From an optimization exercise on the open Yosys and OpenROAD flow, aimed at small area; shortcuts taken in it are not production practice.
At most, simulation tests tie the RTL to the original design; equivalence was not proved.
Some runs may be left out. An edit can pass the tests and still lose a function that they never use.
For run 6, only the layout was checked, not whether the RTL still works.
Power and IR drop assume default switching activity.

`run.sh`:
```
#!/bin/bash
# synth_recipe.tcl (not shown) runs the flow's synth.tcl, then flattens the netlist and writes it again
# the make line also repeats each setting of config.mk as NAME=value (left out here)
make -C /OpenROAD-flow-scripts/flow DESIGN_CONFIG=/design/flow/config.mk WORK_HOME=/design/flow/orfs CLKGATE_MAP_FILE= SYNTH_SCRIPT=/design/flow/synth_recipe.tcl finish
```
`config.mk`:
```
export PLATFORM = sky130hd
export DESIGN_NAME = DPRAM_Banked_Arch
export DESIGN_NICKNAME = DPRAM_Banked_Arch
export VERILOG_FILES = /design/flow/design.v
export SDC_FILE = /design/flow/constraint.sdc
export NUM_CORES = 4
export LEC_CHECK = 0
export CAP_MARGIN = 20
export CORE_MARGIN = 2
export CORE_UTILIZATION = 40
export PLACE_DENSITY = 0.6
export SLEW_MARGIN = 20
```
`constraint.sdc`:
```
create_clock -name core_clock -period 5.0 [get_ports {clk}]
set_input_delay 1.0000 -clock core_clock [delete_from_list [all_inputs] [get_ports {clk}]]
set_output_delay 1.0000 -clock core_clock [all_outputs]
set_load 0.01 [all_outputs]
```
`design.v`:
```
module DPRAM_Banked_Arch #(
    parameter DATA_WIDTH = 8,           
    parameter ADDR_WIDTH = 6,           
    parameter NUM_BANKS  = 4            
)(
    input  wire                     clk,
    input  wire                     we_a,
    input  wire [ADDR_WIDTH-1:0]    addr_a,
    input  wire [DATA_WIDTH-1:0]    din_a,
    output reg  [DATA_WIDTH-1:0]    dout_a,
    input  wire                     we_b,
    input  wire [ADDR_WIDTH-1:0]    addr_b,
    input  wire [DATA_WIDTH-1:0]    din_b,
    output reg  [DATA_WIDTH-1:0]    dout_b
);
    localparam BANK_ADDR_WIDTH = ADDR_WIDTH - $clog2(NUM_BANKS);   
    localparam BANK_DEPTH      = 1 << BANK_ADDR_WIDTH;
    reg [DATA_WIDTH-1:0] banks[NUM_BANKS-1:0][0:BANK_DEPTH-1];
    wire [$clog2(NUM_BANKS)-1:0] bank_sel_a = addr_a[ADDR_WIDTH-1:ADDR_WIDTH-$clog2(NUM_BANKS)];
    wire [$clog2(NUM_BANKS)-1:0] bank_sel_b = addr_b[ADDR_WIDTH-1:ADDR_WIDTH-$clog2(NUM_BANKS)];
    wire [BANK_ADDR_WIDTH-1:0]   bank_addr_a = addr_a[BANK_ADDR_WIDTH-1:0];
    wire [BANK_ADDR_WIDTH-1:0]   bank_addr_b = addr_b[BANK_ADDR_WIDTH-1:0];
    integer i;
    always @(posedge clk) begin
        for (i = 0; i < NUM_BANKS; i = i + 1) begin
            if (bank_sel_a == i) begin
                if (we_a)
                    banks[i][bank_addr_a] <= din_a;
                dout_a <= banks[i][bank_addr_a];
            end
            if (bank_sel_b == i) begin
                if (bank_sel_b != bank_sel_a || !we_a) begin
                    if (we_b)
                        banks[i][bank_addr_b] <= din_b;
                end
                dout_b <= banks[i][bank_addr_b];
            end
        end
    end
endmodule
```
==> PnR_summary.wiki, run 1 <==
{| class="wikitable"
! Metric !! Value
|-
| Count of filler cells inserted in the layout || 5267
|-
| Post-Synth XOR/XNOR Area || 0%
|-
| DR WL met3 || 6.986 mm
|-
| Via density per instance || 6.393
|-
| Reg clk slew, reported paths || ~60 ps
|-
| Area taken by flip-flops and latches || 0.01586 mm²
|-
| Final RePlAce weighted congestion || 0.9138
|-
| Type of element launching the critical path || input pin
|-
| Unrepaired setup endpoints after global routing || false
|-
| Pins Over Slew Limit || 0
|-
| Number of global-route vias before repair || 15.28k
|-
| Global-route track usage on met1 || 31.88%
|-
| First-pass GRT wire length || 110.4 mm
|-
| First-pass iteration count of the detailed router || 5
|-
| Highest Signal Layer || met5
|-
| Total number of vias || 15.21k
|-
| Slew headroom || between 20% and 30%
|-
| Most crowded layer after global routing || met2
|-
| Number of cell rows || ~90
|-
| Starting Density || 40.50%
|-
| PD cells || 352.6 mW/mm²
|-
| Die outline width || around 260 µm
|-
| Synthesis-stage register bit count || 528
|-
| Maximum clock skew at final layout || 25.23 ps
|-
| Comb. pwr || around 1.1 mW
|-
| Fin crit share || ~75%
|-
| Met2 WL post-DR || between 30 and 40 mm
|-
| Arithmetic-cell share of the synthesized area counting full adders, half adders and majority gates || 0%
|-
| Maximum operating frequency || 0.2661 GHz
|-
| Post-CTS setup repair buffer count || 0
|-
| Placed Instances || approximately 2.3k
|-
| Max IR drop VDD || 0.2542 mV
|-
| Part of the total power dissipated in combinational logic || 10.2%
|-
| Max clock buf depth || 3
|-
| Cell with the most instances after synthesis || sky130_fd_sc_hd__edfxtp_1
|-
| Number of maximum-capacitance constraint violations || 0
|-
| Layout overhead on the synthesized area || 16.07%
|-
| DP Worst Slack || 541.4 ps
|-
| Largest area contributor in the netlist || sky130_fd_sc_hd__edfxtp_1
|-
| Post-synthesis mux area share || 27.07%
|-
| Final hold violation count || 0
|-
| Top library cells by usage in the layout, fill and taps aside || 528 x sky130_fd_sc_hd__edfxtp_1, 240 x sky130_fd_sc_hd__mux4_2, 106 x sky130_fd_sc_hd__buf_4
|-
| Number of violations reported at the end of detailed-routing iteration 0 || between 1.5k and 2k
|-
| Finished layout cell area || a little under 0.03 mm²
|-
| Total wirelength of the detailed-routed design || 77.27 mm
|-
| Most common cell after layout, fill and taps aside || sky130_fd_sc_hd__edfxtp_1
|-
| Final-layout setup total negative slack || 0 ps
|-
| Count of flip-flops with a built-in enable after synthesis || around 530
|-
| CP cell instances || clkdlybuf4s50_1 -> nor2b_1 -> nand2_1 -> a21oi_2 -> mux2_2 -> nor4_2 -> buf_4
|-
| Largest fanout of any net on the critical path || 8
|-
| Endpoint arrival time on the critical path || slightly above 4000 ps
|-
| Final core utilization || around 47%
|-
| Synthesized-area fraction occupied by ao, oa, aoi and oai cells || 4.106%
|-
| Total placed instance area || between 0.02 and 0.03 mm²
|-
| Met2 demand-to-capacity share in global routing || 36.72%
|-
| ANT nets after route || 0
|-
| Power consumption || 10.47 mW
|-
| Outcome || no timing/DRC/antenna violations
|}
[run 1: final timing paths]
| kind | from | to | slack, ps | depth (start not counted) |
|---|---|---|---|---|
| max reg2reg | banks[54][0]$_DFFE_PP_ | dout_a[0]$_DFFE_PP_ | 2260 | 4 |
| min | banks[24][5]$_DFFE_PP_ | dout_a[5]$_DFFE_PP_ | 890 | 3 |
| min reg2reg | banks[24][5]$_DFFE_PP_ | dout_a[5]$_DFFE_PP_ | 890 | 3 |
| max | addr_b[5] | banks[17][4]$_DFFE_PP_ | 1240 | 7 |
[run 1: worst max-delay path: cells and delay by family]
kind                   cells  cell delay (ps)
and+or+nand+nor            3             1180
buffers and inverters      2              990
muxes                      1              500
AOI/OAI and AO/OA          1              390
[run 1: final cells by class]
| cell class | count | share of cell area, % |
|---|---|---|
| Sequential cell | 528 | 53.37 |
| Multi-Input combinational cell | 743 | 32.03 |
| Clock buffer | 64 | 5.033 |
| Timing Repair Buffer | 155 | 4.464 |
| Tap cell | 846 | 3.563 |
| Clock inverter | 37 | 1.470 |
| Inverter | 5 | 0.06318 |
| Antenna cell | 1 | 0.008424 |
[run 1: registers in the layout, indices dropped and copies added, names as in the netlist]
signal / count
banks: 512
dout_a: 8
dout_b: 8
Figure 1. Signal wires on met4 (run 1).
Supply wires on this layer in gray.
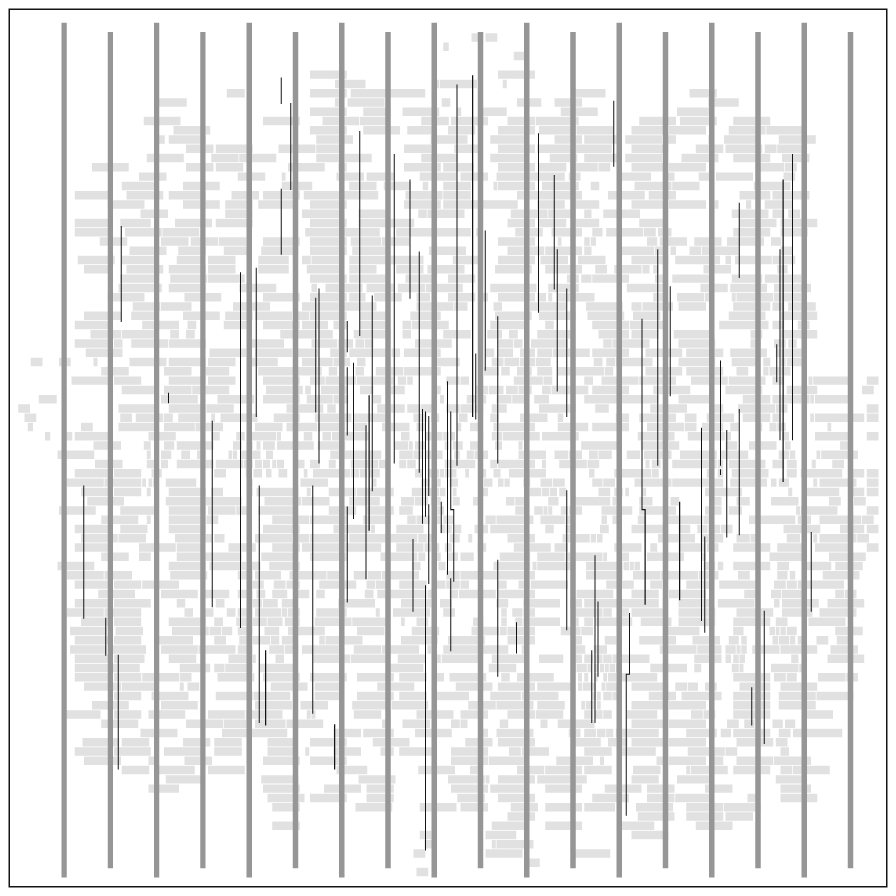
wire length on this layer: 2920 µm
longest straight run: 112 µm
share of all routed wire: 3.8%
nets with wire on the layer: 50
main direction: vertical

Figure 2. Port wiring (run 1).
Scale bar: 100 µm.
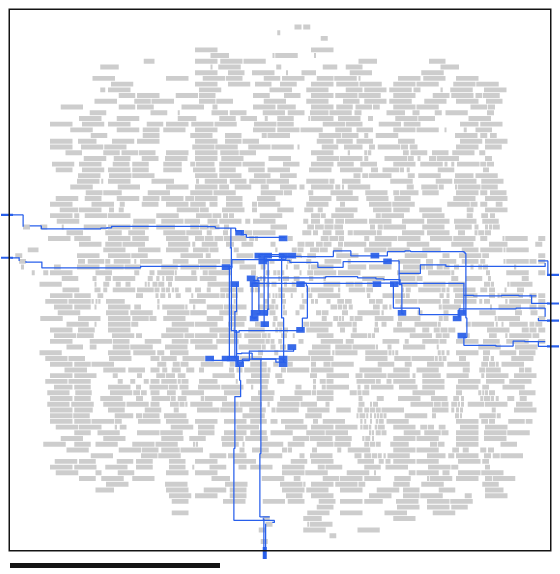
legend:
  `din_b`:
    color: blue
    bits: 8
    direction: input
    edge: 4 right, 2 bottom, 2 left
    end_cells: 32
    buffers: 8
    wire: 1700 µm

Figure 3. CTS result over the die (run 1).
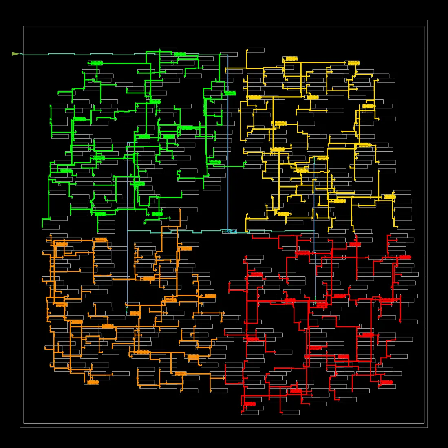
Num CTS Buffers: 57
sink count of the clock tree: 528
Clock Root Buffer: sky130_fd_sc_hd__clkbuf_16

Figure 4. Metal layers overlaid (run 1).
Scale bar: 100 µm. Only two layers are drawn.
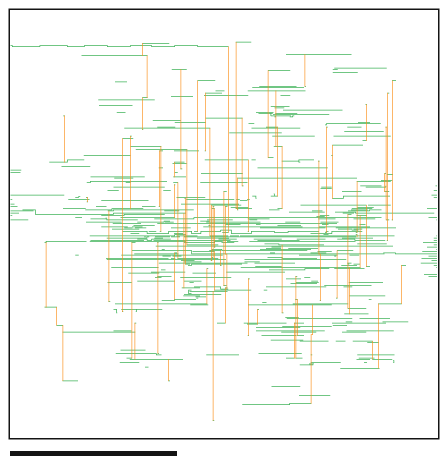

## Run 2: files that changed since run 1, shown whole
removed: run.sh
==> design.v <==
module DPRAM_Banked_Arch #(
    parameter DATA_WIDTH = 8,
    parameter ADDR_WIDTH = 6,
    parameter NUM_BANKS  = 4
)(
    input  wire                     clk,
    input  wire                     we_a,
    input  wire [ADDR_WIDTH-1:0]    addr_a,
    input  wire [DATA_WIDTH-1:0]    din_a,
    output reg  [DATA_WIDTH-1:0]    dout_a,
    input  wire                     we_b,
    input  wire [ADDR_WIDTH-1:0]    addr_b,
    input  wire [DATA_WIDTH-1:0]    din_b,
    output reg  [DATA_WIDTH-1:0]    dout_b
);
    localparam DW    = DATA_WIDTH;
    localparam WORDS = 1 << ADDR_WIDTH;
    localparam BW    = $clog2(NUM_BANKS);
    localparam WPB   = WORDS / NUM_BANKS;
    reg  [DW*WORDS-1:0] store;
    wire [DW*WORDS-1:0] store_nxt;
    wire [DW-1:0]       rd_a, rd_b;
    always @(posedge clk) begin
        store  <= store_nxt;
        dout_a <= rd_a;
        dout_b <= rd_b;
    end
    wire [WORDS-1:0] sel_a, sel_b;
    dpram_dec6 u_dec_a (.addr(addr_a), .sel(sel_a));
    dpram_dec6 u_dec_b (.addr(addr_b), .sel(sel_b));
    wire [DW*NUM_BANKS-1:0] wd;
    wire wb_ok;
    dpram_ctrl u_ctrl (
        .we_a(we_a), .we_b(we_b),
        .bank_a(addr_a[ADDR_WIDTH-1:ADDR_WIDTH-BW]),
        .bank_b(addr_b[ADDR_WIDTH-1:ADDR_WIDTH-BW]),
        .din_a(din_a), .din_b(din_b),
        .wd(wd), .wb_ok(wb_ok)
    );
    genvar w, j;
    generate
        for (w = 0; w < WORDS; w = w + 1) begin : g_word
            wire wen, wen_n;
            dpram_a22o  u_wen (.a1(sel_a[w]), .a2(we_a),
                               .b1(sel_b[w]), .b2(wb_ok), .y(wen));
            dpram_inv   u_wenn (.a(wen), .y(wen_n));
            for (j = 0; j < DW; j = j + 1) begin : g_bit
                dpram_a22o u_hold (
                    .a1(store[w*DW+j]), .a2(wen_n),
                    .b1(wd[(w/WPB)*DW+j]), .b2(wen),
                    .y(store_nxt[w*DW+j]));
            end
        end
        for (j = 0; j < DW; j = j + 1) begin : g_rd
            wire [WORDS-1:0] col;
            for (w = 0; w < WORDS; w = w + 1) begin : g_col
                assign col[w] = store[w*DW+j];
            end
            dpram_rd64 u_rd_a (.d(col), .sel(sel_a), .y(rd_a[j]));
            dpram_rd64 u_rd_b (.d(col), .sel(sel_b), .y(rd_b[j]));
        end
    endgenerate
endmodule
module dpram_rd64 (
    input  wire [63:0] d,
    input  wire [63:0] sel,
    output wire        y
);
    wire [21:0] p;    
    wire [5:0]  q;    
    wire [1:0]  r;
    genvar i;
    generate
        for (i = 0; i < 21; i = i + 1) begin : g_p
            dpram_a222oi u (.a1(d[3*i]), .a2(sel[3*i]),
                            .b1(d[3*i+1]), .b2(sel[3*i+1]),
                            .c1(d[3*i+2]), .c2(sel[3*i+2]), .y(p[i]));
        end
        for (i = 0; i < 5; i = i + 1) begin : g_q
            dpram_nand4 u (.a(p[4*i]), .b(p[4*i+1]), .c(p[4*i+2]), .d(p[4*i+3]), .y(q[i]));
        end
    endgenerate
    dpram_nand2 u_p21 (.a(d[63]), .b(sel[63]), .y(p[21]));
    dpram_nand2 u_q5  (.a(p[20]), .b(p[21]), .y(q[5]));
    dpram_or3   u_r0  (.a(q[0]), .b(q[1]), .c(q[2]), .y(r[0]));
    dpram_or3   u_r1  (.a(q[3]), .b(q[4]), .c(q[5]), .y(r[1]));
    dpram_or2   u_y   (.a(r[0]), .b(r[1]), .y(y));
endmodule
module dpram_dec6 (
    input  wire [5:0]  addr,
    output wire [63:0] sel
);
    wire [7:0] hi_n, lo_n;
    dpram_dec3n u_hi (.a(addr[5:3]), .y_n(hi_n));
    dpram_dec3n u_lo (.a(addr[2:0]), .y_n(lo_n));
    genvar h, l;
    generate
        for (h = 0; h < 8; h = h + 1) begin : g_h
            for (l = 0; l < 8; l = l + 1) begin : g_l
                dpram_nor2 u (.a(hi_n[h]), .b(lo_n[l]), .y(sel[h*8+l]));
            end
        end
    endgenerate
endmodule
module dpram_dec3n (
    input  wire [2:0] a,
    output wire [7:0] y_n
);
    genvar i;
    generate
        for (i = 0; i < 8; i = i + 1) begin : g
            assign y_n[i] = ~(a == i);
        end
    endgenerate
endmodule
module dpram_ctrl (
    input  wire       we_a,
    input  wire       we_b,
    input  wire [1:0] bank_a,
    input  wire [1:0] bank_b,
    input  wire [7:0] din_a,
    input  wire [7:0] din_b,
    output wire [31:0] wd,
    output wire       wb_ok
);
    assign wb_ok = we_b & ~(we_a & (bank_a == bank_b));
    genvar k;
    generate
        for (k = 0; k < 4; k = k + 1) begin : g_bank
            assign wd[k*8 +: 8] = (we_a && bank_a == k) ? din_a : din_b;
        end
    endgenerate
endmodule
module dpram_a22o (input wire a1, a2, b1, b2, output wire y);
    assign y = (a1 & a2) | (b1 & b2);
endmodule
module dpram_a222oi (input wire a1, a2, b1, b2, c1, c2, output wire y);
    assign y = ~((a1 & a2) | (b1 & b2) | (c1 & c2));
endmodule
module dpram_or3 (input wire a, b, c, output wire y);
    assign y = a | b | c;
endmodule
module dpram_or2 (input wire a, b, output wire y);
    assign y = a | b;
endmodule
module dpram_nand4 (input wire a, b, c, d, output wire y);
    assign y = ~(a & b & c & d);
endmodule
module dpram_nor2 (input wire a, b, output wire y);
    assign y = ~(a | b);
endmodule
module dpram_nand2 (input wire a, b, output wire y);
    assign y = ~(a & b);
endmodule
module dpram_inv (input wire a, output wire y);
    assign y = ~a;
endmodule
==> flow/run.sh <==
#!/bin/bash
# The standard ORFS layout, with three changes that only affect cell area:
# port buffers are buf_1 (resized later where timing needs it), CTS inserts
# no dummy loads, and cells off the critical paths are downsized after
# global routing (RECOVER_POWER).
set -euo pipefail
CTS="-sink_clustering_enable -repair_clock_nets -dont_use_dummy_load"
CTS="$CTS -sink_clustering_size 20 -sink_clustering_max_diameter 60"
CTS="$CTS -buf_list {sky130_fd_sc_hd__clkbuf_4 sky130_fd_sc_hd__clkbuf_8}"
bash standard.sh \
  "BUFFER_PORTS_ARGS=-buffer_cell sky130_fd_sc_hd__buf_1" \
  "CTS_ARGS=$CTS" \
  RECOVER_POWER=100 \
  finish > standard_flow.log 2>&1
==> standard.sh <==
#!/bin/bash
# synth_recipe.tcl (not shown) runs the flow's synth.tcl, then flattens the netlist and writes it again
# the make line also repeats each setting of config.mk as NAME=value (left out here)
make -C /OpenROAD-flow-scripts/flow DESIGN_CONFIG=/design/flow/config.mk WORK_HOME=/design/flow/orfs CLKGATE_MAP_FILE= SYNTH_SCRIPT=/design/flow/synth_recipe.tcl "${@:-finish}"
==> config.mk <==
export PLATFORM = sky130hd
export DESIGN_NAME = DPRAM_Banked_Arch
export DESIGN_NICKNAME = DPRAM_Banked_Arch
export VERILOG_FILES = /design/flow/design.v
export SDC_FILE = /design/flow/constraint.sdc
export NUM_CORES = 4
export LEC_CHECK = 0
export CAP_MARGIN = 20
export CORE_MARGIN = 2
export CORE_UTILIZATION = 40
export CTS_BUF_LIST = sky130_fd_sc_hd__clkbuf_4 sky130_fd_sc_hd__clkbuf_8
export CTS_CLUSTER_DIAMETER = 60
export CTS_CLUSTER_SIZE = 20
export GPL_TIMING_DRIVEN = 0
export PLACE_DENSITY = 0.6
export SLEW_MARGIN = 20
export SYNTH_HIERARCHICAL = 1
Figure 5. Metal layers overlaid (run 2).
Scale bar: 50 µm. Only two layers are drawn.
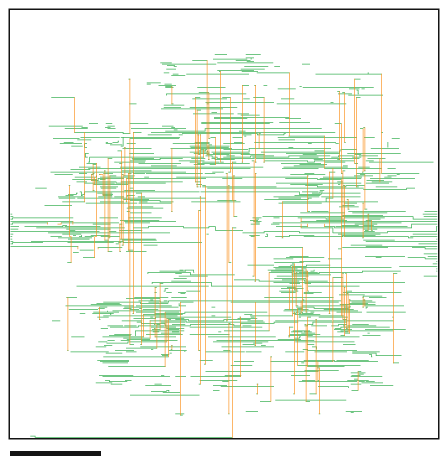
legend:
  met4:
    color: orange
    wire_length: 3700 µm
  met3:
    color: green
    wire_length: 11400 µm

Figure 6. Port wiring (run 2).
Scale bar: 50 µm.
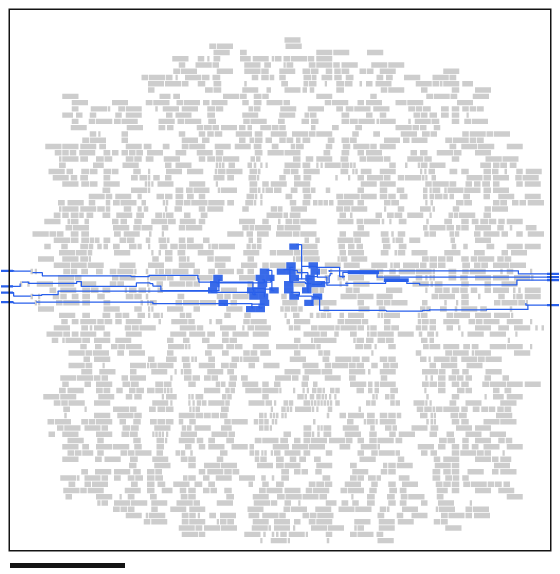
legend:
  `din_b`:
    color: blue
    bits: 8
    direction: input
    edge: 4 left, 4 right
    end_cells: 32
    buffers: 8
    wire: 1040 µm

==> run 2 against run 1 <==
Net effect: the layout now fails its checks (max-capacitance violations, max-slew violations); sequential power rose by 22%; die area fell by 17%; maximum frequency fell by 9.2%; clock power fell by 52%; synthesized area fell by 17%; global-route usage rose by 5.5 points; first-iteration DRC count rose by 140%; sequential share of layout area fell by 7.5 points; utilization fell by 3.2 points; non-clock buffer count fell by 101; critical endpoint is now store[184]$_DFF_P_; largest cell class unchanged.
==> PnR_summary.wiki, run 2 <==
{| class="wikitable"
! Metric !! Value
|-
| Register with the most flip-flops || store (was banks)
|-
| Number of cell rows || 84 (was 92)
|-
| Count of flip-flops with a built-in enable after synthesis || 0 (was 528)
|-
| DP Worst Slack || 911.4 ps (was 541.4 ps)
|-
| Final hold violation count || 0 (unchanged)
|-
| Arithmetic-cell share of the synthesized area counting full adders, half adders and majority gates || 0% (unchanged)
|-
| PD cells || 424.6 mW/mm² (was 352.6 mW/mm²)
|-
| Final-layout setup total negative slack || 0 ps (unchanged)
|-
| Post-CTS setup repair buffer count || 0 (unchanged)
|-
| Sink count of the clock tree || 528 (unchanged)
|-
| Clock Root Buffer || sky130_fd_sc_hd__clkbuf_8 (was sky130_fd_sc_hd__clkbuf_16)
|-
| Largest fanout of any net on the critical path || 15 (was 8)
|-
| CP Capture Point || store[184]$_DFF_P_ (was banks[17][4]$_DFFE_PP_)
|-
| Fin crit share || 82.75% (was 75.17%)
|-
| Cell count of the worst hold path || 1 (was 3)
|-
| Worst Hold Path EP || store[10]$_DFF_P_ (was dout_a[5]$_DFFE_PP_)
|-
| Largest area contributor in the netlist || sky130_fd_sc_hd__dfxtp_1 (was sky130_fd_sc_hd__edfxtp_1)
|-
| Type of element launching the critical path || input pin (unchanged)
|-
| Total wirelength of the detailed-routed design || 84.70 mm (was 77.27 mm)
|-
| Most common cell after layout, fill and taps aside || sky130_fd_sc_hd__a22o_1 (was sky130_fd_sc_hd__edfxtp_1)
|-
| Async set-reset flop share out of synthesis || 0% (unchanged)
|-
| ANT nets after route || 0 (unchanged)
|-
| Pins Over Slew Limit || 7 (was 0)
|-
| Endpoint arrival time on the critical path || 4680 ps (was 4080 ps)
|-
| Top library cells by usage in the layout, fill and taps aside || 576 x sky130_fd_sc_hd__a22o_1, 528 x sky130_fd_sc_hd__dfxtp_1, 336 x sky130_fd_sc_hd__a222oi_1 (was 528 x sky130_fd_sc_hd__edfxtp_1, 240 x sky130_fd_sc_hd__mux4_2, 106 x sky130_fd_sc_hd__buf_4)
|-
| Post-synthesis mux area share || 1.692% (was 27.07%)
|-
| Outcome || complete, but fails checks (was no timing/DRC/antenna violations)
|-
| Synth Area in Simple Gates || 7.890% (was 4.160%)
|-
| Set of violated layout checks || max-capacitance violations, max-slew violations
|-
| Registers with the highest flip-flop counts || store (512), dout_a (8), dout_b (8) (was banks (512), dout_a (8), dout_b (8))
|-
| Finished layout cell area || 0.02304 mm² (was 0.02971 mm²)
|-
| Final RePlAce weighted congestion || 0.9830 (was 0.9138)
|-
| Reg clk slew, reported paths || 80 ps (was 60 ps)
|-
| Number of maximum-capacitance constraint violations || 1 (was 0)
|-
| Flop2flop setup slack || 2690 ps (was 2260 ps)
|-
| Synthesized-area fraction occupied by ao, oa, aoi and oai cells || 39.51% (was 4.106%)
|-
| Placed Instances || 2606 (was 2275)
|-
| Via density per instance || 7.686 (was 6.393)
|-
| Number of violations reported at the end of detailed-routing iteration 0 || 4599 (was 1939)
|-
| Total placed instance area || 0.02248 mm² (was 0.02768 mm²)
|-
| CP cell instances || clkbuf_1 -> clkbuf_1 -> xnor2_1 -> a31oi_1 -> buf_16 -> buf_8 -> a22o_1 -> inv_1 -> a22o_1 (was clkdlybuf4s50_1 -> nor2b_1 -> nand2_1 -> a21oi_2 -> mux2_2 -> nor4_2 -> buf_4)
|-
| Die outline width || 234.7 µm (was 257.0 µm)
|-
| Final WS setup || 862.4 ps (was 1242 ps)
|-
| Unrepaired setup endpoints after global routing || false (unchanged)
|-
| R2R Path End || dout_b[7]$_DFF_P_ (was dout_a[0]$_DFFE_PP_)
|-
| Slew headroom || -28.22% (was 20.62%)
|-
| Maximum clock skew at final layout || 58.75 ps (was 25.23 ps)
|-
| Layout overhead on the synthesized area || 8.196% (was 16.07%)
|-
| Starting Density || 40.53% (was 40.50%)
|}
Figure 7. CTS result over the die (run 2).
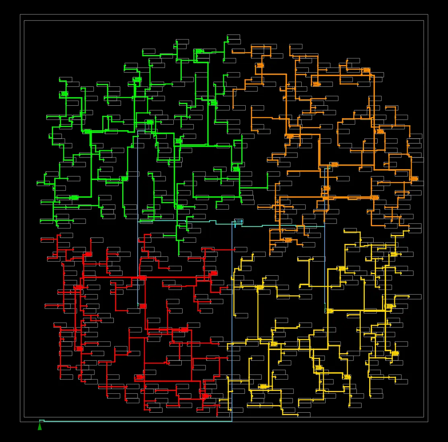
final sequential cell count: 528
Num CTS Buffers: 41

==> run 2: changes by cell type after synthesis, sizes merged, moves of 33 or more <==
cell,before,now
nand4,0,80
clkbuf,45,0
edfxtp,528,0
dfxtp,0,528
inv,4,65
or3,2,36
nor2,38,128
a222oi,2,336
a221oi,33,0
a22o,2,576
nor4,50,0
mux2i,96,0
mux4,240,0
buf,65,2
==> run 2: layer usage <==
metal	global-route usage [%]	up-vias	part of all wire, %
li1	-	8553	-
met1	39.91	10020	40
met2	42.32	1516	42
met3	8.553	268	13
met4	11.01	18	4.4
met5	0	-	0.12
==> run 2: report_power, final <==
part           internal [mW]  switching (mW)  total (mW)
clock network          0.737            1.37        2.10
registers               5.21           0.886        6.09
logic                  0.895           0.694        1.59
total                   6.84            2.95        9.78
==> run 2: layout make-up <==
type	count	area (µm²)
inverter	65	244.0
timing repair buffer	52	311.5
multi-input combinational	1271	10470
fill	4947	29510
antenna	4	10.01
tap	688	860.8
clock buffer	41	564.3
sequential	528	10570
buffer	2	8.758
==> run 2: critical path, delay by kind of cell <==
family	cells	cell delay (ps)
xor+xnor	1	110
buf+inv	5	1410
compound gates	3	2140
Figure 8. Signal wires on met4 (run 2).
Supply wires on this layer in gray.
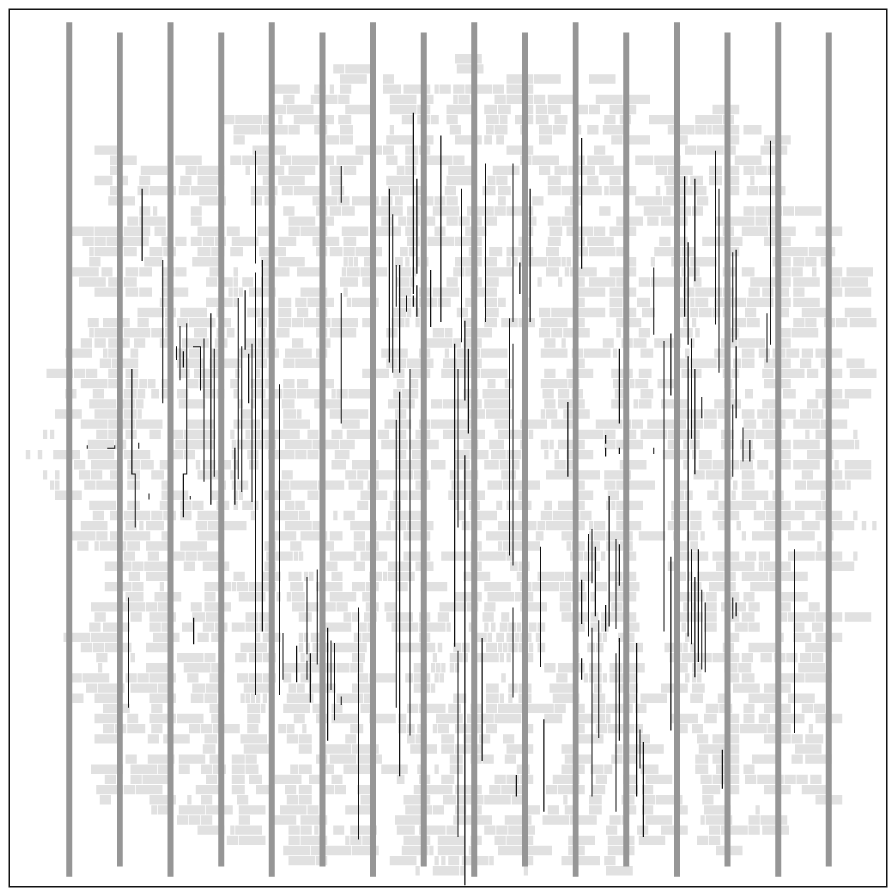

--- run 3 (diff from run 2) ---
==> run.sh (new file) <==
#!/bin/bash
# synth_recipe.tcl (not shown) runs the flow's synth.tcl, then flattens the netlist and writes it again
# the make line also repeats each setting of config.mk as NAME=value (left out here)
make -C /OpenROAD-flow-scripts/flow DESIGN_CONFIG=/design/flow/config.mk WORK_HOME=/design/flow/orfs CLKGATE_MAP_FILE= SYNTH_SCRIPT=/design/flow/synth_recipe.tcl finish
--- a/config.mk
+++ b/config.mk
@@ -8,10 +8,6 @@
 export CAP_MARGIN = 20
 export CORE_MARGIN = 2
 export CORE_UTILIZATION = 40
-export CTS_BUF_LIST = sky130_fd_sc_hd__clkbuf_4 sky130_fd_sc_hd__clkbuf_8
-export CTS_CLUSTER_DIAMETER = 60
-export CTS_CLUSTER_SIZE = 20
-export GPL_TIMING_DRIVEN = 0
 export PLACE_DENSITY = 0.6
 export SLEW_MARGIN = 20
 export SYNTH_HIERARCHICAL = 1
removed: flow/run.sh
removed: standard.sh
Figure 9. Signal wires on met4 (run 3).
Supply wires on this layer in gray.
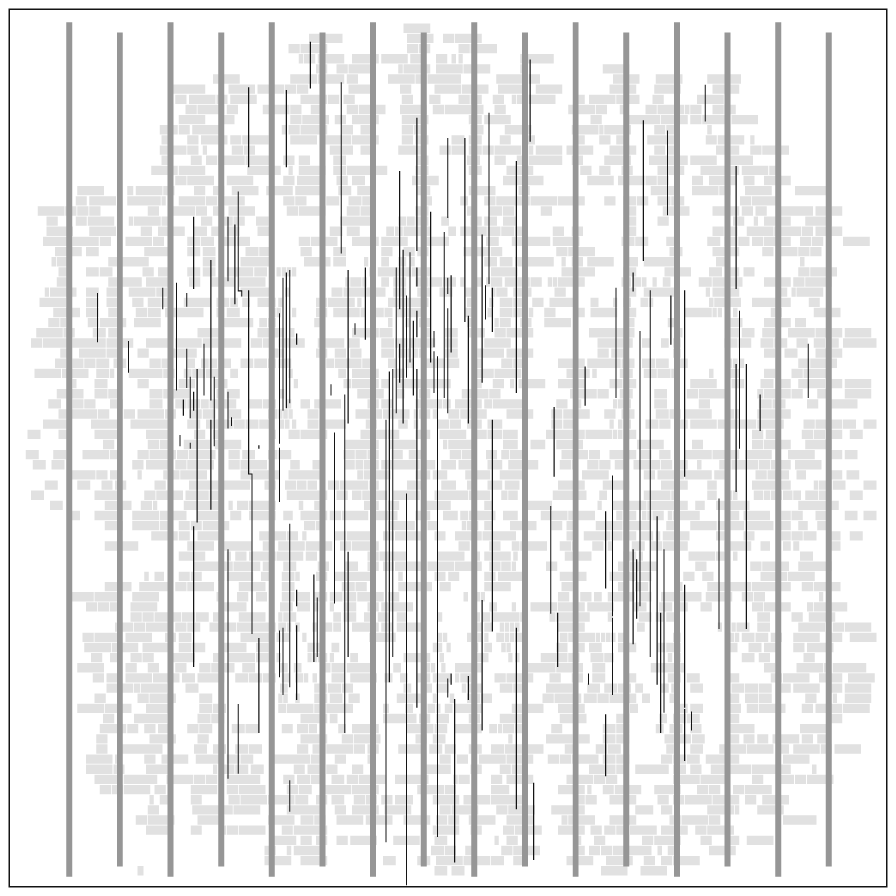
nets with wire on the layer: 95
longest straight run: 129 µm
main direction: vertical
share of all routed wire: 4.1%

Figure 10. CTS result over the die (run 3).
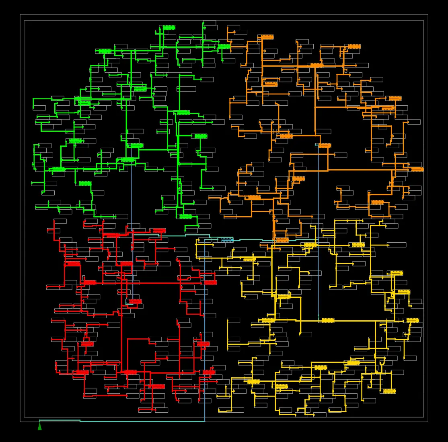
deepest level of the CTS H-tree: 2
Num CTS Buffers: 54

==> run 3 against run 2 <==
Net effect: the run now finishes clean; clock skew decreased by 35 ps; register-to-register slack improved by 180 ps; non-clock buffer count up 12; design area increased by 7.2%; clock power is 110% higher; critical path type unchanged; highest routed layer unchanged.
==> PnR_summary.wiki, run 3 <==
{| class="wikitable"
! Metric !! Value
|-
| Power Sequential || 6.24 mW (was 6.09 mW)
|-
| Min-Delay Startpoint || store[155]$_DFF_P_ (was store[10]$_DFF_P_)
|-
| Flop2flop setup slack || 2870 ps (was 2690 ps)
|-
| Area of combinational cells with multiple inputs || 0.01049 mm² (was 0.01047 mm²)
|-
| Final hold violation count || 0 (unchanged)
|-
| Top library cells by usage in the layout, fill and taps aside || 576 x sky130_fd_sc_hd__a22o_1, 528 x sky130_fd_sc_hd__dfxtp_1, 336 x sky130_fd_sc_hd__a222oi_1 (unchanged)
|-
| Part of the total power dissipated in combinational logic || 13.2% (was 16.2%)
|-
| Cell count of the worst hold path || 1 (unchanged)
|-
| Diode count || 0 (was 4)
|-
| Internal Power || 8.843 mW (was 6.839 mW)
|-
| First-pass GRT wire length || 128.0 mm (was 122.9 mm)
|-
| DP Worst Slack || 665.5 ps (was 911.4 ps)
|-
| R2R Path End || dout_b[5]$_DFF_P_ (was dout_b[7]$_DFF_P_)
|-
| Beginning of the worst register-to-register path || store[413]$_DFF_P_ (was store[223]$_DFF_P_)
|-
| Final-layout setup total negative slack || 0 ps (unchanged)
|-
| Multi-input combinational gate total || 1271 (unchanged)
|-
| Registers with the highest flip-flop counts || store (512), dout_a (8), dout_b (8) (unchanged)
|-
| Total wirelength of the detailed-routed design || 88.22 mm (was 84.70 mm)
|-
| Sink count of the clock tree || 528 (unchanged)
|-
| Relative area of non-clock buffer cells in the final design || 2.452% (was 1.390%)
|-
| Highest Signal Layer || met5 (unchanged)
|-
| Fraction of standard cell area in multi-input logic || 42.47% (was 45.45%)
|-
| Leading cell category by total area || registers (unchanged)
|-
| Via density per instance || 7.671 (was 7.686)
|-
| Cell depth of the worst flop-to-flop path || 4 (unchanged)
|-
| Die outline width || 234.7 µm (unchanged)
|-
| DR WL met3 || 11.14 mm (was 11.39 mm)
|-
| Power drawn by the clock network || 4.39 mW (was 2.10 mW)
|-
| Synthesis-stage register bit count || 528 (unchanged)
|-
| Total placed instance area || 0.02277 mm² (was 0.02248 mm²)
|-
| Share of final layout cell area taken by clock buffers and inverters || 7.798% (was 2.449%)
|-
| Met2 WL post-DR || 37.29 mm (was 35.39 mm)
|-
| Sequential share of power || 51.0% (was 62.3%)
|-
| Well Taps || 688 (unchanged)
|-
| Placed Instances || 2618 (was 2606)
|-
| Total number of vias || 20.83k (was 20.38k)
|-
| Largest area contributor in the netlist || sky130_fd_sc_hd__dfxtp_1 (unchanged)
|-
| Finished layout cell area || 0.02469 mm² (was 0.02304 mm²)
|-
| Outcome || no timing/DRC/antenna violations (was complete, but fails checks)
|-
| Switching power summed over all nets || 3.392 mW (was 2.945 mW)
|}
Figure 11. Port wiring (run 3).
Scale bar: 50 µm.
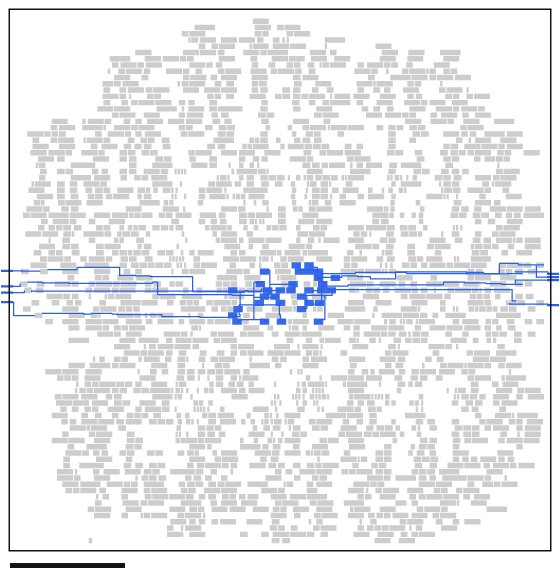
legend:
  `din_b`:
    color: blue
    bits: 8
    direction: input
    edge: 4 left, 4 right
    end_cells: 32
    buffers: 8
    wire: 1080 µm

run 3: critical path, cell delays in order:
cell and delay, ps:
sky130_fd_sc_hd__clkdlybuf4s50_1 590, sky130_fd_sc_hd__nand3b_1 740, sky130_fd_sc_hd__nor2_1 420, sky130_fd_sc_hd__a222oi_1 660, sky130_fd_sc_hd__nand4_1 290, sky130_fd_sc_hd__or3_1 460, sky130_fd_sc_hd__or2_1 250
run 3: kinds of logic after synthesis:
family / synth area share (%)
XOR/XNOR: 0.08227
flip-flops: 49.63
multiplexers: 1.692
AO/OA/AOI/OAI: 39.51
AND/OR/NAND/NOR: 7.890
buffers and inverters: 1.193
run 3: modules after synthesis, one instance, submodules excluded, a selection:
module | flops+latches | cells inside
dpram_a22o | 0 | 1
dpram_ctrl | 0 | 42
dpram_inv | 0 | 1
DPRAM_Banked_Arch | 528 | 528
dpram_nand4 | 0 | 1
dpram_or3 | 0 | 1
dpram_dec3n | 0 | 8
dpram_nand2 | 0 | 1
dpram_nor2 | 0 | 1
run 3: layer usage:
metal | vias up | GRT usage (%)
met4 | 8 | 11.55
met5 | - | 0
met2 | 1664 | 45.12
met3 | 271 | 7.766
li1 | 8643 | -
met1 | 10240 | 41.73
Figure 12. Metal layers overlaid (run 3).
Scale bar: 50 µm. Only two layers are drawn.
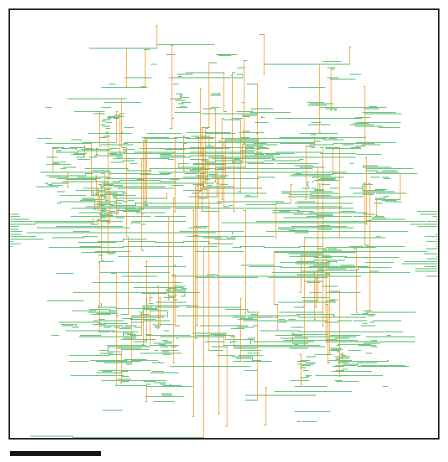

--- run 4 (diff from run 3) ---
--- a/design.v
+++ b/design.v
@@ -29,20 +29,20 @@
     dpram_dec6 u_dec_a (.addr(addr_a), .sel(sel_a));
     dpram_dec6 u_dec_b (.addr(addr_b), .sel(sel_b));
     wire [DW*NUM_BANKS-1:0] wd;
-    wire wb_ok;
+    wire [NUM_BANKS-1:0]    wa_bank, wb_bank;
     dpram_ctrl u_ctrl (
         .we_a(we_a), .we_b(we_b),
         .bank_a(addr_a[ADDR_WIDTH-1:ADDR_WIDTH-BW]),
         .bank_b(addr_b[ADDR_WIDTH-1:ADDR_WIDTH-BW]),
         .din_a(din_a), .din_b(din_b),
-        .wd(wd), .wb_ok(wb_ok)
+        .wd(wd), .wa_bank(wa_bank), .wb_bank(wb_bank)
     );
     genvar w, j;
     generate
         for (w = 0; w < WORDS; w = w + 1) begin : g_word
             wire wen, wen_n;
-            dpram_a22o  u_wen (.a1(sel_a[w]), .a2(we_a),
-                               .b1(sel_b[w]), .b2(wb_ok), .y(wen));
+            dpram_a22o  u_wen (.a1(sel_a[w]), .a2(wa_bank[w/WPB]),
+                               .b1(sel_b[w]), .b2(wb_bank[w/WPB]), .y(wen));
             dpram_inv   u_wenn (.a(wen), .y(wen_n));
             for (j = 0; j < DW; j = j + 1) begin : g_bit
                 dpram_a22o u_hold (
@@ -121,13 +121,15 @@
     input  wire [7:0] din_a,
     input  wire [7:0] din_b,
     output wire [31:0] wd,
-    output wire       wb_ok
+    output wire [3:0] wa_bank,
+    output wire [3:0] wb_bank
 );
-    assign wb_ok = we_b & ~(we_a & (bank_a == bank_b));
     genvar k;
     generate
         for (k = 0; k < 4; k = k + 1) begin : g_bank
-            assign wd[k*8 +: 8] = (we_a && bank_a == k) ? din_a : din_b;
+            assign wa_bank[k] = we_a && bank_a == k;
+            assign wb_bank[k] = we_b && bank_b == k && !wa_bank[k];
+            assign wd[k*8 +: 8] = wa_bank[k] ? din_a : din_b;
         end
     endgenerate
 endmodule
--- a/config.mk
+++ b/config.mk
@@ -8,6 +8,10 @@
 export CAP_MARGIN = 20
 export CORE_MARGIN = 2
 export CORE_UTILIZATION = 40
+export CTS_BUF_LIST = sky130_fd_sc_hd__clkbuf_8
+export CTS_CLUSTER_DIAMETER = 50
+export CTS_CLUSTER_SIZE = 14
+export GPL_TIMING_DRIVEN = 0
 export PLACE_DENSITY = 0.6
 export SLEW_MARGIN = 20
 export SYNTH_HIERARCHICAL = 1
Figure 13. Metal layers overlaid (run 4).
Scale bar: 50 µm. Only two layers are drawn.
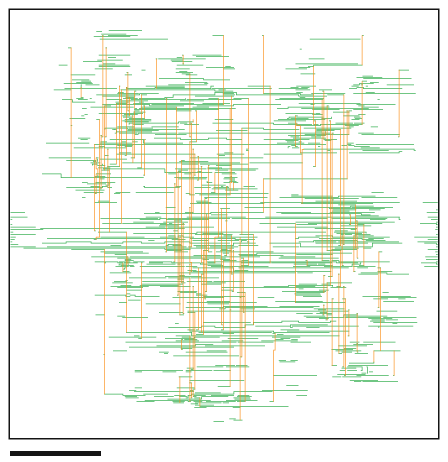
legend:
  met3:
    color: green
    wire_length: 12100 µm
  met4:
    color: orange
    wire_length: 4540 µm

Figure 14. CTS result over the die (run 4).
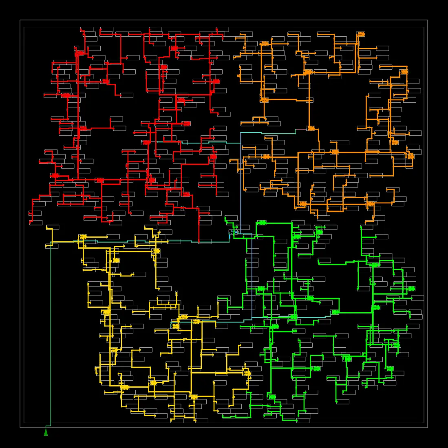
Num CTS Buffers: 56
Clock Root Buffer: sky130_fd_sc_hd__clkbuf_8

==> run 4 against run 3 <==
Net effect: still clean; non-clock buffer count decreased by 15; clock skew increased by 37 ps; cell count is 0.44% lower; register-to-register slack lost 170 ps; critical path type unchanged.
==> PnR_summary.wiki, run 4 <==
{| class="wikitable"
! Metric !! Value
|-
| Outcome || no timing/DRC/antenna violations (unchanged)
|-
| Unrepaired setup endpoints after global routing || false (unchanged)
|-
| Async set-reset flop share out of synthesis || 0% (unchanged)
|-
| Number of cell rows || 84 (unchanged)
|-
| Met2 WL post-DR || 35.94 mm (was 37.29 mm)
|-
| Register with the most flip-flops || store (unchanged)
|-
| Switching power summed over all nets || 2.522 mW (was 3.392 mW)
|-
| DP Worst Slack || 442.7 ps (was 665.5 ps)
|-
| Worst Path Buf+Inv || 1 (unchanged)
|-
| First-pass GRT wire length || 126.8 mm (was 128.0 mm)
|-
| Leading power group || sequential cells (unchanged)
|-
| Max clock buf depth || 3 (unchanged)
|-
| Power share of the clock group || 35.0% (was 35.9%)
|-
| Pins Over Slew Limit || 0 (unchanged)
|-
| Worst stage delay on the critical path || 840 ps (was 740 ps)
|-
| DR WL met3 || 12.06 mm (was 11.14 mm)
|-
| Synthesis-stage register bit count || 528 (unchanged)
|-
| Highest Signal Layer || met5 (unchanged)
|-
| Final RePlAce weighted congestion || 0.9824 (was 1.021)
|-
| Cell family contributing the most delay on the critical path || simple AND/OR/NAND/NOR gates (unchanged)
|-
| ANT nets after route || 0 (unchanged)
|-
| Fin crit share || 82.97% (was 78.59%)
|-
| Most common cell after layout, fill and taps aside || sky130_fd_sc_hd__a22o_1 (unchanged)
|-
| Deepest level of the CTS H-tree || 2 (unchanged)
|-
| Layout overhead on the synthesized area || 12.06% (was 15.95%)
|-
| Total wirelength of the detailed-routed design || 88.78 mm (was 88.22 mm)
|-
| Wire length the detailed router placed on met1 || 36.22 mm (was 36.08 mm)
|-
| Type of element launching the critical path || input pin (unchanged)
|-
| Cell with the most instances after synthesis || sky130_fd_sc_hd__a22o_1 (unchanged)
|-
| Part of the total power dissipated in combinational logic || 9.9% (was 13.2%)
|-
| Max FFs per register || 512 (unchanged)
|-
| Finished layout cell area || 0.02398 mm² (was 0.02469 mm²)
|-
| PD cells || 377.0 mW/mm² (was 495.5 mW/mm²)
|-
| Net switching fraction of the power || 27.89% (was 27.72%)
|-
| Final WS setup || 851.6 ps (was 1071 ps)
|-
| Post-CTS setup repair buffer count || 0 (unchanged)
|-
| Maximum operating frequency || 0.2411 GHz (was 0.2545 GHz)
|-
| CP cell instances || clkdlybuf4s50_1 -> nand3b_1 -> nor2_1 -> a222oi_1 -> nand4_1 -> or3_1 -> or2_1 (unchanged)
|-
| Reg clk slew, reported paths || 80 ps (was 60 ps)
|-
| Startpoint of the worst setup timing path || addr_a[2] (unchanged)
|-
| Count of flip-flops with a built-in enable after synthesis || 0 (unchanged)
|-
| Power consumption || 9.041 mW (was 12.23 mW)
|-
| Power Sequential || 4.99 mW (was 6.24 mW)
|-
| Number of maximum-capacitance constraint violations || 0 (unchanged)
|}
Figure 15. Cells by drive strength (run 4).
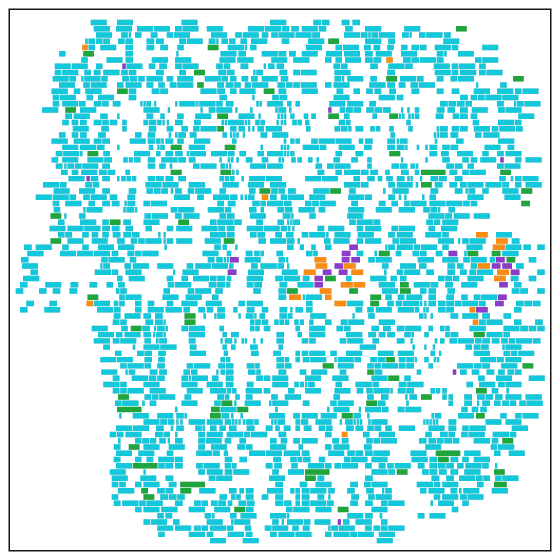
legend:
  drive 6 and up:
    color: green
    cells: 81
    most_used: clkbuf_8
  drive 2:
    color: purple
    cells: 26
    most_used: mux2_2
  drive 3 to 4:
    color: orange
    cells: 24
    most_used: mux2_4
  drive 1 or less:
    color: cyan
    cells: 1881
    most_used: a22o_1

-- run 4: cell families (layout without fill, tap and decap cells) --
group,after synthesis,in the layout,share of synthesized area (%)
AO/OA/AOI/OAI,912,912,39.29
flip-flops,528,528,49.39
AND/OR/NAND/NOR,328,328,8.027
buffers and inverters,70,212,1.333
multiplexers,32,32,1.964
other,0,3,0
-- run 4: final timing paths --
| path | end | cells after the start |
|---|---|---|
| worst max-delay path | dout_a[2]$_DFF_P_ | 7 |
| worst min-delay path | store[201]$_DFF_P_ | 1 |
| worst max register to register | dout_a[2]$_DFF_P_ | 4 |
| worst min register to register | store[201]$_DFF_P_ | 1 |
-- run 4: final cells by class --
cell class                      count  area, µm²
Timing Repair Buffer               48      473.0
Multi-Input combinational cell   1272      10550
Fill cell                        4991      28780
Clock inverter                     34      407.9
Tap cell                          688      860.8
Sequential cell                   528      10570
Buffer                              3      33.78
Antenna cell                        3      7.507
Inverter                           67      251.5
Clock buffer                       60      825.8
-- run 4: per-layer routing --
layer / vias up / track usage [%]
li1: 8630 / -
met2: 1666 / 42.43
met1: 10230 / 42.64
met5: - / 0
met4: 2 / 14.13
met3: 289 / 8.677
Figure 16. Signal wires on met4 (run 4).
Supply wires on this layer in gray.
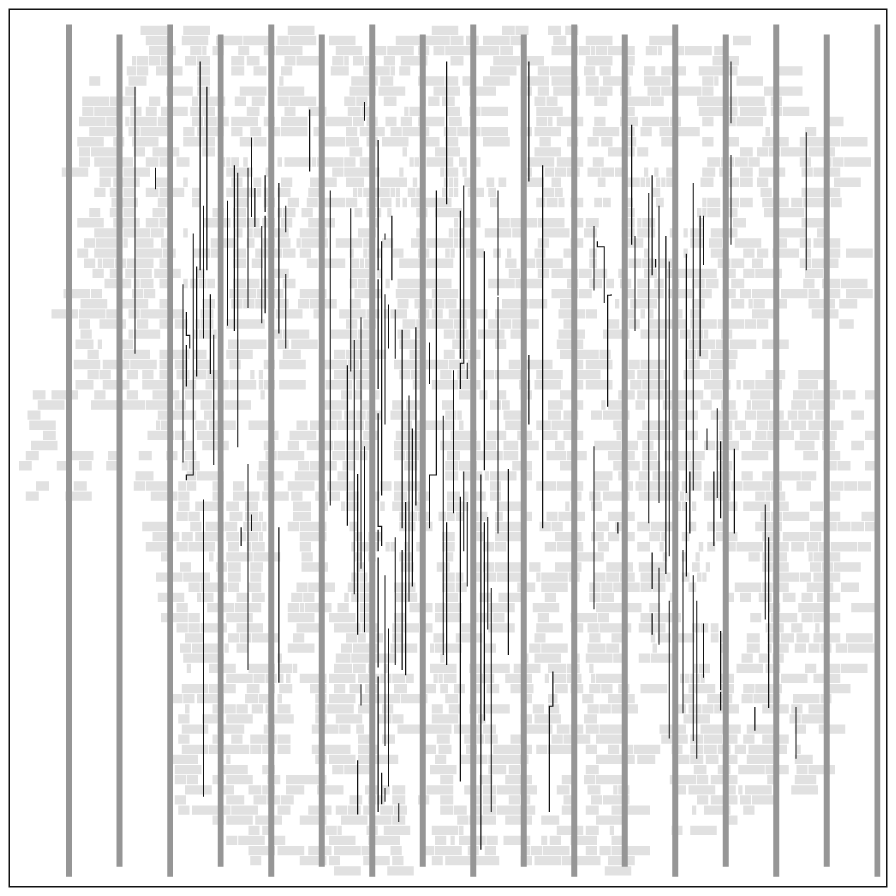

--- run 5 (diff from run 4) ---
==> flow/run.sh (new file) <==
#!/bin/bash
# The standard ORFS layout (bash standard.sh), with two changes that only
# affect cell area: port buffers are buf_1 (the repair steps resize them where
# needed), and the clock tree uses clkbuf_8 leaf clusters of at most 14 sinks
# and no dummy loads.
set -euo pipefail
CTS="-sink_clustering_enable -repair_clock_nets -dont_use_dummy_load"
CTS="$CTS -sink_clustering_size 14 -sink_clustering_max_diameter 50"
CTS="$CTS -buf_list {sky130_fd_sc_hd__clkbuf_8}"
bash standard.sh \
  "BUFFER_PORTS_ARGS=-buffer_cell sky130_fd_sc_hd__buf_1" \
  "CTS_ARGS=$CTS" \
  finish > standard_flow.log 2>&1
==> standard.sh (new file) <==
#!/bin/bash
# synth_recipe.tcl (not shown) runs the flow's synth.tcl, then flattens the netlist and writes it again
# the make line also repeats each setting of config.mk as NAME=value (left out here)
make -C /OpenROAD-flow-scripts/flow DESIGN_CONFIG=/design/flow/config.mk WORK_HOME=/design/flow/orfs CLKGATE_MAP_FILE= SYNTH_SCRIPT=/design/flow/synth_recipe.tcl "${@:-finish}"
--- a/config.mk
+++ b/config.mk
@@ -8,9 +8,6 @@
 export CAP_MARGIN = 20
 export CORE_MARGIN = 2
 export CORE_UTILIZATION = 40
-export CTS_BUF_LIST = sky130_fd_sc_hd__clkbuf_8
-export CTS_CLUSTER_DIAMETER = 50
-export CTS_CLUSTER_SIZE = 14
 export GPL_TIMING_DRIVEN = 0
 export PLACE_DENSITY = 0.6
 export SLEW_MARGIN = 20
removed: run.sh
Figure 17. Signal wires on met4 (run 5).
Supply wires on this layer in gray.
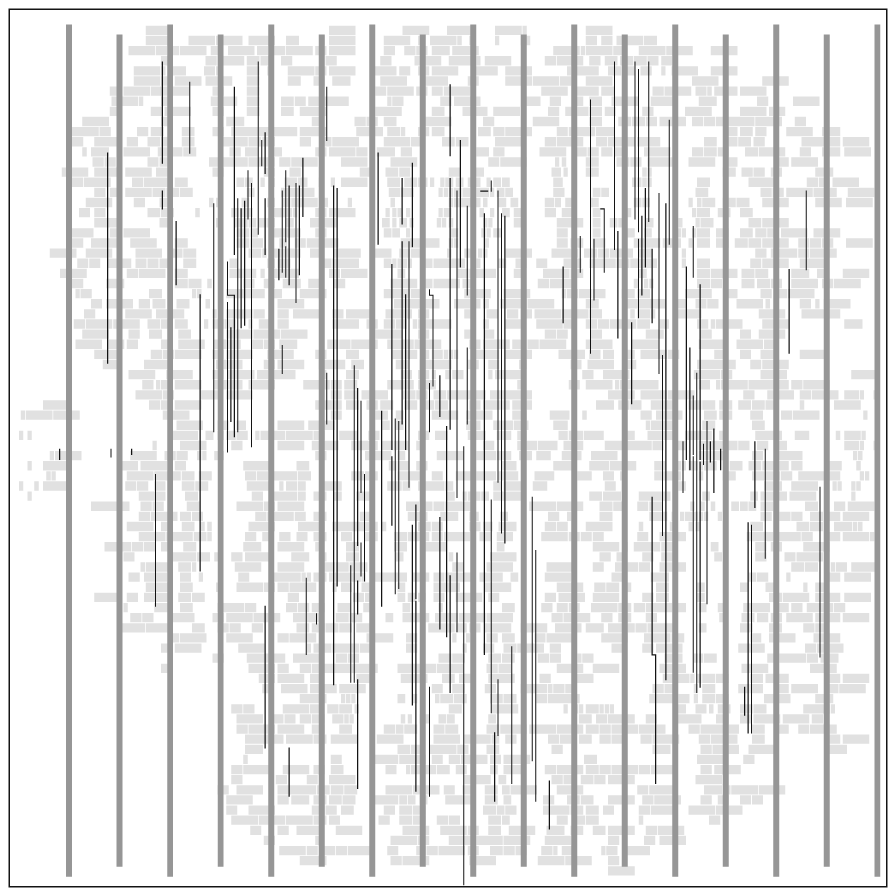
nets with wire on the layer: 95
longest straight run: 134 µm
share of all routed wire: 5.5%

Figure 18. Port wiring (run 5).
Scale bar: 50 µm.
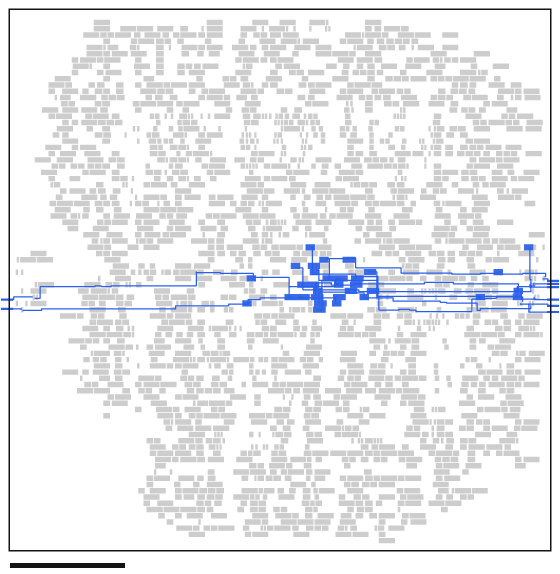
legend:
  `din_b`:
    color: blue
    bits: 8
    direction: input
    edge: 6 right, 2 left
    end_cells: 32
    buffers: 8
    wire: 1120 µm

==> run 5 against run 4 <==
Net effect: still clean on timing, DRC and antenna; critical path depth did not move; clock skew fell by 5.6 ps; worst setup slack better by 230 ps; sequential share of layout area rose by 1.5 points; sequential power about the same; total power shrank 9.0%; clock-buffer cell count decreased by 6; non-clock buffer count stayed put; register-to-register slack improved by 30 ps; via count fell by 1.0%; design area fell by 3.3%; highest routed layer unchanged.
==> PnR_summary.wiki, run 5 <==
{| class="wikitable"
! Metric !! Value
|-
| Max IR drop VDD || 0.1634 mV (was 0.1931 mV)
|-
| Worst Hold Path EP || store[132]$_DFF_P_ (was store[201]$_DFF_P_)
|-
| Highest Signal Layer || met5 (unchanged)
|-
| CP cell instances || buf_1 -> nand3b_1 -> nor2_1 -> a222oi_1 -> nand4_1 -> or3_1 -> or2_1 (was clkdlybuf4s50_1 -> nand3b_1 -> nor2_1 -> a222oi_1 -> nand4_1 -> or3_1 -> or2_1)
|-
| Net switching fraction of the power || 27.48% (was 27.89%)
|-
| Post-CTS setup repair buffer count || 0 (unchanged)
|-
| Most common cell after layout, fill and taps aside || sky130_fd_sc_hd__a22o_1 (unchanged)
|-
| Maximum operating frequency || 0.2551 GHz (was 0.2411 GHz)
|-
| Max clock buf depth || 3 (unchanged)
|-
| Maximum clock skew at final layout || 54.78 ps (was 60.42 ps)
|-
| Unrepaired setup endpoints after global routing || false (unchanged)
|-
| Reg clk slew, reported paths || 80 ps (about the same)
|-
| Power consumption || 8.223 mW (was 9.041 mW)
|-
| Wire length the detailed router placed on met1 || 35.38 mm (was 36.22 mm)
|-
| R2R Path End || dout_a[4]$_DFF_P_ (was dout_a[2]$_DFF_P_)
|-
| Sequential share of power || 60.6% (was 55.1%)
|-
| Cell depth of the worst flop-to-flop path || 4 (unchanged)
|-
| Post-synthesis mux area share || 1.964% (unchanged)
|-
| Count of filler cells inserted in the layout || 4954 (was 4991)
|-
| Global-route track usage on met1 || 42.52% (was 42.64%)
|-
| Worst stage delay on the critical path || 960 ps (was 840 ps)
|-
| Layout overhead on the synthesized area || 8.401% (was 12.06%)
|-
| Finished layout cell area || 0.02320 mm² (was 0.02398 mm²)
|-
| Met2 demand-to-capacity share in global routing || 42.69% (was 42.43%)
|-
| Area taken by flip-flops and latches || 0.01057 mm² (unchanged)
|-
| Final RePlAce weighted congestion || 1.009 (was 0.9824)
|-
| Clock Root Buffer || sky130_fd_sc_hd__clkbuf_8 (unchanged)
|-
| Cell type of the slowest stage on the worst timing path || sky130_fd_sc_hd__nand3b_1 (unchanged)
|-
| First-pass GRT wire length || 126.5 mm (was 126.8 mm)
|-
| Power Sequential || 4.98 mW (was 4.99 mW)
|-
| Area of combinational cells with multiple inputs || 0.01055 mm² (unchanged)
|-
| Number of maximum-capacitance constraint violations || 0 (unchanged)
|-
| Beginning of the worst register-to-register path || store[412]$_DFF_P_ (was store[26]$_DFF_P_)
|-
| Die outline width || 235.3 µm (unchanged)
|-
| Fin crit share || 78.40% (was 82.97%)
|-
| Number of global-route vias before repair || 18.67k (was 18.50k)
|-
| Via density per instance || 7.739 (was 7.702)
|-
| Total placed instance area || 0.02245 mm² (was 0.02274 mm²)
|-
| Outcome || no timing/DRC/antenna violations (unchanged)
|-
| Flop2flop setup slack || 2730 ps (was 2700 ps)
|-
| Switching power summed over all nets || 2.259 mW (was 2.522 mW)
|-
| Cell family contributing the most delay on the critical path || simple AND/OR/NAND/NOR gates (unchanged)
|-
| Sink count of the clock tree || 528 (unchanged)
|-
| Endpoint arrival time on the critical path || 4430 ps (was 4680 ps)
|-
| Part of the total power dissipated in combinational logic || 10.4% (was 9.9%)
|-
| Final core utilization || 43.97% (was 45.46%)
|-
| Number of cell rows || 84 (unchanged)
|-
| Startpoint of the worst setup timing path || addr_a[2] (unchanged)
|}
Figure 19. CTS result over the die (run 5).
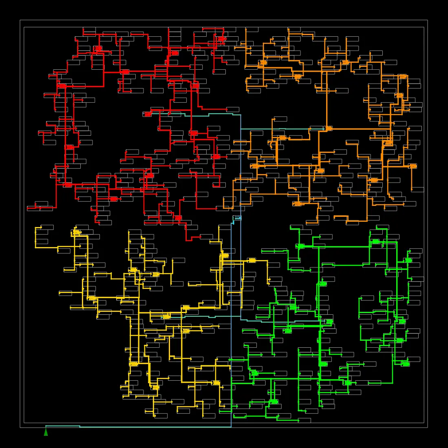
Num CTS Buffers: 54

-- run 5: cell count changes in the layout (fill, tap and decap cells not counted) --
cell                              before  now
sky130_fd_sc_hd__buf_1                 0   46
sky130_fd_sc_hd__clkdlybuf4s50_1      46    0
sky130_fd_sc_hd__inv_8                 7    0
sky130_fd_sc_hd__bufinv_16             6    0
sky130_fd_sc_hd__clkbuf_8             60   54
sky130_fd_sc_hd__clkinv_2              5    0
sky130_fd_sc_hd__clkinv_4              4    0
sky130_fd_sc_hd__inv_1                71   67
sky130_fd_sc_hd__inv_6                 4    0
sky130_fd_sc_hd__clkinvlp_4            3    0
sky130_fd_sc_hd__buf_2                 1    2
sky130_fd_sc_hd__buf_4                 1    0
sky130_fd_sc_hd__clkinv_8              1    0
sky130_fd_sc_hd__diode_2               3    2
-- run 5: final cells by class --
| class | instances | share of cell area, % |
|---|---|---|
| antenna | 2 | 0.02157 |
| clock buffer | 54 | 3.204 |
| tap | 688 | 3.710 |
| multi-input combinational | 1272 | 45.49 |
| buffer | 3 | 0.1456 |
| timing repair buffer | 48 | 0.7874 |
| inverter | 67 | 1.084 |
| sequential | 528 | 45.56 |
Figure 20. Metal layers overlaid (run 5).
Scale bar: 50 µm. Only two layers are drawn.
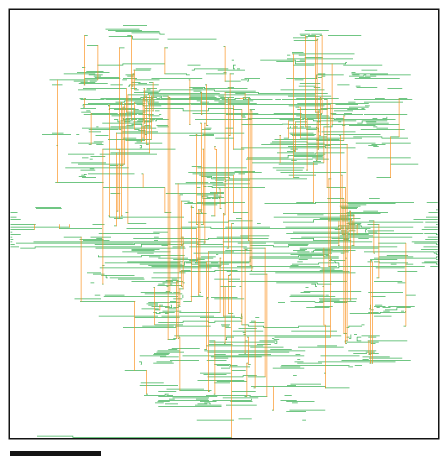

--- run 6 (diff from run 5) ---
--- a/design.v
+++ b/design.v
@@ -29,16 +29,22 @@
     dpram_dec6 u_dec_a (.addr(addr_a), .sel(sel_a));
     dpram_dec6 u_dec_b (.addr(addr_b), .sel(sel_b));
     wire [DW*NUM_BANKS-1:0] wd;
-    wire [NUM_BANKS-1:0]    wa_bank, wb_bank;
+    wire [NUM_BANKS-1:0]    wa_bank, wa_bank_n, wb_bank;
     dpram_ctrl u_ctrl (
         .we_a(we_a), .we_b(we_b),
         .bank_a(addr_a[ADDR_WIDTH-1:ADDR_WIDTH-BW]),
         .bank_b(addr_b[ADDR_WIDTH-1:ADDR_WIDTH-BW]),
-        .din_a(din_a), .din_b(din_b),
-        .wd(wd), .wa_bank(wa_bank), .wb_bank(wb_bank)
+        .wa_bank(wa_bank), .wa_bank_n(wa_bank_n), .wb_bank(wb_bank)
     );
-    genvar w, j;
+    genvar w, j, k;
     generate
+        for (k = 0; k < NUM_BANKS; k = k + 1) begin : g_wd
+            for (j = 0; j < DW; j = j + 1) begin : g_bit
+                dpram_a22o u_wd (.a1(din_a[j]), .a2(wa_bank[k]),
+                                 .b1(din_b[j]), .b2(wa_bank_n[k]),
+                                 .y(wd[k*DW+j]));
+            end
+        end
         for (w = 0; w < WORDS; w = w + 1) begin : g_word
             wire wen, wen_n;
             dpram_a22o  u_wen (.a1(sel_a[w]), .a2(wa_bank[w/WPB]),
@@ -106,10 +112,16 @@
     input  wire [2:0] a,
     output wire [7:0] y_n
 );
+    wire [2:0] an;
+    dpram_inv u_i0 (.a(a[0]), .y(an[0]));
+    dpram_inv u_i1 (.a(a[1]), .y(an[1]));
+    dpram_inv u_i2 (.a(a[2]), .y(an[2]));
     genvar i;
     generate
         for (i = 0; i < 8; i = i + 1) begin : g
-            assign y_n[i] = ~(a == i);
+            dpram_nand3 u (.a(i & 1 ? a[0] : an[0]),
+                           .b(i & 2 ? a[1] : an[1]),
+                           .c(i & 4 ? a[2] : an[2]), .y(y_n[i]));
         end
     endgenerate
 endmodule
@@ -118,18 +130,16 @@
     input  wire       we_b,
     input  wire [1:0] bank_a,
     input  wire [1:0] bank_b,
-    input  wire [7:0] din_a,
-    input  wire [7:0] din_b,
-    output wire [31:0] wd,
     output wire [3:0] wa_bank,
+    output wire [3:0] wa_bank_n,
     output wire [3:0] wb_bank
 );
     genvar k;
     generate
         for (k = 0; k < 4; k = k + 1) begin : g_bank
-            assign wa_bank[k] = we_a && bank_a == k;
-            assign wb_bank[k] = we_b && bank_b == k && !wa_bank[k];
-            assign wd[k*8 +: 8] = wa_bank[k] ? din_a : din_b;
+            assign wa_bank[k]   = we_a && bank_a == k;
+            assign wa_bank_n[k] = !(we_a && bank_a == k);
+            assign wb_bank[k]   = we_b && bank_b == k && !wa_bank[k];
         end
     endgenerate
 endmodule
@@ -151,6 +161,9 @@
 module dpram_nor2 (input wire a, b, output wire y);
     assign y = ~(a | b);
 endmodule
+module dpram_nand3 (input wire a, b, c, output wire y);
+    assign y = ~(a & b & c);
+endmodule
 module dpram_nand2 (input wire a, b, output wire y);
     assign y = ~(a & b);
 endmodule
==> flow/run.sh (replaced) <==
#!/bin/bash
# The standard ORFS layout (bash standard.sh), with two changes that only
# affect cell area: port buffers are buf_1 (the repair steps resize them where
# needed), and the clock tree uses clkbuf_8 leaf clusters of at most 15 sinks
# and no dummy loads.
set -euo pipefail
CTS="-sink_clustering_enable -repair_clock_nets -dont_use_dummy_load"
CTS="$CTS -sink_clustering_size 15 -sink_clustering_max_diameter 100"
CTS="$CTS -buf_list {sky130_fd_sc_hd__clkbuf_8}"
bash standard.sh \
  "BUFFER_PORTS_ARGS=-buffer_cell sky130_fd_sc_hd__buf_1" \
  "CTS_ARGS=$CTS" \
  finish > standard_flow.log 2>&1
Figure 21. Metal layers overlaid (run 6).
Scale bar: 50 µm. Only two layers are drawn.
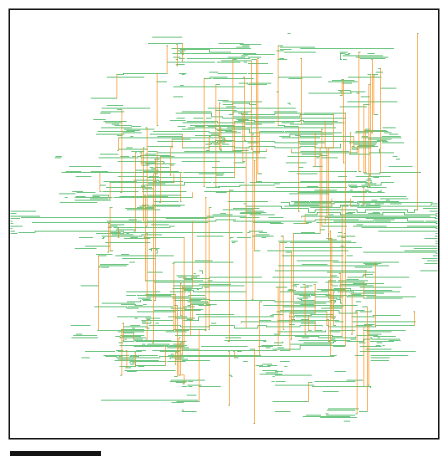
legend:
  met3:
    color: green
    wire_length: 11500 µm
  met4:
    color: orange
    wire_length: 4080 µm

Figure 22. Cells by drive strength (run 6).
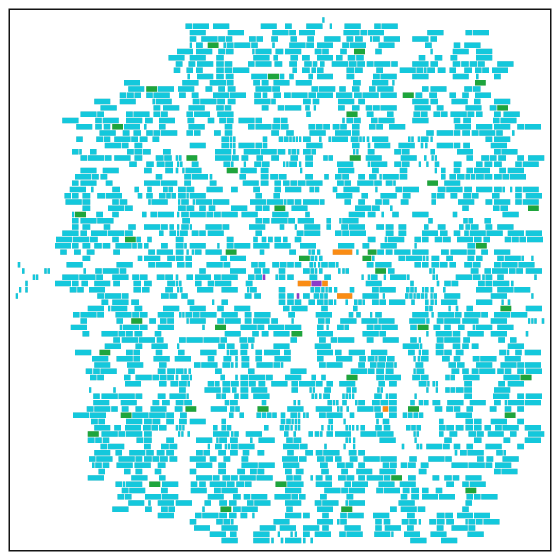
legend:
  drive 2:
    color: purple
    cells: 3
    most_used: inv_2
  drive 3 to 4:
    color: orange
    cells: 5
    most_used: buf_4
  drive 6 and up:
    color: green
    cells: 43
    most_used: clkbuf_8
  drive 1 or less:
    color: cyan
    cells: 1921
    most_used: a22o_1

Figure 23. CTS result over the die (run 6).
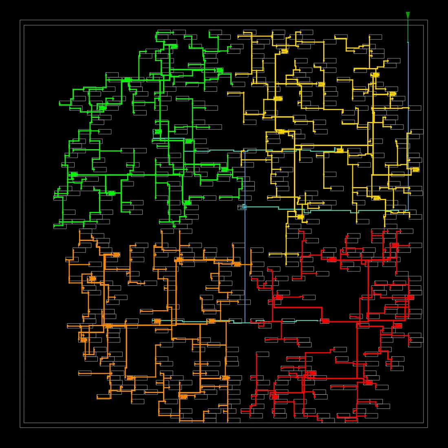
Num CTS Buffers: 41

==> run 6 against run 5 <==
Net effect: register-to-register slack better by 80 ps; design area fell by 1.4%; utilization fell by 0.37 points; combinational power is 4.2% lower; non-clock buffer count fell by 1; via count is 0.56% higher; first-iteration DRC count up 7.8%; clock skew is 8.8 ps lower; total power down 4.0%; clock-buffer cell count down 13.
==> PnR_summary.wiki, run 6 <==
{| class="wikitable"
! Metric !! Value
|-
| Register with the most flip-flops || store (unchanged)
|-
| Unrepaired setup endpoints after global routing || false (unchanged)
|-
| Slew headroom || 22.08% (was 12.09%)
|-
| Number of maximum-capacitance constraint violations || 0 (unchanged)
|-
| Max FFs per register || 512 (unchanged)
|-
| Wire length the detailed router placed on met1 || 34.72 mm (was 35.38 mm)
|-
| Met2 WL post-DR || 36.04 mm (was 35.82 mm)
|-
| Worst stage delay on the critical path || 820 ps (was 960 ps)
|-
| Max clock buf depth || 3 (unchanged)
|-
| Count of filler cells inserted in the layout || 4924 (was 4954)
|-
| DP Worst Slack || 791.7 ps (was 793.1 ps)
|-
| Most common cell after layout, fill and taps aside || sky130_fd_sc_hd__a22o_1 (unchanged)
|-
| Most crowded layer after global routing || met2 (unchanged)
|-
| Reg clk slew, reported paths || 90 ps (was 80 ps)
|-
| Deepest level of the CTS H-tree || 2 (unchanged)
|-
| Post-CTS setup repair buffer count || 0 (unchanged)
|-
| First-pass GRT wire length || 124.9 mm (was 126.5 mm)
|-
| Number of cell rows || 84 (unchanged)
|-
| ANT nets after route || 0 (unchanged)
|-
| Registers with the highest flip-flop counts || store (512), dout_a (8), dout_b (8) (unchanged)
|-
| Outcome || no timing/DRC/antenna violations (unchanged)
|-
| Area of combinational cells with multiple inputs || 0.01035 mm² (was 0.01055 mm²)
|-
| Number of global-route vias before repair || 18.73k (was 18.67k)
|-
| Async set-reset flop share out of synthesis || 0% (unchanged)
|-
| Power consumption || 7.890 mW (was 8.223 mW)
|-
| Finished layout cell area || 0.02287 mm² (was 0.02320 mm²)
|-
| Largest area contributor in the netlist || sky130_fd_sc_hd__dfxtp_1 (unchanged)
|-
| Cell family contributing the most delay on the critical path || simple AND/OR/NAND/NOR gates (unchanged)
|-
| Highest Signal Layer || met5 (unchanged)
|-
| Final WS setup || 1224 ps (was 1080 ps)
|-
| Final core utilization || 43.60% (was 43.97%)
|-
| Final hold violation count || 0 (unchanged)
|-
| Starting Density || 40.42% (was 40.56%)
|-
| Worst Path Buf+Inv || 2 (was 1)
|-
| Cell with the most instances after synthesis || sky130_fd_sc_hd__a22o_1 (unchanged)
|-
| Cell type of the slowest stage on the worst timing path || sky130_fd_sc_hd__nand3_1 (was sky130_fd_sc_hd__nand3b_1)
|-
| Die outline width || 234.2 µm (was 235.3 µm)
|-
| Type of element launching the critical path || input pin (unchanged)
|}
run 6: path summary, 6_finish.rpt:
check                                   startpoint           endpoint  slack, ps  depth (start not counted)
worst max-delay path                     addr_a[0]  dout_a[4]$_DFF_P_       1220                          8
worst min-delay path             store[88]$_DFF_P_  store[88]$_DFF_P_        520                          1
worst min register to register   store[88]$_DFF_P_  store[88]$_DFF_P_        520                          1
worst max register to register  store[271]$_DFF_P_  dout_a[7]$_DFF_P_       2810                          4
run 6: final cells by class:
cell class | count | area share (%)
timing repair buffer | 50 | 0.9193
antenna | 2 | 0.02189
inverter | 80 | 1.313
tap | 688 | 3.765
multi-input combinational | 1273 | 45.29
clock buffer | 41 | 2.468
sequential | 528 | 46.23
run 6: kinds of logic after synthesis:
family                 share of synthesized area [%]
buffers and inverters                          1.417
AOI/OAI and AO/OA                              40.98
and+or+nand+nor                                7.738
DFF                                            49.86
run 6: power breakdown:
part | switching (mW) | internal (mW) | total (mW)
combinational | 0.452 | 0.368 | 0.820
clock | 1.37 | 0.737 | 2.11
sequential | 0.364 | 4.60 | 4.96
Figure 24. Port wiring (run 6).
Scale bar: 50 µm.
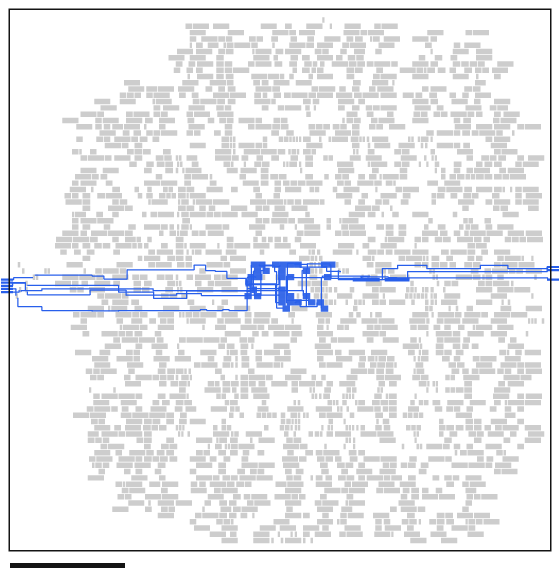

--- run 7 (diff from run 6) ---
--- a/design.v
+++ b/design.v
@@ -74,7 +74,7 @@
 );
     wire [21:0] p;    
     wire [5:0]  q;    
-    wire [1:0]  r;
+    wire        r;
     genvar i;
     generate
         for (i = 0; i < 21; i = i + 1) begin : g_p
@@ -88,9 +88,8 @@
     endgenerate
     dpram_nand2 u_p21 (.a(d[63]), .b(sel[63]), .y(p[21]));
     dpram_nand2 u_q5  (.a(p[20]), .b(p[21]), .y(q[5]));
-    dpram_or3   u_r0  (.a(q[0]), .b(q[1]), .c(q[2]), .y(r[0]));
-    dpram_or3   u_r1  (.a(q[3]), .b(q[4]), .c(q[5]), .y(r[1]));
-    dpram_or2   u_y   (.a(r[0]), .b(r[1]), .y(y));
+    dpram_or4   u_r   (.a(q[0]), .b(q[1]), .c(q[2]), .d(q[3]), .y(r));
+    dpram_or3   u_y   (.a(r), .b(q[4]), .c(q[5]), .y(y));
 endmodule
 module dpram_dec6 (
     input  wire [5:0]  addr,
@@ -152,8 +151,8 @@
 module dpram_or3 (input wire a, b, c, output wire y);
     assign y = a | b | c;
 endmodule
-module dpram_or2 (input wire a, b, output wire y);
-    assign y = a | b;
+module dpram_or4 (input wire a, b, c, d, output wire y);
+    assign y = a | b | c | d;
 endmodule
 module dpram_nand4 (input wire a, b, c, d, output wire y);
     assign y = ~(a & b & c & d);
Figure 25. Port wiring (run 7).
Scale bar: 50 µm.
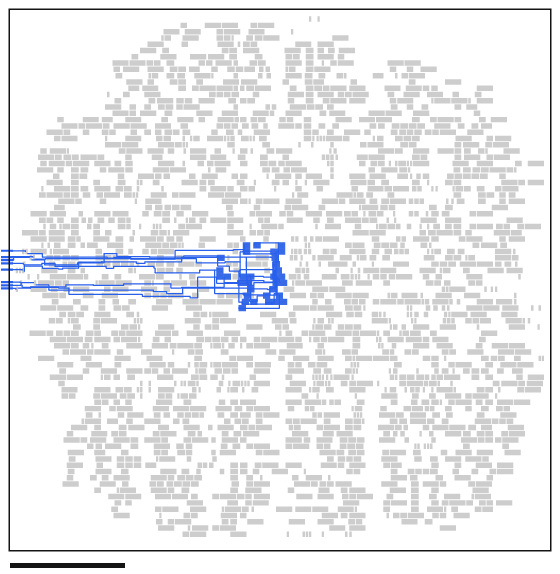
legend:
  `din_b`:
    color: blue
    bits: 8
    direction: input
    edge: left
    end_cells: 32
    buffers: 8
    wire: 1220 µm

Figure 26. Cells by drive strength (run 7).
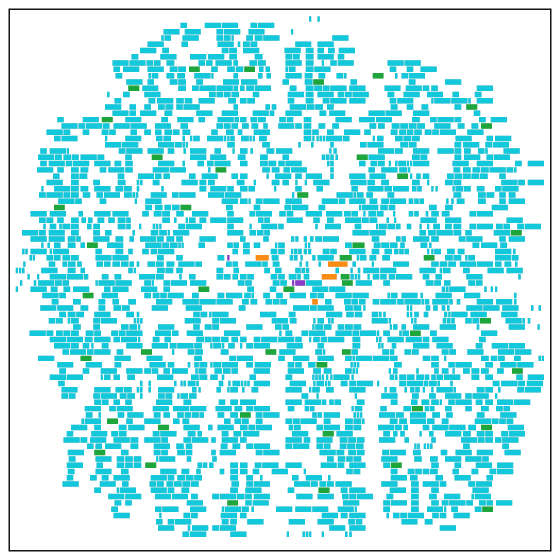
legend:
  drive 1 or less:
    color: cyan
    cells: 1905
    most_used: a22o_1
  drive 2:
    color: purple
    cells: 3
    most_used: inv_2
  drive 3 to 4:
    color: orange
    cells: 4
  drive 6 and up:
    color: green
    cells: 45
    most_used: clkbuf_8

Figure 27. Signal wires on met4 (run 7).
Supply wires on this layer in gray.
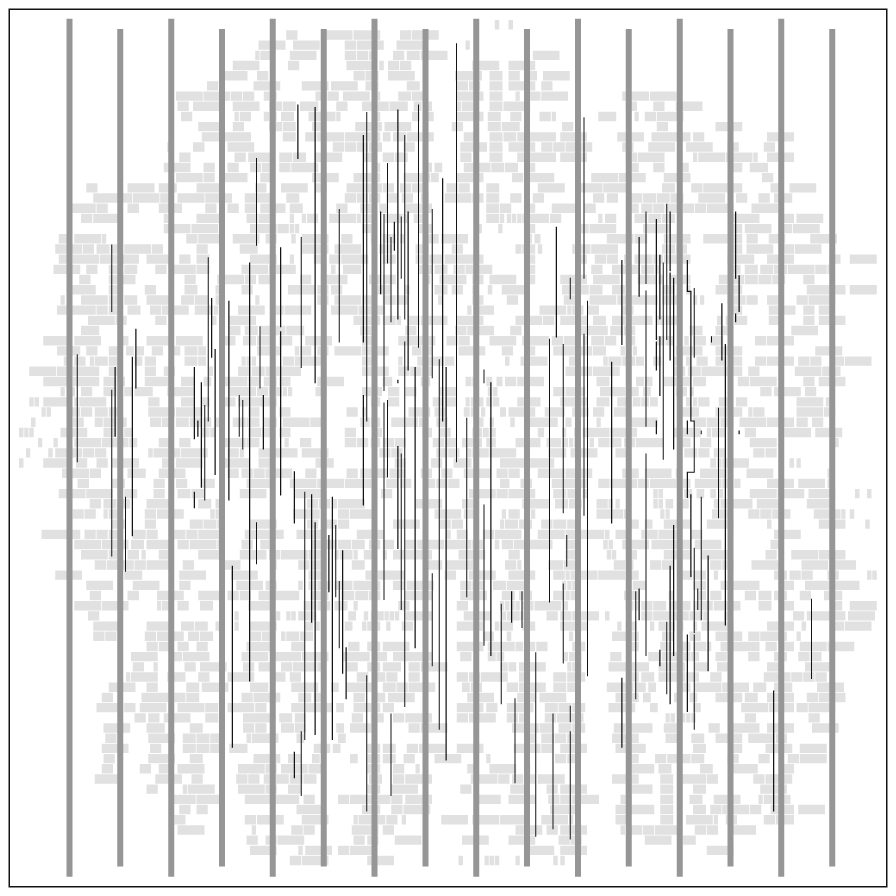
longest straight run: 112 µm
wire length on this layer: 4330 µm
nets with wire on the layer: 100
main direction: vertical
share of all routed wire: 5.1%

==> run 7 against run 6 <==
Net effect: utilization about the same; cell count is 0.38% lower; non-clock buffer count is 1 higher; via count decreased by 0.15%; first-iteration DRC count grew 9.7%; routed wire length down 1.1%; highest routed layer unchanged; design area decreased by 0.20%; register-to-register slack worse by 490 ps.
==> PnR_summary.wiki, run 7 <==
{| class="wikitable"
! Metric !! Value
|-
| Diode count || 7 (was 2)
|-
| PD cells || 346.6 mW/mm² (was 345.1 mW/mm²)
|-
| Outcome || no timing/DRC/antenna violations (unchanged)
|-
| Part of the total power dissipated in combinational logic || 10.4% (about the same)
|-
| Async set-reset flop share out of synthesis || 0% (unchanged)
|-
| Reg clk slew, reported paths || 100 ps (was 90 ps)
|-
| Global-route track usage on met1 || 41.47% (was 42.01%)
|-
| Synthesis-stage register bit count || 528 (unchanged)
|-
| Combinational family with the most area after synthesis || compound AO/OA/AOI/OAI gates (unchanged)
|-
| Switching power summed over all nets || 2.205 mW (was 2.187 mW)
|-
| Pins Over Slew Limit || 0 (unchanged)
|-
| Maximum operating frequency || 0.2398 GHz (was 0.2648 GHz)
|-
| Max FFs per register || 512 (unchanged)
|-
| Final hold violation count || 0 (unchanged)
|-
| Finished layout cell area || 0.02282 mm² (was 0.02287 mm²)
|-
| Final-layout setup total negative slack || 0 ps (unchanged)
|-
| Largest fanout of any net on the critical path || 9 (unchanged)
|-
| First-pass GRT wire length || 124.5 mm (was 124.9 mm)
|-
| Wire length the detailed router placed on met1 || 33.82 mm (was 34.72 mm)
|-
| Post-synthesis mux area share || 0% (unchanged)
|-
| Met2 demand-to-capacity share in global routing || 44.26% (was 44.24%)
|-
| Starting Density || 40.35% (was 40.42%)
|-
| Maximum clock skew at final layout || 40.69 ps (was 45.95 ps)
|-
| Total placed instance area || 0.02224 mm² (was 0.02230 mm²)
|-
| Worst Path Buf+Inv || 2 (unchanged)
|-
| Total number of vias || 20.69k (was 20.72k)
|-
| Number of cell rows || 84 (unchanged)
|-
| Cell with the most instances after synthesis || sky130_fd_sc_hd__a22o_1 (unchanged)
|-
| Clock Root Buffer || sky130_fd_sc_hd__clkbuf_8 (unchanged)
|-
| Post-Synth XOR/XNOR Area || 0% (unchanged)
|-
| Sequential share of power || 62.6% (was 62.9%)
|-
| Internal Power || 5.704 mW (about the same)
|-
| Most common cell after layout, fill and taps aside || sky130_fd_sc_hd__a22o_1 (unchanged)
|-
| Area of combinational cells with multiple inputs || 0.01027 mm² (was 0.01035 mm²)
|-
| Max IR drop VDD || 0.1664 mV (was 0.1359 mV)
|-
| Post-CTS setup repair buffer count || 0 (unchanged)
|-
| Worst stage delay on the critical path || 720 ps (was 820 ps)
|-
| Num CTS Buffers || 41 (unchanged)
|-
| Relative area of non-clock buffer cells in the final design || 1.020% (was 0.9193%)
|-
| Total stage count of the critical path || 8 (unchanged)
|}
-- run 7: changes by cell type in the layout (fill, tap and decap cells not counted), sizes merged --
cell   before  now
diode       2    7
buf        50   51
or3        32   16
or4         0   16
or2        16    0
-- run 7: path summary, 6_finish.rpt --
kind | from | end | slack (ps)
worst max register to register | store[124]$_DFF_P_ | dout_a[4]$_DFF_P_ | 2320
worst max-delay path | addr_b[2] | dout_b[4]$_DFF_P_ | 830
worst min-delay path | store[336]$_DFF_P_ | store[336]$_DFF_P_ | 510
worst min register to register | store[336]$_DFF_P_ | store[336]$_DFF_P_ | 510
-- run 7: power groups by stage --
| stage | clock, mW | sequential (mW) | combinational [mW] |
|---|---|---|---|
| 6_report | 2.13 | 4.95 | 0.826 |
| 5_1_grt | 2.29 | 4.99 | 0.858 |
| 4_1_cts | 2.17 | 4.93 | 0.801 |
| 3_5_place_dp | 0 | 5.02 | 0.800 |
| 3_3_place_gp | 0 | 5.01 | 0.771 |
| 2_1_floorplan | 0 | 4.92 | 0.521 |
Figure 28. CTS result over the die (run 7).
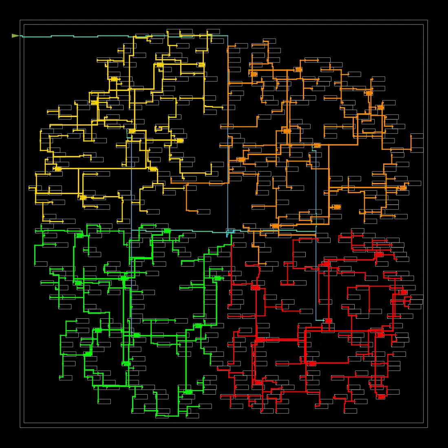

--- run 8 (diff from run 7) ---
--- a/config.mk
+++ b/config.mk
@@ -7,8 +7,8 @@
 export LEC_CHECK = 0
 export CAP_MARGIN = 20
 export CORE_MARGIN = 2
-export CORE_UTILIZATION = 40
+export CORE_UTILIZATION = 55
 export GPL_TIMING_DRIVEN = 0
-export PLACE_DENSITY = 0.6
+export PLACE_DENSITY = 0.7
 export SLEW_MARGIN = 20
 export SYNTH_HIERARCHICAL = 1
Figure 29. CTS result over the die (run 8).
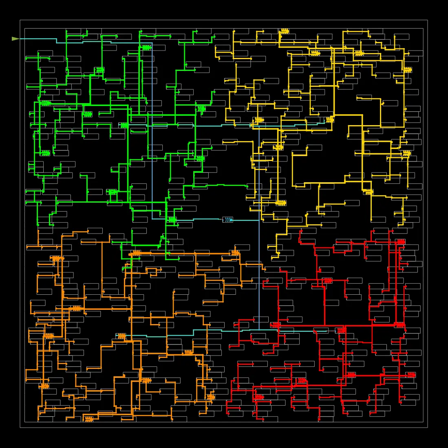

Figure 30. Metal layers overlaid (run 8).
Scale bar: 50 µm. Only two layers are drawn.
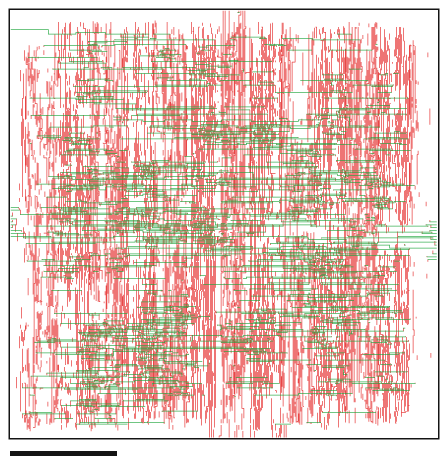
legend:
  met3:
    color: green
    wire_length: 12100 µm
  met2:
    color: red
    wire_length: 34.1 mm

==> run 8 against run 7 <==
Net effect: total power shrank 0.48%; worst hold slack improved by 5.1 ps; sequential share of layout area up 0.52 points; critical path type unchanged; largest power group unchanged; highest routed layer is now met4.
==> PnR_summary.wiki, run 8 <==
{| class="wikitable"
! Metric !! Value
|-
| Outcome || no timing/DRC/antenna violations (unchanged)
|-
| Number of maximum-capacitance constraint violations || 0 (unchanged)
|-
| Maximum operating frequency || 0.2355 GHz (was 0.2398 GHz)
|-
| Arithmetic-cell share of the synthesized area counting full adders, half adders and majority gates || 0% (unchanged)
|-
| Most crowded layer after global routing || met2 (unchanged)
|-
| Pins Over Slew Limit || 0 (unchanged)
|-
| Cell count of the worst hold path || 1 (unchanged)
|-
| DP Worst Slack || 564.3 ps (was 434.0 ps)
|-
| Unrepaired setup endpoints after global routing || false (unchanged)
|-
| Total placed instance area || 0.02199 mm² (was 0.02224 mm²)
|-
| Deepest level of the CTS H-tree || 2 (unchanged)
|-
| Comb. pwr || 0.812 mW (was 0.826 mW)
|-
| First-pass iteration count of the detailed router || 15 (was 14)
|-
| Number of cell rows || 71 (was 84)
|-
| Grt met3 use || 11.83% (was 8.354%)
|-
| Max FFs per register || 512 (unchanged)
|-
| Fin crit share || 84.92% (was 83.41%)
|-
| Total number of vias || 20.72k (was 20.69k)
|-
| Number of violations reported at the end of detailed-routing iteration 0 || 4495 (was 5297)
|-
| Async set-reset flop share out of synthesis || 0% (unchanged)
|-
| Most common cell after layout, fill and taps aside || sky130_fd_sc_hd__a22o_1 (unchanged)
|-
| Sequential share of power || 62.8% (was 62.6%)
|-
| Reg clk slew, reported paths || 90 ps (was 100 ps)
|-
| Cell family contributing the most delay on the critical path || simple AND/OR/NAND/NOR gates (unchanged)
|-
| Synthesis-stage register bit count || 528 (unchanged)
|-
| Highest Signal Layer || met4 (was met5)
|-
| Finished layout cell area || 0.02257 mm² (was 0.02282 mm²)
|-
| Post-CTS setup repair buffer count || 0 (unchanged)
|-
| Flop2flop setup slack || 2300 ps (was 2320 ps)
|-
| Power consumption || 7.872 mW (was 7.909 mW)
|-
| Largest fanout of any net on the critical path || 9 (unchanged)
|}
Figure 31. Cells by drive strength (run 8).
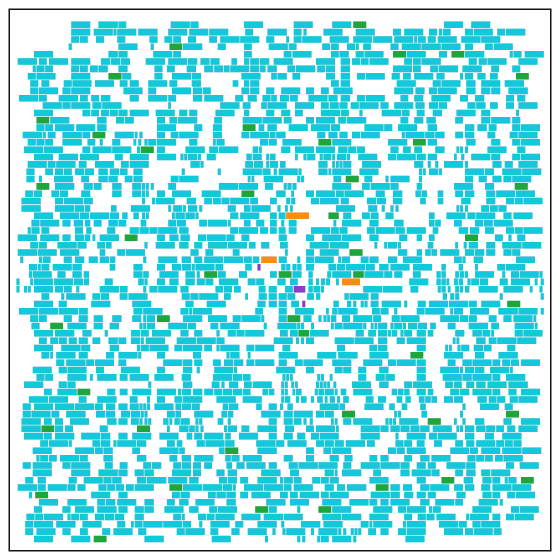
legend:
  drive 3 to 4:
    color: orange
    cells: 3
  drive 2:
    color: purple
    cells: 3
    most_used: inv_2
  drive 6 and up:
    color: green
    cells: 44
    most_used: clkbuf_8
  drive 1 or less:
    color: cyan
    cells: 1905
    most_used: a22o_1

run 8: cell count changes in the layout (fill, tap and decap cells not counted), sizes merged:
cell and delta:
diode -3, buf -2
run 8: path summary, 6_finish.rpt:
path                           start                  to
setup / recovery           addr_b[0]   dout_b[4]$_DFF_P_
hold / removal    store[117]$_DFF_P_  store[117]$_DFF_P_
setup reg to reg   store[52]$_DFF_P_   dout_b[4]$_DFF_P_
hold reg to reg   store[117]$_DFF_P_  store[117]$_DFF_P_
run 8: through the flow:
step           util (%)  std cells
6_report          59.77       2470
5_1_grt           59.75       2468
4_1_cts           59.74       2466
3_5_place_dp      58.25       2425
3_3_place_gp      58.09       2422
2_1_floorplan         -       1865
run 8: kinds of logic (layout without fill, tap and decap cells):
| family | Yosys count | after routing |
|---|---|---|
| AO/OA/AOI/OAI | 944 | 944 |
| flip-flops | 528 | 528 |
| AND/OR/NAND/NOR | 313 | 313 |
| buffers and inverters | 80 | 170 |
| other | 0 | 4 |
run 8: area by class of cell:
class	count	area share [%]
tap	511	2.833
sequential	528	46.84
clock buffer	41	2.501
timing repair buffer	49	0.9149
multi-input combinational	1257	45.53
antenna	4	0.04436
inverter	80	1.331

afterwards: timing with drivers on the ports:
The results above use ideal ports. As a check the final layouts listed here were re-extracted and re-timed, cells and wires unchanged. Step 1: set_driving_cell puts a clkbuf_16 on clk and a buf_2 on each other input, an assumption about the parent block. Step 2 moves the port delays by t, midway between the first and last clock arrival at a register: inputs arrive t later, outputs are due t later. That takes back most of the time a late clock gives input paths. Three values: ideal, step 1, step 2; two values: the first two.
| run | t (ns) | setup slack, ns | worst setup path at the end | latest minus earliest clock arrival (ns) | worst register clock-pin slew, ns |
|---|---|---|---|---|---|
| run 1 | 0.678 | 1.242 / 1.277 / 0.599 | input to register | 0.028 / 0.028 | 0.06 / 0.06 |
| run 2 | 0.699 | 0.862 / 0.830 / 0.131 | input to register | 0.077 / 0.078 | 0.12 / 0.12 |
| run 3 | 0.657 | 1.071 / 1.096 / 0.439 | input to register | 0.025 / 0.025 | 0.07 / 0.07 |
| run 4 | 0.746 | 0.852 / 0.858 / 0.113 | input to register | 0.061 / 0.061 | 0.10 / 0.10 |
| run 5 | 0.719 | 1.080 / 1.061 / 0.342 | input to register | 0.066 / 0.066 | 0.09 / 0.09 |
| run 6 | 0.696 | 1.224 / 1.212 / 0.516 | input to register | 0.058 / 0.058 | 0.10 / 0.10 |
| run 7 | 0.699 | 0.829 / 0.865 / 0.166 | input to register | 0.080 / 0.080 | 0.11 / 0.11 |
| run 8 | 0.707 | 0.754 / 0.785 / 0.078 | input to register | 0.063 / 0.063 | 0.12 / 0.12 |
For run 4, which loses most, drivers alone change the setup slack by +0.006 ns; drivers and shift together by -0.739 ns.
